From an optimization exercise on the open Yosys and OpenROAD flow, aimed at small area, a short achievable clock period and few clock cycles per item; shortcuts taken in it are not production practice. RTL that was checked went through simulation tests only; none was proved equivalent to the original. Not every run is shown, and edits may drop behaviour that the tests do not exercise. Only the layout flow was run in runs 2 to 4 and 8; the RTL was not checked for function there.

## flow/design.v in outline (module list and top-level ports)
// module SNN: 3101 lines
module SNN(
	clk,
	rst_n,
	in_valid,
	img,
	ker,
	weight,
	out_valid,
	out_data
);
  // ...
==> flow/flow/run.sh <==
#!/bin/bash
# Standard ORFS layout with two changes: the ports are buffered with buf_2, and
# after the standard synthesis the inverters that extract_fa leaves around
# full adders are removed by choosing each full adder's polarity (invopt.py).
set -euo pipefail
export BUFFER_PORTS_ARGS="-buffer_cell sky130_fd_sc_hd__buf_2"
bash standard.sh synth > synth.log 2>&1
NET=orfs/results/sky130hd/SNN/base/1_2_yosys.v
cp "$NET" synth_netlist_before_invopt.log
python3 flow/invopt.py "$NET" > invopt.log 2>&1
bash standard.sh > standard.log 2>&1
==> flow/flow/invopt.py <==
#!/usr/bin/env python3
"""Remove inverters around full adders in a flat gate-level netlist.

A full adder is self-dual: FA(~a,~b,~c) = (~cout, ~sum).  Yosys' extract_fa
leaves many inverters between full-adder cells.  This pass chooses, for each
fa cell, whether to implement it in complemented polarity so that the number
of inverters needed is minimal, then rewrites the netlist.  The logic
function of every port and register input is unchanged.

usage: invopt.py netlist.v [out.v]
"""
import re, sys, random, collections, os

CELL_RE = re.compile(r'^(\s*)(sky130_fd_sc_hd__\w+)\s+(\S+)\s*\((.*?)\);\n', re.M | re.S)
PIN_RE = re.compile(r'\.(\w+)\(\s*((?:\\\S+\s*)|[^()]*?)\s*\)')
OUTPINS = {'X', 'Y', 'Q', 'Q_N', 'SUM', 'COUT', 'HI', 'LO'}
INV_TYPES = {'sky130_fd_sc_hd__inv_1'}


def fmt(net):
    return net + ' ' if net.startswith('\\') else net


def main():
    src = sys.argv[1]
    dst = sys.argv[2] if len(sys.argv) > 2 else src
    txt = open(src).read()
    mod_end = txt.rindex('endmodule')
    ports = set()
    for m in re.finditer(r'^\s*(input|output)\s+(\[[^\]]*\]\s*)?(\S+);', txt, re.M):
        ports.add(m.group(3))

    cells = []   # [type, name, {pin: net}, indent]
    for m in CELL_RE.finditer(txt):
        pins = {p: n.strip() for p, n in PIN_RE.findall(m.group(4))}
        cells.append([m.group(2), m.group(3), pins, m.group(1)])

    def base(net):
        return net.split('[')[0].strip().lstrip('\\')

    drv = {}
    loads = collections.defaultdict(list)
    for i, (t, n, p, _) in enumerate(cells):
        for pin, net in p.items():
            if pin in OUTPINS:
                drv[net] = (i, pin)
            else:
                loads[net].append((i, pin))

    # removable inverters: input and output internal nets
    removable = set()
    for i, (t, n, p, _) in enumerate(cells):
        if t in INV_TYPES:
            a, y = p['A'], p['Y']
            if base(a) in ports or base(y) in ports:
                continue
            removable.add(i)

    # resolve every net to (root net, polarity) through removable inverters
    root = {}
    def resolve(net):
        if net in root:
            return root[net]
        d = drv.get(net)
        if d is not None and d[0] in removable:
            r, pol = resolve(cells[d[0]][2]['A'])
            root[net] = (r, pol ^ 1)
        else:
            root[net] = (net, 0)
        return root[net]

    # load pins (non-removable cells) grouped by root net
    pinreq = collections.defaultdict(list)  # root -> [(cell, pin, pol)]
    for i, (t, n, p, _) in enumerate(cells):
        if i in removable:
            continue
        for pin, net in p.items():
            if pin in OUTPINS:
                continue
            r, pol = resolve(net)
            pinreq[r].append((i, pin, pol))

    isfa = [c[0].startswith('sky130_fd_sc_hd__fa_') for c in cells]
    # gates whose output polarity may be chosen: type -> (complement type, output pin map)
    PAIRS = [('and2_1', 'nand2_1', 6.256, 3.754), ('or2_1', 'nor2_1', 6.256, 3.754),
             ('xor2_1', 'xnor2_1', 8.758, 8.758), ('a21o_1', 'a21oi_1', 7.507, 5.005),
             ('o21a_1', 'o21ai_0', 7.507, 5.005), ('and3_1', 'nand3_1', 6.256, 5.005),
             ('or3_1', 'nor3_1', 6.256, 5.005), ('a22o_1', 'a22oi_1', 8.758, 7.507),
             ('o22a_1', 'o22ai_1', 8.758, 6.256), ('and4_1', 'nand4_1', 8.758, 6.256),
             ('or4_1', 'nor4_1', 7.507, 6.256), ('a211o_1', 'a211oi_1', 8.758, 7.507),
             ('o211a_1', 'o211ai_1', 10.010, 7.507), ('a31o_1', 'a31oi_1', 8.758, 6.256),
             ('o31a_1', 'o31ai_1', 8.758, 7.507), ('mux2_1', 'mux2i_1', 11.261, 10.010),
             ('or2b_1', 'nor2b_1', 7.507, 6.256), ('and2b_1', 'nand2b_1', 7.507, 6.256)]
    DUAL = {}
    AREA = {}
    for pos, neg, apos, aneg in PAIRS:
        P = 'sky130_fd_sc_hd__' + pos
        N = 'sky130_fd_sc_hd__' + neg
        DUAL[P] = (N, {'X': 'Y'})
        DUAL[N] = (P, {'Y': 'X'})
        AREA[P] = apos
        AREA[N] = aneg
    # o21ai_1 is flipped to o21a_1 (o21a_1 flips back to o21ai_0)
    DUAL['sky130_fd_sc_hd__o21ai_1'] = ('sky130_fd_sc_hd__o21a_1', {'Y': 'X'})
    AREA['sky130_fd_sc_hd__o21ai_1'] = 5.005
    INV_AREA = 3.754
    isgate = [False] * len(cells)
    for i, c in enumerate(cells):
        if c[0] in DUAL and i not in removable:
            outnet = [n for pin, n in c[2].items() if pin in OUTPINS][0]
            if base(outnet) not in ports:
                isgate[i] = True
    flip = [0] * len(cells)
    # root nets driven by fa cells
    rootdrv = {}
    for r in pinreq:
        d = drv.get(r)
        rootdrv[r] = d[0] if d is not None else None

    fa_roots = collections.defaultdict(set)   # flippable cell -> root nets it touches
    for r, lst in pinreq.items():
        d = rootdrv[r]
        if d is not None and (isfa[d] or isgate[d]):
            fa_roots[d].add(r)
        for (i, pin, pol) in lst:
            if isfa[i]:
                fa_roots[i].add(r)

    def gate_area(i):
        t = cells[i][0]
        return AREA[DUAL[t][0]] if flip[i] else AREA[t]

    def cost_root(r):
        d = rootdrv[r]
        fd = flip[d] if d is not None else 0
        need = 0
        for (i, pin, pol) in pinreq[r]:
            if pol ^ (flip[i] if isfa[i] else 0) ^ fd:
                need = 1
                break
        # a root whose driver was flipped but which feeds a port directly is handled
        # by the rewrite (it needs an inverter to the port); count it too
        return need

    fas = [i for i in range(len(cells)) if isfa[i] or isgate[i]]
    def cell_cost(i):
        return gate_area(i) if isgate[i] else 0.0
    def total_cost():
        return INV_AREA * sum(cost_root(r) for r in pinreq) + sum(cell_cost(i) for i in fas)
    area0 = total_cost()
    total0 = sum(cost_root(r) for r in pinreq)
    best = total0
    random.seed(int(os.environ.get('INVOPT_SEED', '1')))
    import math
    def local(i):
        return INV_AREA * sum(cost_root(r) for r in fa_roots[i]) + cell_cost(i)
    if os.environ.get('INVOPT_INIT') == 'inv':
        for i in fas:
            if isfa[i] or cells[i][0] == 'sky130_fd_sc_hd__and2_1':
                flip[i] = 1
    cur = total_cost()
    best_cost = cur
    best_flip = list(flip)
    n = len(fas)
    iters = int(os.environ.get('INVOPT_ITERS', '3000')) * n
    T0, T1 = float(os.environ.get('INVOPT_T0', '3.0')), 0.01
    for k in range(iters):
        T = T0 * (T1 / T0) ** (k / iters)
        i = fas[random.randrange(n)]
        before = local(i)
        flip[i] ^= 1
        after = local(i)
        d = after - before
        if d <= 0 or random.random() < math.exp(-d / T):
            cur += d
            if cur < best_cost - 1e-9:
                best_cost = cur
                best_flip = list(flip)
        else:
            flip[i] ^= 1
    flip[:] = best_flip
    # final greedy clean-up
    improved = True
    while improved:
        improved = False
        for i in fas:
            before = local(i)
            flip[i] ^= 1
            if local(i) < before - 1e-9:
                improved = True
            else:
                flip[i] ^= 1
    total = sum(cost_root(r) for r in pinreq)

    # nets that are outputs of cells we keep and are connected to ports need care:
    # a flipped fa never drives a port net directly (check)
    for i in fas:
        if flip[i] and isfa[i]:
            for pin in ('SUM', 'COUT'):
                net = cells[i][2].get(pin)
                if net is not None and base(net) in ports:
                    flip[i] = 0
    total = sum(cost_root(r) for r in pinreq)

    # rewrite: new inverter per root that needs one
    newcells = []
    newwires = []
    invnet = {}
    k = 0
    for r, lst in pinreq.items():
        d = rootdrv[r]
        fd = flip[d] if d is not None else 0
        for (i, pin, pol) in lst:
            if pol ^ (flip[i] if isfa[i] else 0) ^ fd:
                if r not in invnet:
                    k += 1
                    nn = f'_invopt_n{k}_'
                    invnet[r] = nn
                    newwires.append(nn)
                    newcells.append(('sky130_fd_sc_hd__inv_1', f'_invopt_i{k}_', {'A': r, 'Y': nn}))
                cells[i][2][pin] = invnet[r]
            else:
                cells[i][2][pin] = r
    for i in fas:
        if isgate[i] and flip[i]:
            t = cells[i][0]
            nt, pm = DUAL[t]
            cells[i][0] = nt
            cells[i][2] = {pm.get(pin, pin): net for pin, net in cells[i][2].items()}
    # removed inverters: drop them
    out = []
    pos = 0
    idx = 0
    pieces = []
    last = 0
    for m, c in zip(CELL_RE.finditer(txt), cells):
        pieces.append(txt[last:m.start()])
        i = idx
        idx += 1
        last = m.end()
        if i in removable:
            continue
        t, n, p, ind = c
        body = ',\n'.join(f'{ind}  .{pin}({fmt(net)})' for pin, net in p.items())
        pieces.append(f'{ind}{t} {n} (\n{body}\n{ind});\n')
    tail = txt[last:]
    body = ''.join(pieces)
    # declare new wires right after the module header port declarations
    decl = ''.join(f'  wire {w};\n' for w in newwires)
    cellsrc = ''.join(f'  {t} {n} (\n' + ',\n'.join(f'    .{pin}({fmt(net)})' for pin, net in p.items()) + '\n  );\n' for t, n, p in newcells)
    ei = tail.rindex('endmodule')
    tail = tail[:ei] + cellsrc + tail[ei:]
    first_cell = body.find('sky130_fd_sc_hd__')
    # insert declarations before the first cell instance line
    line_start = body.rfind('\n', 0, first_cell) + 1
    body = body[:line_start] + decl + body[line_start:]
    open(dst, 'w').write(body + tail)
    print(f'invopt: flippable cells {len(fas)}, flipped {sum(flip[i] for i in fas)}, '
          f'removable inverters {len(removable)}, inverters before {total0} after {total}, '
          f'area of inverters+gates {area0:.1f} -> {total_cost():.1f}')


if __name__ == '__main__':
    main()
==> flow/standard.sh <==
#!/bin/bash
# synth_recipe.tcl (not shown) runs the flow's synth.tcl, then flattens the netlist and writes it again
# the make line also repeats each setting of config.mk as NAME=value (left out here)
make -C /OpenROAD-flow-scripts/flow DESIGN_CONFIG=/design/flow/config.mk WORK_HOME=/design/flow/orfs CLKGATE_MAP_FILE= SYNTH_SCRIPT=/design/flow/synth_recipe.tcl "${@:-finish}"
==> flow/config.mk <==
export PLATFORM = sky130hd
export DESIGN_NAME = SNN
export DESIGN_NICKNAME = SNN
export VERILOG_FILES = /design/flow/design.v
export SDC_FILE = /design/flow/constraint.sdc
export NUM_CORES = 4
export LEC_CHECK = 0
export CAP_MARGIN = 20
export CORE_MARGIN = 2
export CORE_UTILIZATION = 40
export CTS_CLUSTER_DIAMETER = 120
export CTS_CLUSTER_SIZE = 24
export SLEW_MARGIN = 20
==> flow/constraint.sdc <==
create_clock -name core_clock -period 16.0 [get_ports {clk}]
set_input_delay 3.2000 -clock core_clock [delete_from_list [all_inputs] [get_ports {clk}]]
set_output_delay 3.2000 -clock core_clock [all_outputs]
set_load 0.01 [all_outputs]
run_1/gates.png
Drawn at 1.5 px/µm.
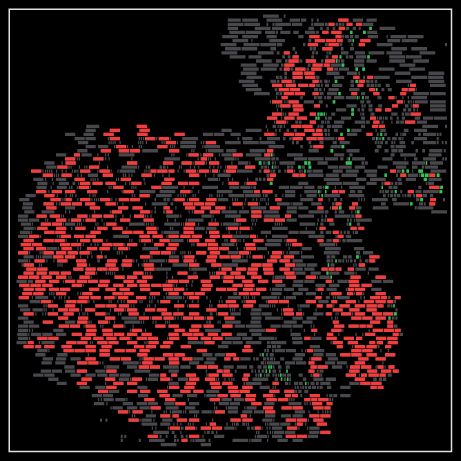
| family | colour | cells | most used |
|---|---|---|---|
| nor cells | green | 84 | nor2b_1 |
| fa/ha/maj cells | red | 819 | fa_1 |
multi-input combinational area share: 0.572
Layout Cells excl Fill: 3,766
most common cell after layout, fill and taps aside: fa_1

run_1/sizing.png
Drawn at 1.5 px/µm.
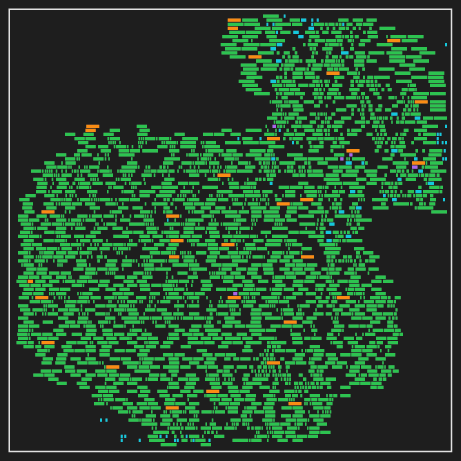
| size | colour | cells |
|---|---|---|
| x1 and smaller | green | 2,581 |
| x6 and larger | orange | 31 |
| x3 and x4 | purple | 5 |
| x2 | cyan | 68 |

run_1/congestion_map.png
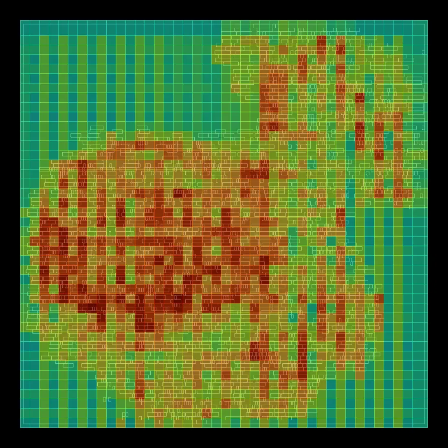
DR WL/cell: 21.8 µm
Final Util: 0.431

==> impl_results.md, run 1 <==
* Area of the multi-input gates at between 20,000 and 25,000 µm²
* Logic inverters at 201
* Final HPWL DP at a little under 70 mm
* Core ar. at about 83,000 µm²
* Die Ht at 294 µm
* Met3 Wirelength at roughly 4.6 mm
* CTS sink count at about 520
* Post-Syn Instances at about 2,600
* GRT Max-Usage Layer: met2
* WS Path Type: reg -> reg
* Global-route congestion overflow total at 0
* Top layer in use: met4
* Max reg flops at 20
* CP max FO at 8
* I/O pin total at 38
* DR vias at 19,428
* CP endpoint kind: flip-flop
* Minimum clock period at between 4 and 5 ns
* Worst-skew pair later-pin latency at 0.63 ns
* Fin crit share at 0.290
* WP data arrival at 5.15 ns
* Hold/Removal Path Class: reg -> reg
* Drt total wl at a little over 80 mm
* Mapped Nets at approximately 3,500
* Slew Viols, Final at 0
* Number of port buffers at 37
* Nets at around 3,500
* Met2 GRT Util at 0.336
* Starting Density at 0.403
* First-pass GRT wire length at ~130 mm
* Signal buffers at 40
* Fraction of layout cells with a size suffix above 1 at 0.0387
* DR pass1 iterations at 5
* P&R area growth vs syn at 6.96%
* Flip-flop and latch area at around 12,000 µm²
* Deepest clock path buffer count at 3
* Die X at 294 µm
* Post-CTS sizing at 0
* Flop2flop setup slack at 11.36 ns
* ANT nets after route at 0
* ANT cells at 1
* Via/cell ratio at 5.16
* Setup ws final at between 10 and 15 ns
* Crit path buffers/inverters at 0
* CTS tree: done
* CTS root buffer: clkbuf_16
* Synth Warn # at 1
* Number of global-route vias before repair at 22,013
* Final TNS setup at 0 ns
* Cell Count Post-Placement at ~3,700
* Multi-Input Combinational at roughly 1,900
* Largest net degree at the start of global routing at 34
* Total global-route track usage at 0.197
* Fraction of area in registers at 0.341
* # DRC at 0
* CTS Hold Buffers Added at 0
* Tapcells at 1,080
* Critical-path cell list: nand2_1 > fa_1 > fa_1 > fa_1 > fa_1 > fa_1 > fa_1 > fa_1
* Iter 0 DRT Violations at between 1,000 and 1,500
* Fmax at between 200 and 250 MHz
* Buffer share of cell area at 0.00578
* Crit path top cell by count: fa_1
* Worst Reg-to-Reg Cells at 8
* Top cell category: multi-input gates
* Clock-cell share of area at 0.0227
* Setup violators final at 0
* Commonest non-fill, non-tap cells in the layout: 653 x fa_1, 584 x nand2_1, 330 x dfxtp_1
* Clk_skew at roughly 0.035 ns
* Setup slack at placement at around 11 ns
* Min-Delay Path Depth at 0
* Seq_cells at approximately 520
* Rows at 106
* Avg Synthesized Cell Area at 12.9 µm²
* Cts bufs inserted at 27
* Clock slew at reported path FFs at 0.10 ns
* Initial antenna violation count at 2
* Min Hold Slack at around 0.31 ns
* Critical Path Max Stage Delay at around 0.67 ns
* Design Area, Final at 35,900 µm²
* Synthesized cell area at between 30,000 and 40,000 µm²
* Die Footprint at around 86,000 µm²
* Slowest CP cell: fa_1
* CTS H-tree lvls at 1
* Critical Path RT at 16.51 ns
* Final Hold Fails at 0
* Slew HR at 0.448
* CP delay by family, top: adder cells
* Slew @ Worst Pin at between 0.8 and 0.9 ns
* Met2 WL at 40.6 mm
* CP Depth at 8
* CLK BUF at between 40 and 50
* Met1 wire length at 32.3 mm
* Setup bufs post-CTS at 0
* Met1 GRT Util at 0.253
* Run status: complete, no violations
* Number of max-cap violations at 0
* Worst setup SP type: flip-flop
* GPL Wtd Cong at between 0.9 and 1
* Filler instances at about 7,500
* M3 GR Usage at 0.0213
* RSZ-0062 raised after global routing: no
* DP Area at between 30,000 and 40,000 µm²
Testbench counts for the RTL of run 1, summed over its fixed seeds: cycles 38,400, items 480.
--- run 2 (diff from run 1) ---
--- a/flow/design.v
+++ b/flow/design.v
@@ -3072,4 +3072,6 @@
 wire [16:0] fsum = {1'b0, mr[16:1]} + {9'd0, mr[16:9]} + 17'd1;
 wire [7:0] fcv = fsum[15:8];
+wire [8:0] dfa = {1'b0, f0} - {1'b0, fcv};
+wire [7:0] dfb = fcv - f0;
 wire last = h & hpr & hk;
 wire [9:0] tot = ((hpr | hk) ? dsum : 10'd0) + {2'd0, dif};
@@ -3089,5 +3091,5 @@
     f0 <= f1; f1 <= f2; f2 <= f3; f3 <= fcv;
   end
-  dif <= (f0 > fcv) ? f0 - fcv : fcv - f0;
+  dif <= dfa[8] ? dfb : dfa[7:0];
   if (h) dsum <= tot;
 end
--- a/flow/flow/invopt.py
+++ b/flow/flow/invopt.py
@@ -109,5 +109,6 @@
         if c[0] in DUAL and i not in removable:
             outnet = [n for pin, n in c[2].items() if pin in OUTPINS][0]
-            if base(outnet) not in ports:
+            # weak inverting gates are kept off high-fanout nets
+            if base(outnet) not in ports and len(loads.get(outnet, [])) <= 3:
                 isgate[i] = True
     flip = [0] * len(cells)
run_2/congestion_map.png
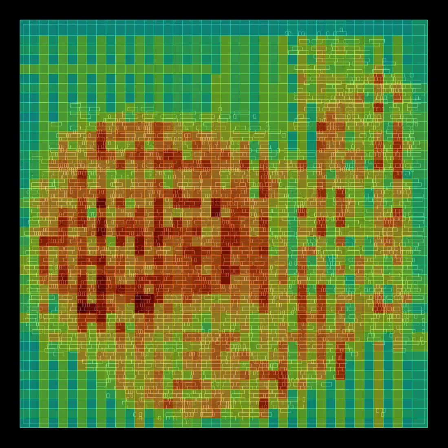
DR WL/cell: 22.0 µm
Final Util: 0.430
M3 GR Usage: 0.0225

run_2/sizing.png
Drawn at 1.5 px/µm.
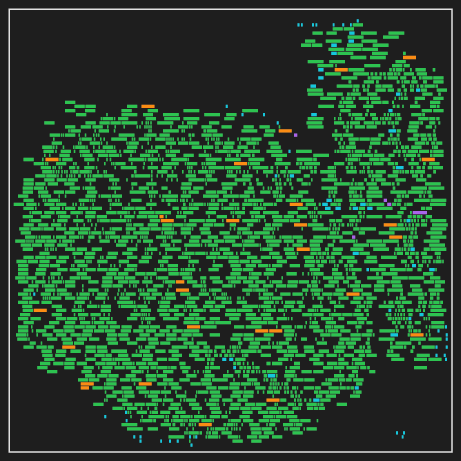
| size | colour | cells |
|---|---|---|
| x2 | cyan | 76 |
| x1 and smaller | green | 2,588 |
| x6 and larger | orange | 29 |
| x3 and x4 | purple | 5 |

run_2/layers.png
Drawn at 2 px/µm.
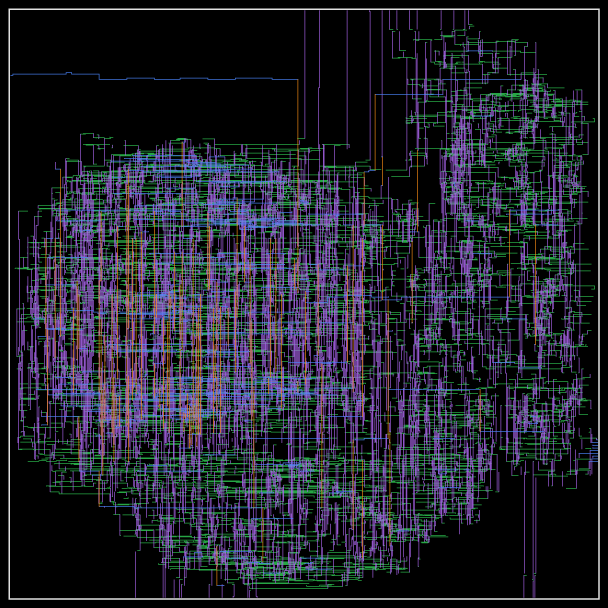
| layer | colour | wire length |
|---|---|---|
| M3 | blue | 4,440 µm |
| M2 | purple | 43.0 mm |
| M1 | green | 31.5 mm |
| M4 | orange | 4,040 µm |
drt total wl: 83.1 mm
total global-route track usage: 0.199

run_2/gates.png
Drawn at 1.5 px/µm.
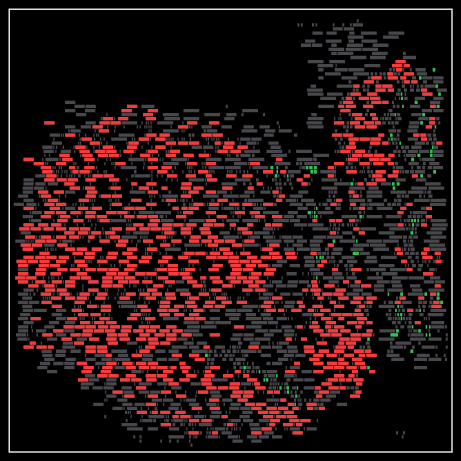
| family | colour | cells | most used |
|---|---|---|---|
| fa/ha/maj cells | red | 819 | fa_1 |
| nor cells | green | 90 | nor2b_1 |

==> run 2 against run 1 <==
Effect of this change:
- global-route usage rose by 0.14 points
- utilization barely moved
- die area rose by 0.26%
- still clean on timing, DRC and antenna
- synthesized area rose by 0.26%
- routed wire length rose by 1.3%
- cell area barely moved
- worst hold slack improved by 0.013 ns
- cell count rose by 0.32%
==> impl_results.md, run 2 <==
* Run status: complete, no violations
* Worst Reg-to-Reg Cells at 13 (+5)
* Die Footprint at 86,500 µm² (+0.26%)
* Number of port buffers at 37 (unchanged)
* Final Hold Fails at 0 (unchanged)
* WS Path Type: reg -> reg
* Post-Syn Instances at 2,624 (+0.57%)
* P&R area growth vs syn at 6.78%
* Met1 wire length at 31.5 mm (-2.5%)
* Most common cell after layout, fill and taps aside: fa_1
* Design Area, Final at 36,000 µm² (about the same)
* Worst setup SP type: flip-flop
* Min Hold Slack at 0.328 ns (+0.0132 ns)
* Fraction of area in registers at 0.340 (about the same)
* Fin crit share at 0.291 (+0.00146)
* Initial antenna violation count at 1 (-1)
* Met1 GRT Util at 0.244 (-0.00877)
* Cts bufs inserted at 26 (-3.7%)
* Hold/Removal Path Class: reg -> reg
* CTS Hold Buffers Added at 0 (unchanged)
* Clk_skew at 0.0267 ns (-0.00857 ns)
* ANT cells at 0 (-1)
* Number of global-route vias before repair at 22,285 (+1.2%)
* Worst-skew pair later-pin latency at 0.62 ns (about the same)
* Setup slack at placement at 11.32 ns (+0.228 ns)
* # DRC at 0 (unchanged)
* CP Depth at 13 (+5)
* Post-CTS sizing at 0 (unchanged)
* Critical-path cell list: and2_1 > fa_1 > fa_1 > fa_1 > fa_1 > ha_1 > a21oi_1 > o21ai_0 > nor2b_1 > a2111oi_2 > o21bai_1 > a21oi_1 > xnor2_1
* CP endpoint kind: flip-flop
* Met2 GRT Util at 0.355 (+0.0195)
* CTS H-tree lvls at 1 (unchanged)
* Cell Count Post-Placement at 3,730 (+0.35%)
* Setup bufs post-CTS at 0 (unchanged)
* Final TNS setup at 0 ns (unchanged)
* Top layer in use: met4
* Setup violators final at 0 (unchanged)
* DR vias at 19,634 (+1.1%)
* CTS root buffer: clkbuf_16
* Multi-Input Combinational at 1,891 (+0.85%)
* Die Ht at 294 µm (+0.13%)
* Global-route congestion overflow total at 0 (unchanged)
* DR pass1 iterations at 5 (unchanged)
* RSZ-0062 raised after global routing: no
* Synth Warn # at 1 (unchanged)
* Largest net degree at the start of global routing at 34 (unchanged)
* Max reg flops at 20 (unchanged)
* GRT Max-Usage Layer: met2
* First-pass GRT wire length at 130 mm (+1.0%)
* Iter 0 DRT Violations at 1,338 (-7.9%)
* Nets at 3,523 (+0.34%)
* Commonest non-fill, non-tap cells in the layout: 653 x fa_1, 585 x nand2_1, 330 x dfxtp_1
* I/O pin total at 38 (unchanged)
* Slew Viols, Final at 0 (unchanged)
* Min-Delay Path Depth at 0 (unchanged)
* Buffer share of cell area at 0.00578 (about the same)
* Top cell category: multi-input gates
* Clock-cell share of area at 0.0214 (-0.00131)
* Core ar. at 83,600 µm² (+0.16%)
* CLK BUF at 43 (+2.4%)
* Crit path buffers/inverters at 0 (unchanged)
* Signal buffers at 40 (unchanged)
* CP max FO at 9 (+1)
* Setup ws final at 11.34 ns (-0.0233 ns)
* Die X at 294 µm (+0.13%)
* Multi-input combinational area share at 0.574 (+0.00206)
* Logic inverters at 198 (-1.5%)
* Fmax at 215 MHz (-0.50%)
* Minimum clock period at 4.66 ns (+0.0233 ns)
* Filler instances at 7,750 (+2.8%)
* Slew @ Worst Pin at 0.887 ns (+0.0613 ns)
* Rows at 106 (unchanged)
* Mapped Nets at 3,469 (+0.43%)
* Flip-flop and latch area at 12,200 µm² (unchanged)
* CTS tree: done
* GPL Wtd Cong at 0.947 (+0.16%)
* Starting Density at 0.403 (+0.000424)
* Flop2flop setup slack at 11.34 ns (-0.02 ns)
* Via/cell ratio at 5.20 (+0.74%)
* Synthesized cell area at 33,700 µm² (+0.26%)
* Clock slew at reported path FFs at 0.09 ns (about the same)
* Tapcells at 1,080 (unchanged)
* Seq_cells at 521 (unchanged)
* Slew HR at 0.407 (-0.0410)
* Area of the multi-input gates at 20,600 µm² (+0.45%)
* Slowest CP cell: fa_1
* Met2 WL at 43.0 mm (+5.9%)
* Met3 Wirelength at 4.44 mm (-2.9%)
* Deepest clock path buffer count at 3 (unchanged)
* ANT nets after route at 0 (unchanged)
* CP delay by family, top: adder cells
* Crit path top cell by count: fa_1
* WP data arrival at 5.20 ns (+0.05 ns)
* CTS sink count at 521 (unchanged)
* Layout Cells excl Fill at 3,778 (+0.32%)
* Fraction of layout cells with a size suffix above 1 at 0.0408 (+0.00204)
* DP Area at 35,200 µm² (+0.25%)
* Final HPWL DP at 69.5 mm (+1.4%)
* Number of max-cap violations at 0 (unchanged)
* Critical Path RT at 16.54 ns (+0.03 ns)
* Critical Path Max Stage Delay at 0.58 ns (-0.09 ns)
* Avg Synthesized Cell Area at 12.8 µm² (-0.31%)
--- run 3 (diff from run 2) ---
--- a/flow/config.mk
+++ b/flow/config.mk
@@ -6,4 +6,5 @@
 export NUM_CORES = 4
 export LEC_CHECK = 0
+export ABC_CLOCK_PERIOD_IN_PS = 4500
 export CAP_MARGIN = 20
 export CORE_MARGIN = 2
run_3/m1.png
Drawn at 2 px/µm. Supply wires on this layer in grey.
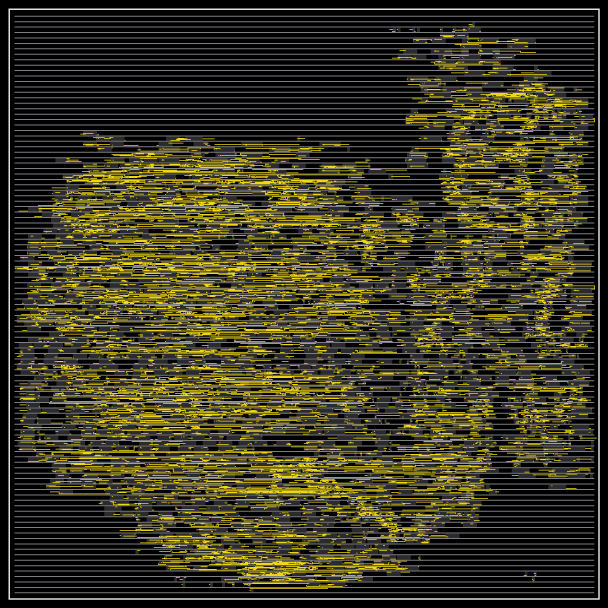
longest straight run: 110 µm
main direction: horizontal
share of all routed wire: 38%
met1 GRT Util: 0.244
DR vias: 19,634

==> run 3 against run 2 <==
Effect of this change:
- fmax did not move
- largest cell class unchanged
- first-iteration DRC count did not move
- die area did not move
- synthesized cell count did not move
- still clean
- critical path type unchanged
- synthesized area did not move
- global-route usage did not move
==> impl_results.md, run 3 <==
* Mapped Nets at 3,469 (unchanged)
* Run status: complete, no violations
* Design Area, Final at 36,000 µm² (unchanged)
* Nets at 3,523 (unchanged)
* Buffer share of cell area at 0.00578 (unchanged)
* Met2 WL at 43.0 mm (unchanged)
* Slowest CP cell: fa_1
* CLK BUF at 43 (unchanged)
* Min Hold Slack at 0.328 ns (unchanged)
* Multi-Input Combinational at 1,891 (unchanged)
* Met1 wire length at 31.5 mm (unchanged)
* CP max FO at 9 (unchanged)
* Logic inverters at 198 (unchanged)
* Setup ws final at 11.34 ns (unchanged)
* Number of port buffers at 37 (unchanged)
* Deepest clock path buffer count at 3 (unchanged)
* Seq_cells at 521 (unchanged)
* Synthesized cell area at 33,700 µm² (unchanged)
* Fraction of area in registers at 0.340 (unchanged)
* Tapcells at 1,080 (unchanged)
* Worst-skew pair later-pin latency at 0.62 ns (about the same)
* DP Area at 35,200 µm² (unchanged)
* WP data arrival at 5.20 ns (about the same)
* Critical Path Max Stage Delay at 0.58 ns (about the same)
* Cell Count Post-Placement at 3,730 (unchanged)
* CP endpoint kind: flip-flop
* I/O pin total at 38 (unchanged)
* Flop2flop setup slack at 11.34 ns (about the same)
* Slew HR at 0.407 (unchanged)
* Largest net degree at the start of global routing at 34 (unchanged)
* Number of global-route vias before repair at 22,285 (unchanged)
* Iter 0 DRT Violations at 1,338 (unchanged)
* Slew Viols, Final at 0 (unchanged)
* Setup bufs post-CTS at 0 (unchanged)
* P&R area growth vs syn at 6.78% (unchanged)
* Fraction of layout cells with a size suffix above 1 at 0.0408 (unchanged)
* Clk_skew at 0.0267 ns (unchanged)
* Final TNS setup at 0 ns (unchanged)
* Die Ht at 294 µm (unchanged)
* First-pass GRT wire length at 130 mm (unchanged)
* Rows at 106 (unchanged)
* CTS H-tree lvls at 1 (unchanged)
* GRT Max-Usage Layer: met2
* Initial antenna violation count at 1 (unchanged)
* Post-Syn Instances at 2,624 (unchanged)
* Number of max-cap violations at 0 (unchanged)
* Core ar. at 83,600 µm² (unchanged)
* Crit path top cell by count: fa_1
* Die X at 294 µm (unchanged)
* Synth Warn # at 1 (unchanged)
* Min-Delay Path Depth at 0 (unchanged)
* Area of the multi-input gates at 20,600 µm² (unchanged)
* Clock slew at reported path FFs at 0.09 ns (about the same)
* Hold/Removal Path Class: reg -> reg
* Clock-cell share of area at 0.0214 (unchanged)
* RSZ-0062 raised after global routing: no
* Commonest non-fill, non-tap cells in the layout: 653 x fa_1, 585 x nand2_1, 330 x dfxtp_1
* Avg Synthesized Cell Area at 12.8 µm² (unchanged)
* M3 GR Usage at 0.0225 (unchanged)
* CTS root buffer: clkbuf_16
* # DRC at 0 (unchanged)
* WS Path Type: reg -> reg
* CP delay by family, top: adder cells
* Die Footprint at 86,500 µm² (unchanged)
* Cts bufs inserted at 26 (unchanged)
* Critical-path cell list: and2_1 > fa_1 > fa_1 > fa_1 > fa_1 > ha_1 > a21oi_1 > o21ai_0 > nor2b_1 > a2111oi_2 > o21bai_1 > a21oi_1 > xnor2_1
* GPL Wtd Cong at 0.947 (unchanged)
* Max reg flops at 20 (unchanged)
* Post-CTS sizing at 0 (unchanged)
* Starting Density at 0.403 (unchanged)
* Layout Cells excl Fill at 3,778 (unchanged)
* Minimum clock period at 4.66 ns (unchanged)
* ANT nets after route at 0 (unchanged)
* Most common cell after layout, fill and taps aside: fa_1
* Final HPWL DP at 69.5 mm (unchanged)
* Signal buffers at 40 (unchanged)
* CP Depth at 13 (unchanged)
* Top layer in use: met4
* Via/cell ratio at 5.20 (unchanged)
* Setup violators final at 0 (unchanged)
* CTS sink count at 521 (unchanged)
* Setup slack at placement at 11.32 ns (unchanged)
* Final Hold Fails at 0 (unchanged)
* Met3 Wirelength at 4.44 mm (unchanged)
* DR WL/cell at 22.0 µm (unchanged)
* Final Util at 0.430 (unchanged)
* Fmax at 215 MHz (unchanged)
* Drt total wl at 83.1 mm (unchanged)
* CTS tree: done
* ANT cells at 0 (unchanged)
* Multi-input combinational area share at 0.574 (unchanged)
* Fin crit share at 0.291 (unchanged)
* Global-route congestion overflow total at 0 (unchanged)
* Total global-route track usage at 0.199 (unchanged)
* Worst setup SP type: flip-flop
* Top cell category: multi-input gates
* Worst Reg-to-Reg Cells at 13 (unchanged)
* Met2 GRT Util at 0.355 (unchanged)
* Filler instances at 7,750 (unchanged)
## Run 4: large edit since run 3, in outline
flow/design.v: 3103 -> 3114 lines; modules unchanged: 0
  SNN: edited, 3103 -> 3114 lines
--- a/flow/config.mk
+++ b/flow/config.mk
@@ -6,5 +6,4 @@
 export NUM_CORES = 4
 export LEC_CHECK = 0
-export ABC_CLOCK_PERIOD_IN_PS = 4500
 export CAP_MARGIN = 20
 export CORE_MARGIN = 2
run_4/m1.png
Drawn at 2 px/µm. Supply wires on this layer in grey.
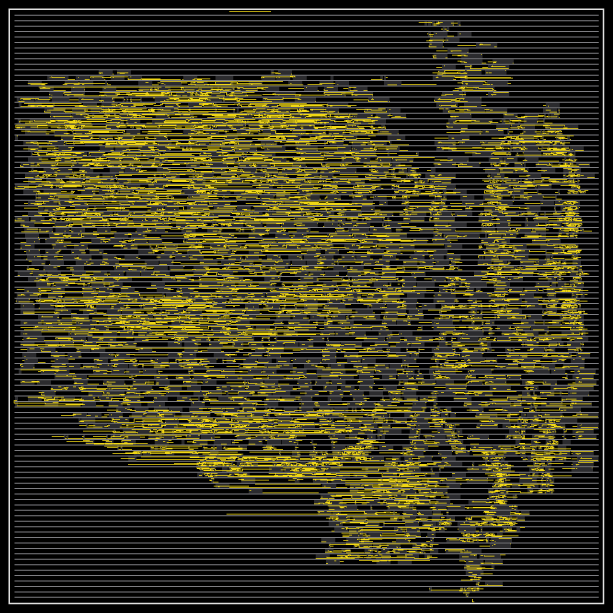
longest straight run: 121 µm
wire length on this layer: 32.1 mm
main direction: horizontal
share of all routed wire: 38%

run_4/congestion_map.png
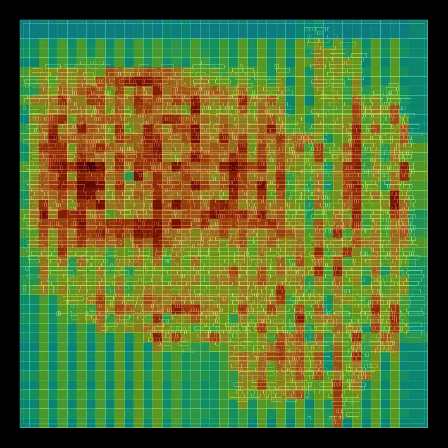
Final Util: 0.431
total global-route track usage: 0.201
GRT Max-Usage Layer: met2

run_4/gates.png
Drawn at 1.5 px/µm.
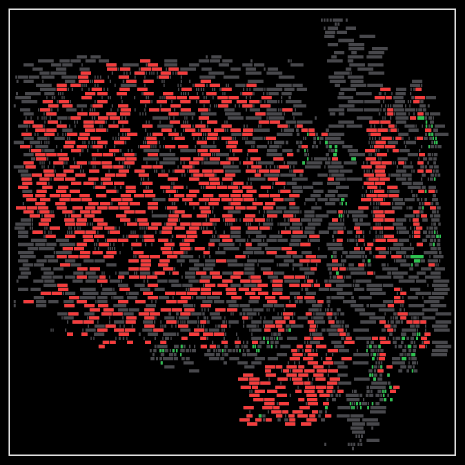
| family | colour | cells | most used |
|---|---|---|---|
| fa/ha/maj cells | red | 809 | fa_1 |
| nor cells | green | 93 | nor2_1 |

run_4/sizing.png
Drawn at 1.5 px/µm.
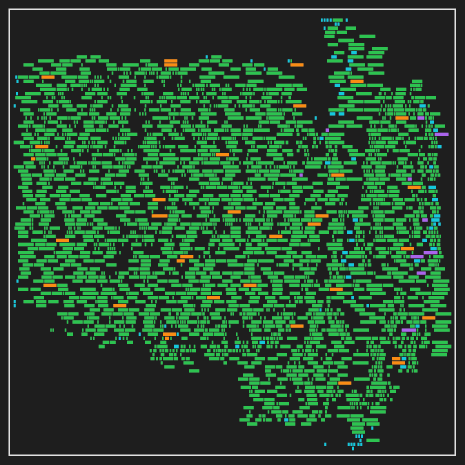
| size | colour | cells |
|---|---|---|
| x6 and larger | orange | 34 |
| x1 and smaller | green | 2,635 |
| x3 and x4 | purple | 10 |
| x2 | cyan | 79 |

==> run 4 against run 3 <==
Effect of this change:
- critical path depth grew 7
- clock skew shrank 0.0080 ns
- die area grew 1.5%
- global-route usage grew 0.27 points
- flip-flop and latch count grew 29
- register-to-register slack lost 0.25 ns
- cell area grew 1.9%
==> impl_results.md, run 4 <==
* Worst setup SP type: flip-flop
* Number of global-route vias before repair at 22,664 (+1.7%)
* Cell Count Post-Placement at 3,851 (+3.2%)
* Fmax at 204 MHz (-5.0%)
* Fraction of layout cells with a size suffix above 1 at 0.0446 (+0.00383)
* Final TNS setup at 0 ns (unchanged)
* Met2 WL at 43.1 mm (+0.29%)
* Signal buffers at 39 (-2.5%)
* Via/cell ratio at 5.10 (-1.8%)
* # DRC at 0 (unchanged)
* Area of the multi-input gates at 20,400 µm² (-0.96%)
* Final Hold Fails at 0 (unchanged)
* Global-route congestion overflow total at 0 (unchanged)
* Final HPWL DP at 70.6 mm (+1.6%)
* Die X at 296 µm (+0.77%)
* Multi-input combinational area share at 0.558 (-0.0163)
* CTS H-tree lvls at 1 (unchanged)
* Clock-cell share of area at 0.0239 (+0.00246)
* CP max FO at 5 (-4)
* Buffer share of cell area at 0.00546 (-0.000314)
* Rows at 107 (+0.94%)
* Min-Delay Path Depth at 0 (unchanged)
* Hold/Removal Path Class: reg -> reg
* Run status: complete, no violations
* Logic inverters at 233 (+18%)
* Cts bufs inserted at 28 (+7.7%)
* Met1 GRT Util at 0.252 (+0.00822)
* DR vias at 19,909 (+1.4%)
* Critical Path Max Stage Delay at 0.43 ns (-0.15 ns)
* Met1 wire length at 32.1 mm (+1.9%)
* Worst-skew pair later-pin latency at 0.63 ns (about the same)
* GPL Wtd Cong at 0.953 (+0.65%)
* Filler instances at 7,836 (+1.1%)
* Starting Density at 0.402 (-0.000714)
* Most common cell after layout, fill and taps aside: nand2_1
* Slew HR at 0.381 (-0.0258)
* Avg Synthesized Cell Area at 12.8 µm² (-0.60%)
* Iter 0 DRT Violations at 1,506 (+13%)
* Setup bufs post-CTS at 0 (unchanged)
* Die Ht at 296 µm (+0.77%)
* Met2 GRT Util at 0.351 (-0.00440)
* Post-CTS sizing at 0 (unchanged)
* Largest net degree at the start of global routing at 34 (unchanged)
* WS Path Type: reg -> reg
* CTS root buffer: clkbuf_16
* CP endpoint kind: flip-flop
* Fin crit share at 0.307 (+0.0155)
* CTS sink count at 550 (+5.6%)
* DR WL/cell at 21.7 µm (-1.3%)
* Initial antenna violation count at 1 (unchanged)
* CP delay by family, top: compound AO/OA/AOI/OAI gates
* Slew Viols, Final at 0 (unchanged)
* Seq_cells at 550 (+5.6%)
* Number of port buffers at 37 (unchanged)
* CP Depth at 20 (+7)
* Commonest non-fill, non-tap cells in the layout: 666 x nand2_1, 653 x fa_1, 359 x dfxtp_1
* Min Hold Slack at 0.325 ns (-0.00256 ns)
* Layout Cells excl Fill at 3,903 (+3.3%)
* P&R area growth vs syn at 7.16%
* First-pass GRT wire length at 133 mm (+2.4%)
* Synthesized cell area at 34,200 µm² (+1.6%)
* Slowest CP cell: fa_1
* Core ar. at 85,000 µm² (+1.7%)
* Max reg flops at 20 (unchanged)
* WP data arrival at 5.42 ns (+0.22 ns)
* Post-Syn Instances at 2,681 (+2.2%)
* Multi-Input Combinational at 1,885 (-0.32%)
* Number of max-cap violations at 0 (unchanged)
* CTS tree: done
* Setup ws final at 11.09 ns (-0.247 ns)
* CLK BUF at 45 (+4.7%)
* Tapcells at 1,144 (+5.9%)
* Flop2flop setup slack at 11.09 ns (-0.25 ns)
* Drt total wl at 84.7 mm (+1.9%)
* Design Area, Final at 36,600 µm² (+1.9%)
* Top cell category: multi-input gates
* Mapped Nets at 3,516 (+1.4%)
--- run 5 (diff from run 4) ---
--- a/flow/design.v
+++ b/flow/design.v
@@ -77,8 +77,8 @@
 reg cv, qv;
 reg [1:0] cr, cc, qr, qc;
-reg cim, qim, opr, oim, epr, eim;
+reg cim, qim, opr, oim, epr, eim, hk, hpr;
 always @(posedge clk or negedge rst_n) begin
   if (!rst_n) begin cv <= 1'b0; qv <= 1'b0; op0 <= 1'b0; op1 <= 1'b0; op2 <= 1'b0; op3 <= 1'b0;
-    n2 <= 1'b0; n3 <= 1'b0; e2 <= 1'b0; e3 <= 1'b0; end
+    n2 <= 1'b0; n3 <= 1'b0; e2 <= 1'b0; e3 <= 1'b0; h <= 1'b0; end
   else begin
     cv <= v_r & (x >= 3'd2) & (ym >= 3'd2);
@@ -92,4 +92,5 @@
     e2 <= n2;
     e3 <= n3;
+    h <= (e2 | e3) & eim;
   end
 end
@@ -99,4 +100,5 @@
   if (op0) begin opr <= qr[1]; oim <= qim; end
   epr <= opr; eim <= oim;
+  hk <= e3; hpr <= epr;
 end
 reg [19:0] conv;
@@ -108,5 +110,5 @@
 reg [7:0] f0, f1, f2, f3;
 reg [9:0] dsum;
-reg [7:0] fcv;
+reg [7:0] dif;
 wire fs_1;
 wire fc_2;
@@ -3082,10 +3084,10 @@
 wire q_gt1 = q > pm1;
 wire pfirst = !qr[0] && !qc[0];
-wire [16:0] fsum = {1'b0, mac_nx[16:1]} + {9'd0, mac_nx[16:9]} + 17'd1;
+wire [16:0] fsum = {1'b0, mr[16:1]} + {9'd0, mr[16:9]} + 17'd1;
+wire [7:0] fcv = fsum[15:8];
 wire [8:0] dfa = {1'b0, f0} - {1'b0, fcv};
 wire [7:0] dfb = fcv - f0;
-wire [7:0] dif = dfa[8] ? dfb : dfa[7:0];
-wire last = e3 & eim & epr;
-wire [9:0] tot = ((epr | e3) ? dsum : 10'd0) + {2'd0, dif};
+wire last = h & hpr & hk;
+wire [9:0] tot = ((hpr | hk) ? dsum : 10'd0) + {2'd0, dif};
 always @(posedge clk) begin
   conv <= conv_nx;
@@ -3099,9 +3101,9 @@
   end
   mr <= mac_nx;
-  fcv <= fsum[15:8];
   if (e2 | e3) begin
     f0 <= f1; f1 <= f2; f2 <= f3; f3 <= fcv;
   end
-  if ((e2 | e3) & eim) dsum <= tot;
+  dif <= dfa[8] ? dfb : dfa[7:0];
+  if (h) dsum <= tot;
 end
 always @(posedge clk or negedge rst_n) begin
--- a/flow/config.mk
+++ b/flow/config.mk
@@ -9,5 +9,6 @@
 export CORE_MARGIN = 2
 export CORE_UTILIZATION = 40
-export CTS_CLUSTER_DIAMETER = 120
-export CTS_CLUSTER_SIZE = 24
+export CTS_BUF_LIST = sky130_fd_sc_hd__clkbuf_8
+export CTS_CLUSTER_DIAMETER = 80
+export CTS_CLUSTER_SIZE = 16
 export SLEW_MARGIN = 20
run_5/layers.png
Drawn at 2 px/µm.
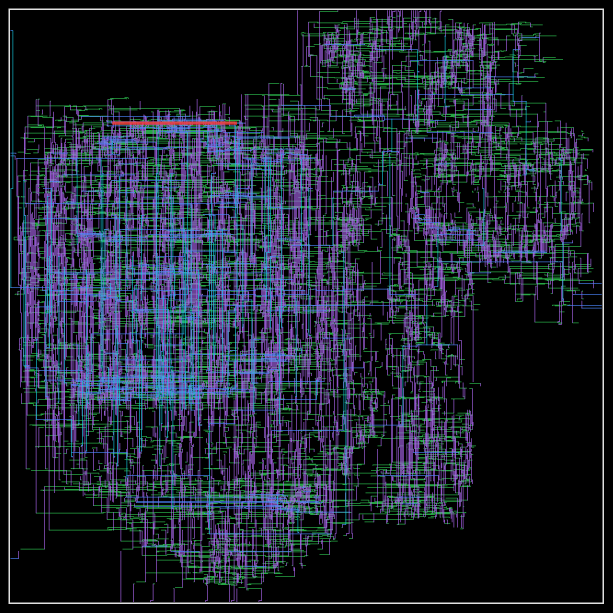
| layer | colour | wire length |
|---|---|---|
| M2 | purple | 44.4 mm |
| M4 | cyan | 5,050 µm |
| M3 | blue | 5,220 µm |
| M1 | green | 32.2 mm |
| M5 | red | 60.7 µm |
DR WL/cell: 22.1 µm
total global-route track usage: 0.207
drt total wl: 86.9 mm

run_5/congestion_map.png
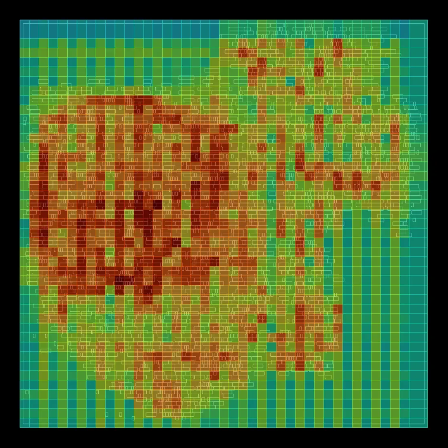
met1 GRT Util: 0.248
M3 GR Usage: 0.0309
met2 GRT Util: 0.359
Final Util: 0.432

run_5/m1.png
Drawn at 2 px/µm. Supply wires on this layer in grey.
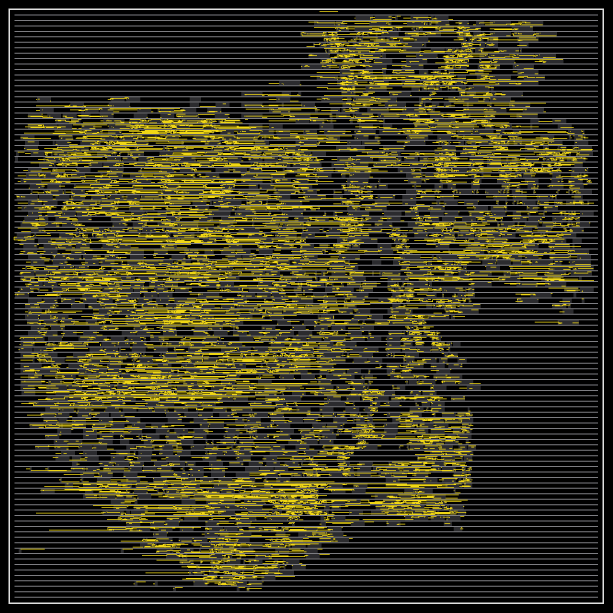
nets with wire on the layer: 3,192
longest straight run: 95.2 µm
main direction: horizontal
wire length on this layer: 32.2 mm
share of all routed wire: 37%

run_5/sizing.png
Drawn at 1.5 px/µm.
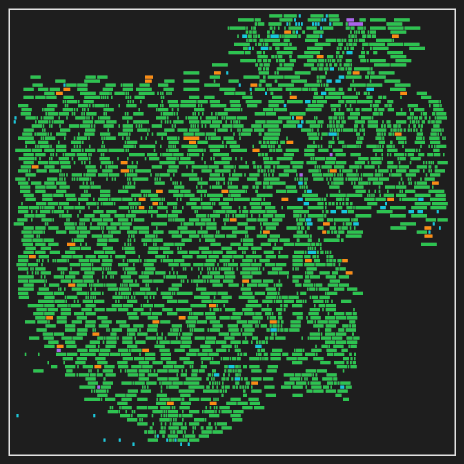
| size | colour | cells |
|---|---|---|
| x3 and x4 | purple | 6 |
| x1 and smaller | green | 2,658 |
| x6 and larger | orange | 55 |
| x2 | cyan | 75 |
Signal buffers: 38
setup ws final: 11.62 ns
Design Area, Final: 36,600 µm²
P&R area growth vs syn: 7.22%

==> run 5 against run 4 <==
Effect of this change:
- clock-buffer cell count up 1
- routed wire length up 2.6%
- utilization up 0.061 points
- sequential share of layout area up 0.18 points
- register-to-register slack better by 0.62 ns
- cell count up 0.92%
- clock skew up 0.025 ns
- highest routed layer is now met5
==> impl_results.md, run 5 <==
* Run status: complete, no violations
* Met3 Wirelength at between 5 and 6 mm
* Worst-skew pair later-pin latency at 0.66 ns (+0.03 ns)
* WS Path Type: reg -> out
* Fraction of area in registers at 0.352
* GRT Max-Usage Layer: met2
* Post-Syn Instances at 2,685 (+0.15%)
* Synthesized cell area at 34,200 µm² (about the same)
* Logic inverters at 229 (-1.7%)
* Fmax at 228 MHz (+12%)
* Minimum clock period at around 4.4 ns
* ANT nets after route at 0
* CTS Hold Buffers Added at 0
* Starting Density at 0.403 (about the same)
* Tapcells at 1,144 (unchanged)
* Mapped Nets at 3,520 (+0.11%)
* CP endpoint kind: output pin
* CP delay by family, top: flip-flops
* Number of max-cap violations at 0 (unchanged)
* Rows at 107 (unchanged)
* Clk_skew at between 0.04 and 0.05 ns
* Number of port buffers at 37 (unchanged)
* Slew @ Worst Pin at 0.980 ns
* Setup bufs post-CTS at 0 (unchanged)
* Flop2flop setup slack at 11.71 ns (+0.62 ns)
* CTS sink count at 553 (+0.55%)
* Min Hold Slack at 0.321 ns (-0.00441 ns)
* WP data arrival at 1.18 ns (-4.24 ns)
* Final HPWL DP at 71.1 mm (+0.75%)
* Flip-flop and latch area at around 13,000 µm²
* DR vias at 20,088 (+0.90%)
* Slew HR at 0.343 (-0.0383)
* Met2 WL at 44.4 mm (+2.9%)
* Deepest clock path buffer count at 3
* Critical Path Max Stage Delay at 0.39 ns (-0.04 ns)
* Die Footprint at 87,800 µm²
* Worst setup SP type: flip-flop
* Met1 wire length at 32.2 mm (+0.15%)
* CTS H-tree lvls at 2 (+1)
* Commonest non-fill, non-tap cells in the layout: 666 x nand2_1, 653 x fa_1, 361 x dfxtp_1
* Max reg flops at 20 (unchanged)
* CP Depth at 1 (-95%)
* First-pass GRT wire length at 135 mm (+1.5%)
* I/O pin total at 38
* Worst Reg-to-Reg Cells at 12
* ANT cells at 1
* Core ar. at 84,900 µm² (-0.16%)
* Via/cell ratio at 5.10 (about the same)
* Most common cell after layout, fill and taps aside: nand2_1
* GPL Wtd Cong at 0.943 (-1.1%)
* Multi-input combinational area share at 0.556 (-0.00182)
* Critical-path cell list: buf_2
* Cts bufs inserted at 46 (+64%)
* Top cell category: multi-input gates
* Min-Delay Path Depth at 0 (unchanged)
* Filler instances at 7,902 (+0.84%)
* Clock-cell share of area at 0.0244 (+0.000585)
* CTS root buffer: clkbuf_8
* CLK BUF at 46 (+2.2%)
* CP max FO at 1 (-4)
* Setup slack at placement at about 11 ns
* Seq_cells at 553 (+0.55%)
* Hold/Removal Path Class: reg -> reg
* # DRC at 0 (unchanged)
* Buffer share of cell area at 0.00526 (-0.000204)
* Iter 0 DRT Violations at 1,658 (+10%)
* Fin crit share at 0.274 (-0.0329)
* Area of the multi-input gates at 20,400 µm² (-0.34%)
* Initial antenna violation count at 1 (unchanged)
* Top layer in use: met5
* RSZ-0062 raised after global routing: no
* Multi-Input Combinational at 1,889 (+0.21%)
* DR pass1 iterations at 6
* Final Hold Fails at 0 (unchanged)
* Setup violators final at 0
* Post-CTS sizing at 0 (unchanged)
* Final TNS setup at 0 ns (unchanged)
* Cell Count Post-Placement at 3,853 (+0.052%)
* Number of global-route vias before repair at 22,679 (+0.066%)
* Slowest CP cell: dfrtp_1
* Clock slew at reported path FFs at between 0.1 and 0.15 ns
* CTS tree: done
* Crit path buffers/inverters at 1
* Slew Viols, Final at 0 (unchanged)
* Nets at 3,592
* Largest net degree at the start of global routing at 34 (unchanged)
* Avg Synthesized Cell Area at 12.7 µm² (-0.23%)
* Fraction of layout cells with a size suffix above 1 at 0.0487 (+0.00408)
* Die X at 296 µm (about the same)
* Synth Warn # at 1
* Layout Cells excl Fill at 3,939 (+0.92%)
* DP Area at between 30,000 and 40,000 µm²
* Die Ht at 296 µm (about the same)
* Critical Path RT at approximately 13 ns
* Global-route congestion overflow total at 0 (unchanged)
Testbench counts for the RTL of run 5, summed over its fixed seeds: cycles 38,880, items 480.
--- run 6 (diff from run 5) ---
--- a/flow/config.mk
+++ b/flow/config.mk
@@ -9,6 +9,6 @@
 export CORE_MARGIN = 2
 export CORE_UTILIZATION = 40
-export CTS_BUF_LIST = sky130_fd_sc_hd__clkbuf_8
-export CTS_CLUSTER_DIAMETER = 80
-export CTS_CLUSTER_SIZE = 16
+export CTS_CLUSTER_DIAMETER = 120
+export CTS_CLUSTER_SIZE = 24
+export GPL_TIMING_DRIVEN = 1
 export SLEW_MARGIN = 20
run_6/layers.png
Drawn at 2 px/µm.
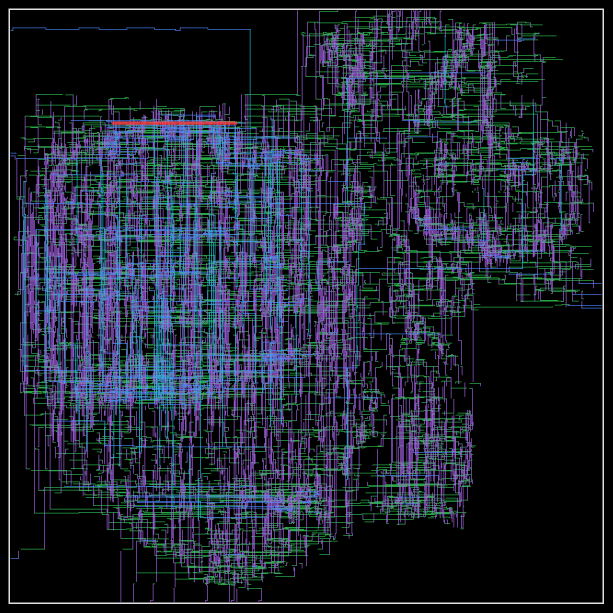
| layer | colour | wire length |
|---|---|---|
| M3 | blue | 5,090 µm |
| M2 | purple | 44.1 mm |
| M1 | green | 32.1 mm |
| M5 | red | 60.7 µm |
| M4 | cyan | 5,180 µm |

run_6/m1.png
Drawn at 2 px/µm. Supply wires on this layer in grey.
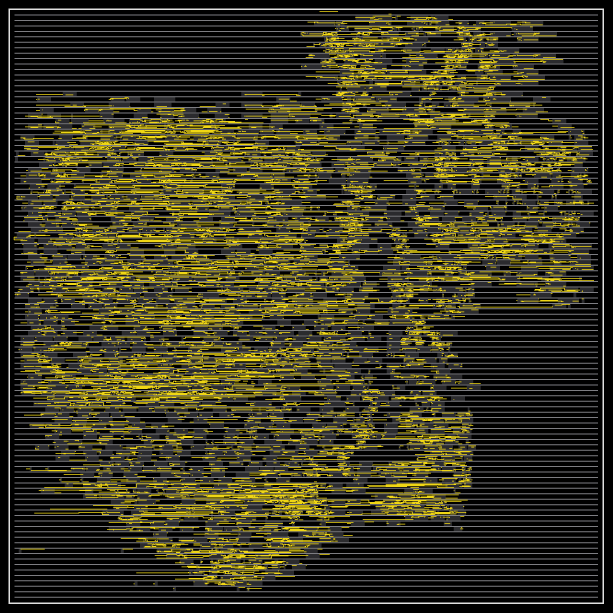
main direction: horizontal
longest straight run: 95.2 µm
share of all routed wire: 37%

run_6/gates.png
Drawn at 1.5 px/µm.
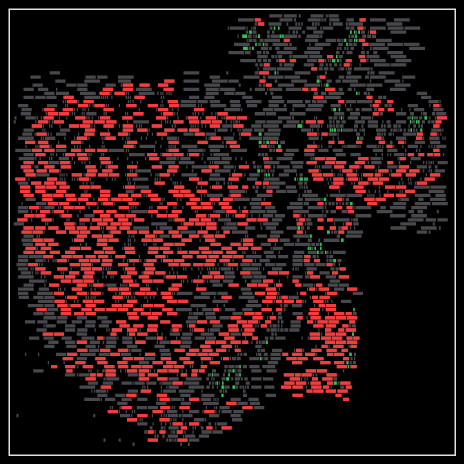
| family | colour | cells | most used |
|---|---|---|---|
| fa/ha/maj cells | red | 808 | fa_1 |
| nor cells | green | 87 | nor2_1 |
Layout Cells excl Fill: 3,906
multi-input combinational area share: 0.556

run_6/sizing.png
Drawn at 1.5 px/µm.
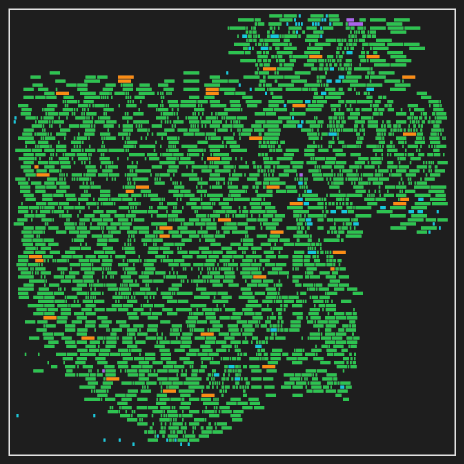
| size | colour | cells |
|---|---|---|
| x6 and larger | orange | 37 |
| x3 and x4 | purple | 4 |
| x2 | cyan | 73 |
| x1 and smaller | green | 2,648 |

==> run 6 against run 5 <==
Effect of this change:
- global-route usage fell by 0.23 points
- routed wire length fell by 0.48%
- synthesized area did not move
- clock-buffer cell count fell by 1
- highest routed layer unchanged
==> impl_results.md, run 6 <==
* Most common cell after layout, fill and taps aside: nand2_1
* Slowest CP cell: dfrtp_1
* CP delay by family, top: flip-flops
* Cell Count Post-Placement at 3,853 (unchanged)
* ANT nets after route at 0 (unchanged)
* Hold/Removal Path Class: reg -> reg
* Area of the multi-input gates at 20,400 µm² (unchanged)
* CTS Hold Buffers Added at 0 (unchanged)
* Signal buffers at 38 (unchanged)
* Met2 WL at 44.1 mm (-0.74%)
* First-pass GRT wire length at 134 mm (-0.79%)
* Die Ht at 296 µm (unchanged)
* Global-route congestion overflow total at 0 (unchanged)
* RSZ-0062 raised after global routing: no
* Tapcells at 1,144 (unchanged)
* Post-CTS sizing at 0 (unchanged)
* Crit path buffers/inverters at 1 (unchanged)
* Minimum clock period at 4.36 ns (-0.0216 ns)
* Via/cell ratio at 5.11 (+0.25%)
* Filler instances at 7,853 (-0.62%)
* Met2 GRT Util at 0.356 (-0.00365)
* GRT Max-Usage Layer: met2
* GPL Wtd Cong at 0.943 (unchanged)
* Min Hold Slack at 0.326 ns (+0.00535 ns)
* Seq_cells at 553 (unchanged)
* Clock-cell share of area at 0.0254 (+0.000934)
* Slew HR at 0.329 (-0.0142)
* Flop2flop setup slack at 11.71 ns (about the same)
* DR pass1 iterations at 7 (+1)
* Max reg flops at 20 (unchanged)
* Setup bufs post-CTS at 0 (unchanged)
* Avg Synthesized Cell Area at 12.7 µm² (unchanged)
* Clk_skew at 0.0243 ns (-0.0191 ns)
* Final TNS setup at 0 ns (unchanged)
* WS Path Type: reg -> out
* Number of port buffers at 37 (unchanged)
* Buffer share of cell area at 0.00525 (about the same)
* Run status: complete, no violations
* Die Footprint at 87,800 µm² (unchanged)
* Synth Warn # at 1 (unchanged)
* CTS root buffer: clkbuf_16
* ANT cells at 0 (-1)
* Nets at 3,575 (-0.47%)
* Starting Density at 0.403 (unchanged)
* Top layer in use: met5
* Fraction of area in registers at 0.351 (about the same)
* Final Util at 0.432 (about the same)
* Final Hold Fails at 0 (unchanged)
* Setup ws final at 11.64 ns (+0.0216 ns)
* Initial antenna violation count at 0 (-1)
* CP Depth at 1 (unchanged)
* Largest net degree at the start of global routing at 34 (unchanged)
* CP endpoint kind: output pin
* Critical-path cell list: buf_2
* CTS tree: done
* CLK BUF at 45 (-2.2%)
* Number of global-route vias before repair at 22,508 (-0.75%)
* Setup slack at placement at 11.36 ns (unchanged)
* Final HPWL DP at 71.1 mm (unchanged)
* Multi-Input Combinational at 1,889 (unchanged)
* Fin crit share at 0.273 (-0.00135)
* # DRC at 0 (unchanged)
* Met3 Wirelength at 5.09 mm (-2.6%)
* Number of max-cap violations at 0 (unchanged)
* CP max FO at 1 (unchanged)
* Iter 0 DRT Violations at 1,458 (-12%)
* Top cell category: multi-input gates
* DP Area at 35,700 µm² (unchanged)
* Met1 wire length at 32.1 mm (-0.28%)
* Clock slew at reported path FFs at 0.11 ns (about the same)
* Die X at 296 µm (unchanged)
* Total global-route track usage at 0.204 (-0.00234)
* Design Area, Final at 36,700 µm² (about the same)
* DR vias at 19,970 (-0.59%)
* Critical Path Max Stage Delay at 0.39 ns (about the same)
* Critical Path RT at 12.80 ns (about the same)
* CTS sink count at 553 (unchanged)
* CTS H-tree lvls at 1 (-1)
* Flip-flop and latch area at 12,900 µm² (unchanged)
* Synthesized cell area at 34,200 µm² (unchanged)
* I/O pin total at 38 (unchanged)
* Mapped Nets at 3,520 (unchanged)
* Logic inverters at 229 (unchanged)
* Met1 GRT Util at 0.247 (-0.00143)
* Min-Delay Path Depth at 0 (unchanged)
* Setup violators final at 0 (unchanged)
* Worst-skew pair later-pin latency at 0.64 ns (-0.02 ns)
* Fraction of layout cells with a size suffix above 1 at 0.0413 (-0.00740)
* Commonest non-fill, non-tap cells in the layout: 666 x nand2_1, 653 x fa_1, 361 x dfxtp_1
* P&R area growth vs syn at 7.32% (about the same)
* Core ar. at 84,900 µm² (unchanged)
* Drt total wl at 86.5 mm (-0.48%)
* Slew @ Worst Pin at 1.00 ns (+0.0213 ns)
* Worst Reg-to-Reg Cells at 12 (unchanged)
* DR WL/cell at 22.1 µm (+0.36%)
* Deepest clock path buffer count at 3 (unchanged)
* WP data arrival at 1.16 ns (-0.02 ns)
* Worst setup SP type: flip-flop
* Cts bufs inserted at 29 (-37%)
* Fmax at 229 MHz (+0.49%)
* Rows at 107 (unchanged)
* Post-Syn Instances at 2,685 (unchanged)
* Slew Viols, Final at 0 (unchanged)
* M3 GR Usage at 0.0295 (-0.00142)
--- run 7 (diff from run 6) ---
--- a/flow/config.mk
+++ b/flow/config.mk
@@ -11,4 +11,3 @@
 export CTS_CLUSTER_DIAMETER = 120
 export CTS_CLUSTER_SIZE = 24
-export GPL_TIMING_DRIVEN = 1
 export SLEW_MARGIN = 20
run_7/congestion_map.png
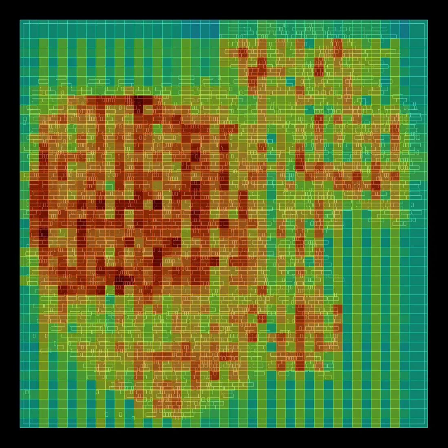
M3 GR Usage: 0.0295
total global-route track usage: 0.204

==> run 7 against run 6 <==
Effect of this change:
- still clean
- largest cell class unchanged
- routed wire length unchanged
- cell count stayed put
- die area stayed put
- flip-flop and latch count stayed put
- critical path type unchanged
- worst setup slack unchanged
- synthesized cell count unchanged
- register-to-register slack hardly changed
- worst hold slack unchanged
- utilization unchanged
==> impl_results.md, run 7 <==
* Run status: complete, no violations
* Iter 0 DRT Violations at 1,458 (unchanged)
* RSZ-0062 raised after global routing: no
* Worst setup SP type: flip-flop
* Largest net degree at the start of global routing at 34 (unchanged)
* Met2 GRT Util at 0.356 (unchanged)
* Post-Syn Instances at 2,685 (unchanged)
* Die Footprint at 87,800 µm² (unchanged)
* Die Ht at 296 µm (unchanged)
* Clock-cell share of area at 0.0254 (unchanged)
* Layout Cells excl Fill at 3,906 (unchanged)
* CP Depth at 1 (unchanged)
* Die X at 296 µm (unchanged)
* Setup violators final at 0 (unchanged)
* DR pass1 iterations at 7 (unchanged)
* Critical Path RT at 12.80 ns (about the same)
* Most common cell after layout, fill and taps aside: nand2_1
* Fraction of layout cells with a size suffix above 1 at 0.0413 (unchanged)
* Slew @ Worst Pin at 1.00 ns (unchanged)
* WP data arrival at 1.16 ns (about the same)
* Max reg flops at 20 (unchanged)
* Via/cell ratio at 5.11 (unchanged)
* Top layer in use: met5
* Slew HR at 0.329 (unchanged)
* Multi-input combinational area share at 0.556 (unchanged)
* Global-route congestion overflow total at 0 (unchanged)
* Signal buffers at 38 (unchanged)
* Final Hold Fails at 0 (unchanged)
* Met1 GRT Util at 0.247 (unchanged)
* Drt total wl at 86.5 mm (unchanged)
* CLK BUF at 45 (unchanged)
* Filler instances at 7,853 (unchanged)
* Min-Delay Path Depth at 0 (unchanged)
* GRT Max-Usage Layer: met2
* Minimum clock period at 4.36 ns (unchanged)
* Cell Count Post-Placement at 3,853 (unchanged)
* CP max FO at 1 (unchanged)
* Fin crit share at 0.273 (unchanged)
* Cts bufs inserted at 29 (unchanged)
* CP delay by family, top: flip-flops
* ANT nets after route at 0 (unchanged)
* Design Area, Final at 36,700 µm² (unchanged)
* Min Hold Slack at 0.326 ns (unchanged)
* GPL Wtd Cong at 0.943 (unchanged)
* CTS Hold Buffers Added at 0 (unchanged)
* CTS root buffer: clkbuf_16
* Fraction of area in registers at 0.351 (unchanged)
* Fmax at 229 MHz (unchanged)
* CTS H-tree lvls at 1 (unchanged)
* P&R area growth vs syn at 7.32% (unchanged)
* Critical Path Max Stage Delay at 0.39 ns (about the same)
* Commonest non-fill, non-tap cells in the layout: 666 x nand2_1, 653 x fa_1, 361 x dfxtp_1
* Setup slack at placement at 11.36 ns (unchanged)
* ANT cells at 0 (unchanged)
* Tapcells at 1,144 (unchanged)
* Area of the multi-input gates at 20,400 µm² (unchanged)
* Hold/Removal Path Class: reg -> reg
* Post-CTS sizing at 0 (unchanged)
* Worst-skew pair later-pin latency at 0.64 ns (about the same)
* Initial antenna violation count at 0 (unchanged)
* Multi-Input Combinational at 1,889 (unchanged)
* Starting Density at 0.403 (unchanged)
* Nets at 3,575 (unchanged)
* Flop2flop setup slack at 11.71 ns (about the same)
* CTS tree: done
* First-pass GRT wire length at 134 mm (unchanged)
* Final Util at 0.432 (unchanged)
* Rows at 107 (unchanged)
* Logic inverters at 229 (unchanged)
* Synthesized cell area at 34,200 µm² (unchanged)
* DR WL/cell at 22.1 µm (unchanged)
* Mapped Nets at 3,520 (unchanged)
* # DRC at 0 (unchanged)
* Worst Reg-to-Reg Cells at 12 (unchanged)
* WS Path Type: reg -> out
* Top cell category: multi-input gates
* Clock slew at reported path FFs at 0.11 ns (about the same)
* Seq_cells at 553 (unchanged)
* Met2 WL at 44.1 mm (unchanged)
* Final TNS setup at 0 ns (unchanged)
* Number of port buffers at 37 (unchanged)
* Crit path buffers/inverters at 1 (unchanged)
* Met1 wire length at 32.1 mm (unchanged)
* Deepest clock path buffer count at 3 (unchanged)
* Flip-flop and latch area at 12,900 µm² (unchanged)
* Number of global-route vias before repair at 22,508 (unchanged)
* CTS sink count at 553 (unchanged)
* DP Area at 35,700 µm² (unchanged)
* Slew Viols, Final at 0 (unchanged)
* Core ar. at 84,900 µm² (unchanged)
* DR vias at 19,970 (unchanged)
* Critical-path cell list: buf_2
* Setup ws final at 11.64 ns (unchanged)
* Setup bufs post-CTS at 0 (unchanged)
* Met3 Wirelength at 5.09 mm (unchanged)
* Buffer share of cell area at 0.00525 (unchanged)
* Avg Synthesized Cell Area at 12.7 µm² (unchanged)
* Clk_skew at 0.0243 ns (unchanged)
* Slowest CP cell: dfrtp_1
* Synth Warn # at 1 (unchanged)
* I/O pin total at 38 (unchanged)
* Final HPWL DP at 71.1 mm (unchanged)
* CP endpoint kind: output pin
* Number of max-cap violations at 0 (unchanged)
==> run 8: too many edits to list; what changed since run 7 <==
flow/design.v: 3116 -> 3103 lines; modules unchanged: 0
  SNN: edited, 3116 -> 3103 lines
run_8/layers.png
Drawn at 2 px/µm.
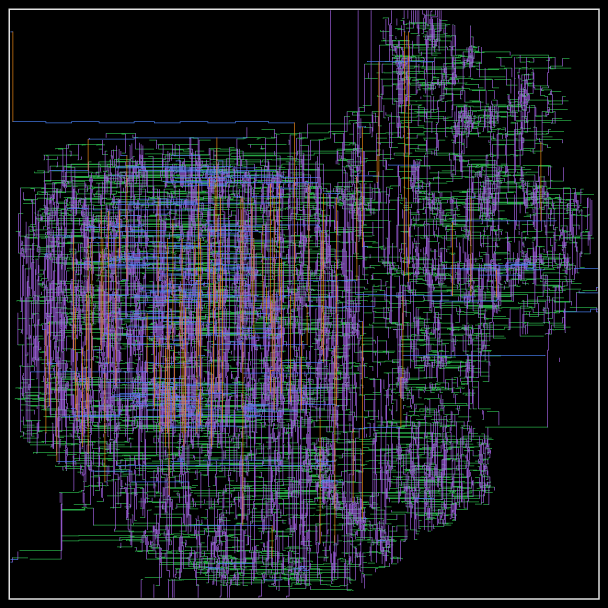
| layer | colour | wire length |
|---|---|---|
| M2 | purple | 41.6 mm |
| M3 | blue | 4,600 µm |
| M1 | green | 31.6 mm |
| M4 | orange | 4,650 µm |
total global-route track usage: 0.198
DR WL/cell: 21.6 µm
drt total wl: 82.4 mm
DR vias: 19,657

run_8/gates.png
Drawn at 1.5 px/µm.
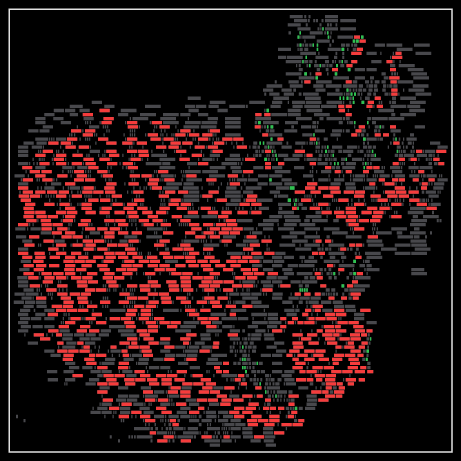
| family | colour | cells | most used |
|---|---|---|---|
| nor cells | green | 90 | nor2_1 |
| fa/ha/maj cells | red | 809 | fa_1 |

run_8/congestion_map.png
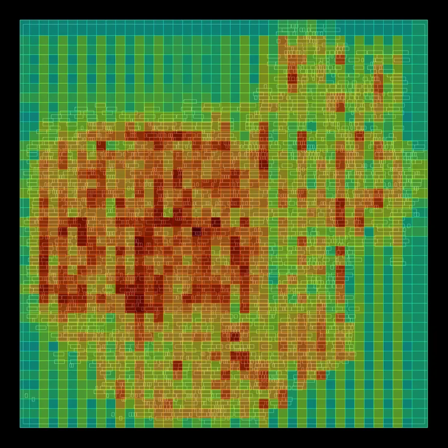
met2 GRT Util: 0.340
Final Util: 0.432
met1 GRT Util: 0.250

run_8/m1.png
Drawn at 2 px/µm. Supply wires on this layer in grey.
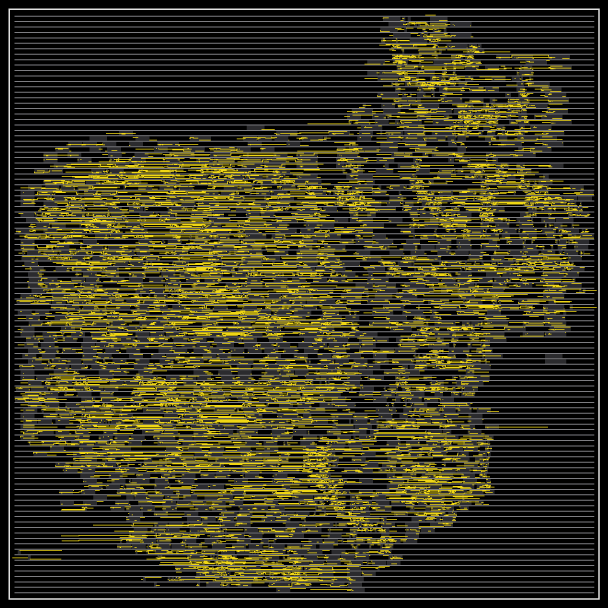
longest straight run: 103 µm
nets with wire on the layer: 3,145

==> run 8 against run 7 <==
Effect of this change:
- fmax decreased by 1.2%
- worst hold slack worse by 0.015 ns
- synthesized cell count fell by 1.0%
- die area is 1.5% lower
- critical path type is now in -> reg
- routed wire length down 4.7%
- still clean on timing, DRC and antenna
- cell area shrank 1.7%
- critical endpoint is now wr0[0]
==> impl_results.md, run 8 <==
* Commonest non-fill, non-tap cells in the layout: 676 x nand2_1, 653 x fa_1, 345 x dfxtp_1
* Design Area, Final at 36,100 µm² (-1.7%)
* Post-Syn Instances at 2,658 (-1.0%)
* Worst setup SP type: input port
* Post-CTS sizing at 0 (unchanged)
* Min Hold Slack at 0.311 ns (-0.0150 ns)
* Layout Cells excl Fill at 3,816 (-2.3%)
* CTS sink count at 537 (-2.9%)
* Met1 wire length at 31.6 mm (-1.6%)
* Largest net degree at the start of global routing at 34 (unchanged)
* Slowest CP cell: nor2b_1
* Rows at 106 (-0.93%)
* WP data arrival at 4.67 ns (+3.51 ns)
* CP Depth at 4 (+3)
* M3 GR Usage at 0.0250 (-0.00451)
* Max reg flops at 20 (unchanged)
* GRT Max-Usage Layer: met2
* Synthesized cell area at 33,700 µm² (-1.5%)
* Initial antenna violation count at 1 (+1)
* Clock-cell share of area at 0.0250 (-0.000372)
* Via/cell ratio at 5.15 (+0.75%)
* Buffer share of cell area at 0.00534 (+0.0000882)
* Avg Synthesized Cell Area at 12.7 µm² (-0.49%)
* Tapcells at 1,080 (-5.6%)
* Number of global-route vias before repair at 22,119 (-1.7%)
* Critical-path cell list: buf_2 > nor2b_1 > nand3b_1 > buf_4
* CP delay by family, top: simple AND/OR/NAND/NOR gates
* Cell Count Post-Placement at 3,764 (-2.3%)
* Fraction of area in registers at 0.348 (-0.00298)
* Die X at 294 µm (-0.74%)
* GPL Wtd Cong at 0.965 (+2.3%)
* Multi-input combinational area share at 0.561 (+0.00527)
* Fmax at 227 MHz (-1.2%)
* Seq_cells at 537 (-2.9%)
* Worst Reg-to-Reg Cells at 12 (unchanged)
* CP endpoint kind: flip-flop
* Fin crit share at 0.276 (+0.00329)
* ANT cells at 0 (unchanged)
* Clock slew at reported path FFs at 0.10 ns (about the same)
* Deepest clock path buffer count at 3 (unchanged)
* Top layer in use: met4
* Slew @ Worst Pin at 0.880 ns (-0.122 ns)
* Core ar. at 83,600 µm² (-1.6%)
* Iter 0 DRT Violations at 1,665 (+14%)
* Most common cell after layout, fill and taps aside: nand2_1
* Nets at 3,550 (-0.70%)
* Multi-Input Combinational at 1,888 (-0.053%)
* DP Area at 35,200 µm² (-1.6%)
* CTS Hold Buffers Added at 0 (unchanged)
* DR pass1 iterations at 6 (-1)
* Met2 WL at 41.6 mm (-5.6%)
* CTS root buffer: clkbuf_16
* Mapped Nets at 3,493 (-0.77%)
* Minimum clock period at 4.41 ns (+0.0527 ns)
* Number of port buffers at 37 (unchanged)
* Logic inverters at 221 (-3.5%)
* Worst-skew pair later-pin latency at 0.63 ns (about the same)
* Flop2flop setup slack at 11.68 ns (-0.03 ns)
* Run status: complete, no violations
* RSZ-0062 raised after global routing: no
* Top cell category: multi-input gates
* Hold/Removal Path Class: reg -> reg
* Starting Density at 0.403 (about the same)
* Met3 Wirelength at 4.60 mm (-9.6%)
* Cts bufs inserted at 29 (unchanged)
* Crit path buffers/inverters at 2 (+1)
* ANT nets after route at 0 (unchanged)
* Setup ws final at 11.59 ns (-0.0527 ns)
* Global-route congestion overflow total at 0 (unchanged)
* Final Hold Fails at 0 (unchanged)
* Fraction of layout cells with a size suffix above 1 at 0.0384 (-0.00290)
* Critical Path Max Stage Delay at 0.72 ns (+0.33 ns)
* CTS H-tree lvls at 1 (unchanged)
* First-pass GRT wire length at 130 mm (-3.1%)
* Final HPWL DP at 68.5 mm (-3.6%)
* Filler instances at 7,685 (-2.1%)
* Setup bufs post-CTS at 0 (unchanged)
* P&R area growth vs syn at 7.14%
* CP max FO at 32 (+31)
* Setup slack at placement at 11.00 ns (-0.360 ns)
* Die Footprint at 86,500 µm² (-1.5%)
* Setup violators final at 0 (unchanged)
* Slew HR at 0.412 (+0.0835)
* I/O pin total at 38 (unchanged)
--- run 9 (diff from run 8) ---
--- a/flow/design.v
+++ b/flow/design.v
@@ -22,5 +22,5 @@
 reg [7:0] img_r, sr0, sr1, sr2, sr3, sr4, sr5, sr6, sr7, sr8, sr9, sr10, sr11, sr12;
 reg [7:0] k0, k1, k2, k3, k4, k5, k6, k7, k8;
-reg [7:0] wr0, wr1, wr2, wr3;
+reg [7:0] w_in, wr0, wr1, wr2, wr3;
 always @(posedge clk or negedge rst_n) begin
   if (!rst_n) v_r <= 1'b0;
@@ -39,4 +39,5 @@
 always @(posedge clk) begin
     img_r <= img;
+    w_in <= weight;
     sr0 <= img_r;
     sr1 <= sr0;
@@ -58,5 +59,5 @@
 reg op0, op1, op2, op3, n2, n3, e2, e3, h;
 wire opany = op0 | op1 | op2 | op3;
-wire wshift = first | (row0 & (x <= 3'd2)) | opany;
+wire wshift = (row0 & (x <= 3'd3)) | opany;
 always @(posedge clk) begin
   if (first) k0 <= ker;
@@ -71,5 +72,5 @@
   if (wshift) begin
     wr0 <= wr1; wr1 <= wr2; wr2 <= wr3;
-    wr3 <= opany ? wr0 : weight;
+    wr3 <= opany ? wr0 : w_in;
   end
 end
run_9/gates.png
Drawn at 1.5 px/µm.
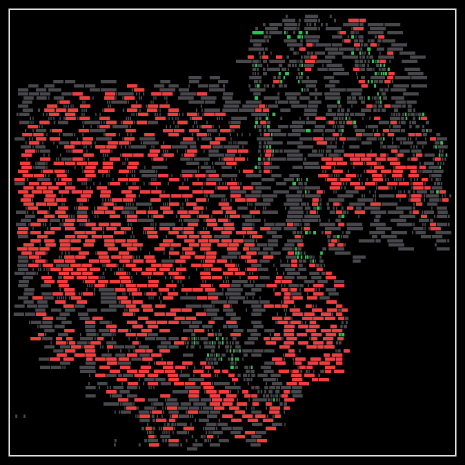
| family | colour | cells | most used |
|---|---|---|---|
| fa/ha/maj cells | red | 808 | fa_1 |
| nor cells | green | 106 | nor2_1 |

run_9/layers.png
Drawn at 2 px/µm.
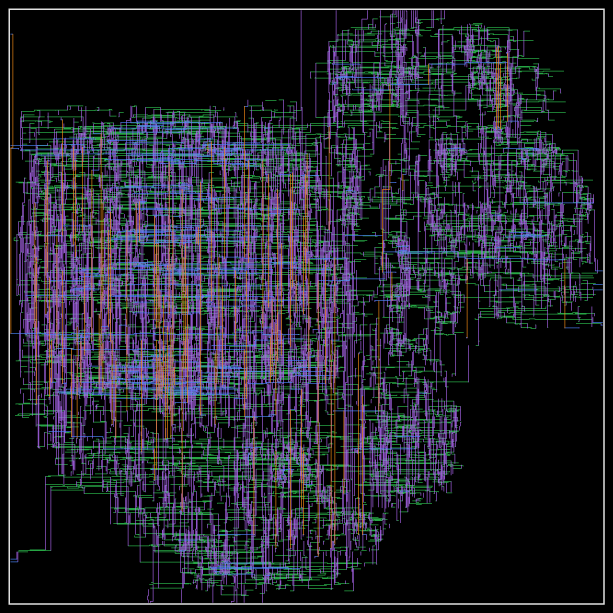
| layer | colour | wire length |
|---|---|---|
| M1 | green | 32.8 mm |
| M2 | purple | 43.6 mm |
| M4 | orange | 5,490 µm |
| M3 | blue | 4,600 µm |

run_9/m1.png
Drawn at 2 px/µm. Supply wires on this layer in grey.
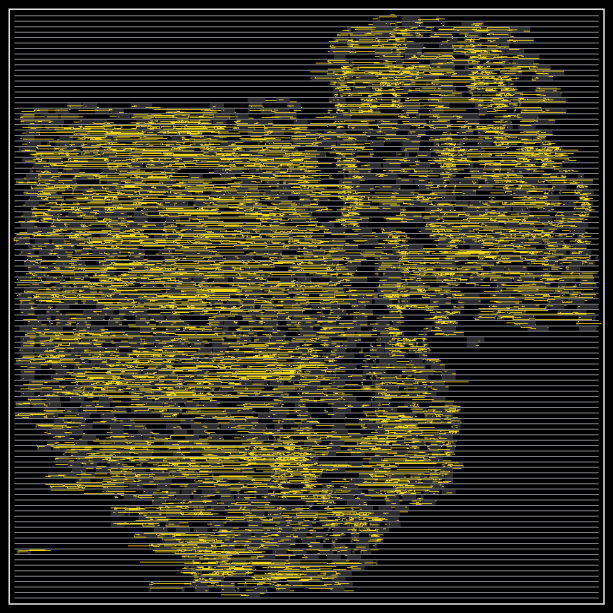
main direction: horizontal
wire length on this layer: 32.8 mm
longest straight run: 97.5 µm
nets with wire on the layer: 3,154
share of all routed wire: 38%

run_9/congestion_map.png
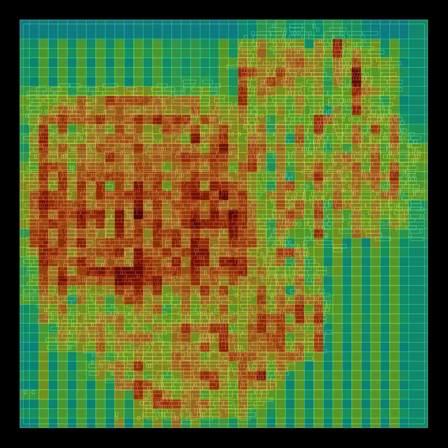
met1 GRT Util: 0.254
met2 GRT Util: 0.353

==> run 9 against run 8 <==
Effect of this change:
- die area rose by 1.7%
- first-iteration DRC count decreased by 7.6%
- register-to-register slack better by 0.09 ns
- non-clock buffer count is the same
- sequential share of layout area decreased by 0.19 points
- synthesized cell count rose by 2.1%
- critical path type is now reg -> out
==> impl_results.md, run 9 <==
* Tapcells at 1,144 (+5.9%)
* Post-CTS sizing at 0 (unchanged)
* Top cell category: multi-input gates
* Multi-Input Combinational at 1,931 (+2.3%)
* Commonest non-fill, non-tap cells in the layout: 675 x nand2_1, 653 x fa_1, 353 x dfxtp_1
* Min-Delay Path Depth at 0
* Critical-path cell list: buf_2
* Via/cell ratio at 5.17 (+0.30%)
* Setup violators final at 0 (unchanged)
* DR WL/cell at 22.0 µm (+1.8%)
* Clock-cell share of area at 0.0246 (-0.000378)
* WP data arrival at 1.14 ns (-3.53 ns)
* Setup ws final at 11.66 ns (+0.0710 ns)
* Clock slew at reported path FFs at 0.10 ns (about the same)
* DR pass1 iterations at 5 (-1)
* Max reg flops at 20 (unchanged)
* Final Util at 0.432 (about the same)
* Crit path buffers/inverters at 1 (-1)
* GRT Max-Usage Layer: met2
* Hold/Removal Path Class: reg -> reg
* Cts bufs inserted at 29 (unchanged)
* Fraction of area in registers at 0.347 (-0.00186)
* Design Area, Final at 36,700 µm² (+1.8%)
* Total global-route track usage at 0.205 (+0.00700)
* Initial antenna violation count at 1 (unchanged)
* Flop2flop setup slack at 11.77 ns (+0.09 ns)
* Filler instances at 7,834 (+1.9%)
* Cell Count Post-Placement at 3,878 (+3.0%)
* Iter 0 DRT Violations at 1,538 (-7.6%)
* Run status: complete, no violations
* Fmax at 230 MHz (+1.6%)
* Drt total wl at 86.4 mm (+4.9%)
* Most common cell after layout, fill and taps aside: nand2_1
* Seq_cells at 545 (+1.5%)
* Met2 WL at 43.6 mm (+4.8%)
* Critical Path Max Stage Delay at 0.39 ns (-0.33 ns)
* Top layer in use: met4
* Minimum clock period at 4.34 ns (-0.0710 ns)
* Worst Reg-to-Reg Cells at 11 (-1)
* Slew HR at 0.362 (-0.0503)
* Min Hold Slack at 0.327 ns (+0.0158 ns)
* Die Footprint at 88,000 µm² (+1.7%)
* CTS tree: done
* Number of port buffers at 37 (unchanged)
* DP Area at 35,800 µm² (+1.9%)
* Worst setup SP type: flip-flop
* First-pass GRT wire length at 135 mm (+3.8%)
* Die X at 297 µm (+0.87%)
* Multi-input combinational area share at 0.562 (+0.00133)
* Fin crit share at 0.271 (-0.00444)
* P&R area growth vs syn at 7.19% (about the same)
* Synthesized cell area at 34,300 µm² (+1.8%)
* Post-Syn Instances at 2,714 (+2.1%)
* CTS sink count at 545 (+1.5%)
* CP delay by family, top: flip-flops
* CP max FO at 1 (-97%)
* M3 GR Usage at 0.0234 (-0.00161)
* I/O pin total at 38 (unchanged)
* Largest net degree at the start of global routing at 34 (unchanged)
* Nets at 3,600 (+1.4%)
* Setup slack at placement at 11.35 ns (+0.345 ns)
* CTS H-tree lvls at 1 (unchanged)
* Final HPWL DP at 71.4 mm (+4.3%)
* CP endpoint kind: output pin
* Number of global-route vias before repair at 22,749 (+2.8%)
* ANT nets after route at 0 (unchanged)
* RSZ-0062 raised after global routing: no
* GPL Wtd Cong at 0.956 (-0.89%)
* Core ar. at 85,000 µm² (+1.7%)
* Met3 Wirelength at 4.60 mm (about the same)
* Avg Synthesized Cell Area at 12.6 µm² (-0.33%)
* Starting Density at 0.403 (about the same)
* Logic inverters at 220 (-0.45%)
* CP Depth at 1 (-3)
Testbench counts for the RTL of run 9, summed over its fixed seeds: cycles 38,880, items 480.

==> port drivers added, routing unchanged <==
The flow's constraints put no driver on any port. The routed layouts listed below were extracted and timed again, unchanged, in two steps. Step 1, drivers: a clkbuf_16 drives clk and a buf_2 each remaining input, both assumed. Step 2, shift: input delay + t, output delay - t, t = (earliest + latest rising clock arrival at the registers) / 2. This alone moves slack from input paths to output paths. a / b / c = ideal ports / drivers / drivers and shift; a / b = the first two.
| run | t (ns) | slack for setup (ns) | latest minus earliest clock arrival (ns) | pins driven straight from the clock port |
|---|---|---|---|---|
| run 1 | 0.679 | 11.362 / 11.362 / 11.362 | 0.049 / 0.049 | 1 |
| run 2 | 0.665 | 11.339 / 11.339 / 11.339 | 0.027 / 0.027 | 1 |
| run 3 | 0.665 | 11.339 / 11.339 / 11.339 | 0.027 / 0.027 | 1 |
| run 4 | 0.689 | 11.091 / 11.091 / 11.091 | 0.021 / 0.021 | 1 |
| run 5 | 0.711 | 11.617 / 11.554 / 11.396 | 0.061 / 0.061 | 1 |
| run 6 | 0.692 | 11.639 / 11.576 / 11.378 | 0.025 / 0.024 | 1 |
| run 7 | 0.692 | 11.639 / 11.576 / 11.378 | 0.025 / 0.024 | 1 |
| run 8 | 0.675 | 11.586 / 11.566 / 10.891 | 0.037 / 0.038 | 1 |
| run 9 | 0.682 | 11.657 / 11.592 / 11.364 | 0.047 / 0.047 | 1 |
After both steps setup and hold are still met in every run listed. The setup slack of run 8, which loses most, moves by -0.020 ns with the drivers and by -0.695 ns with both steps.
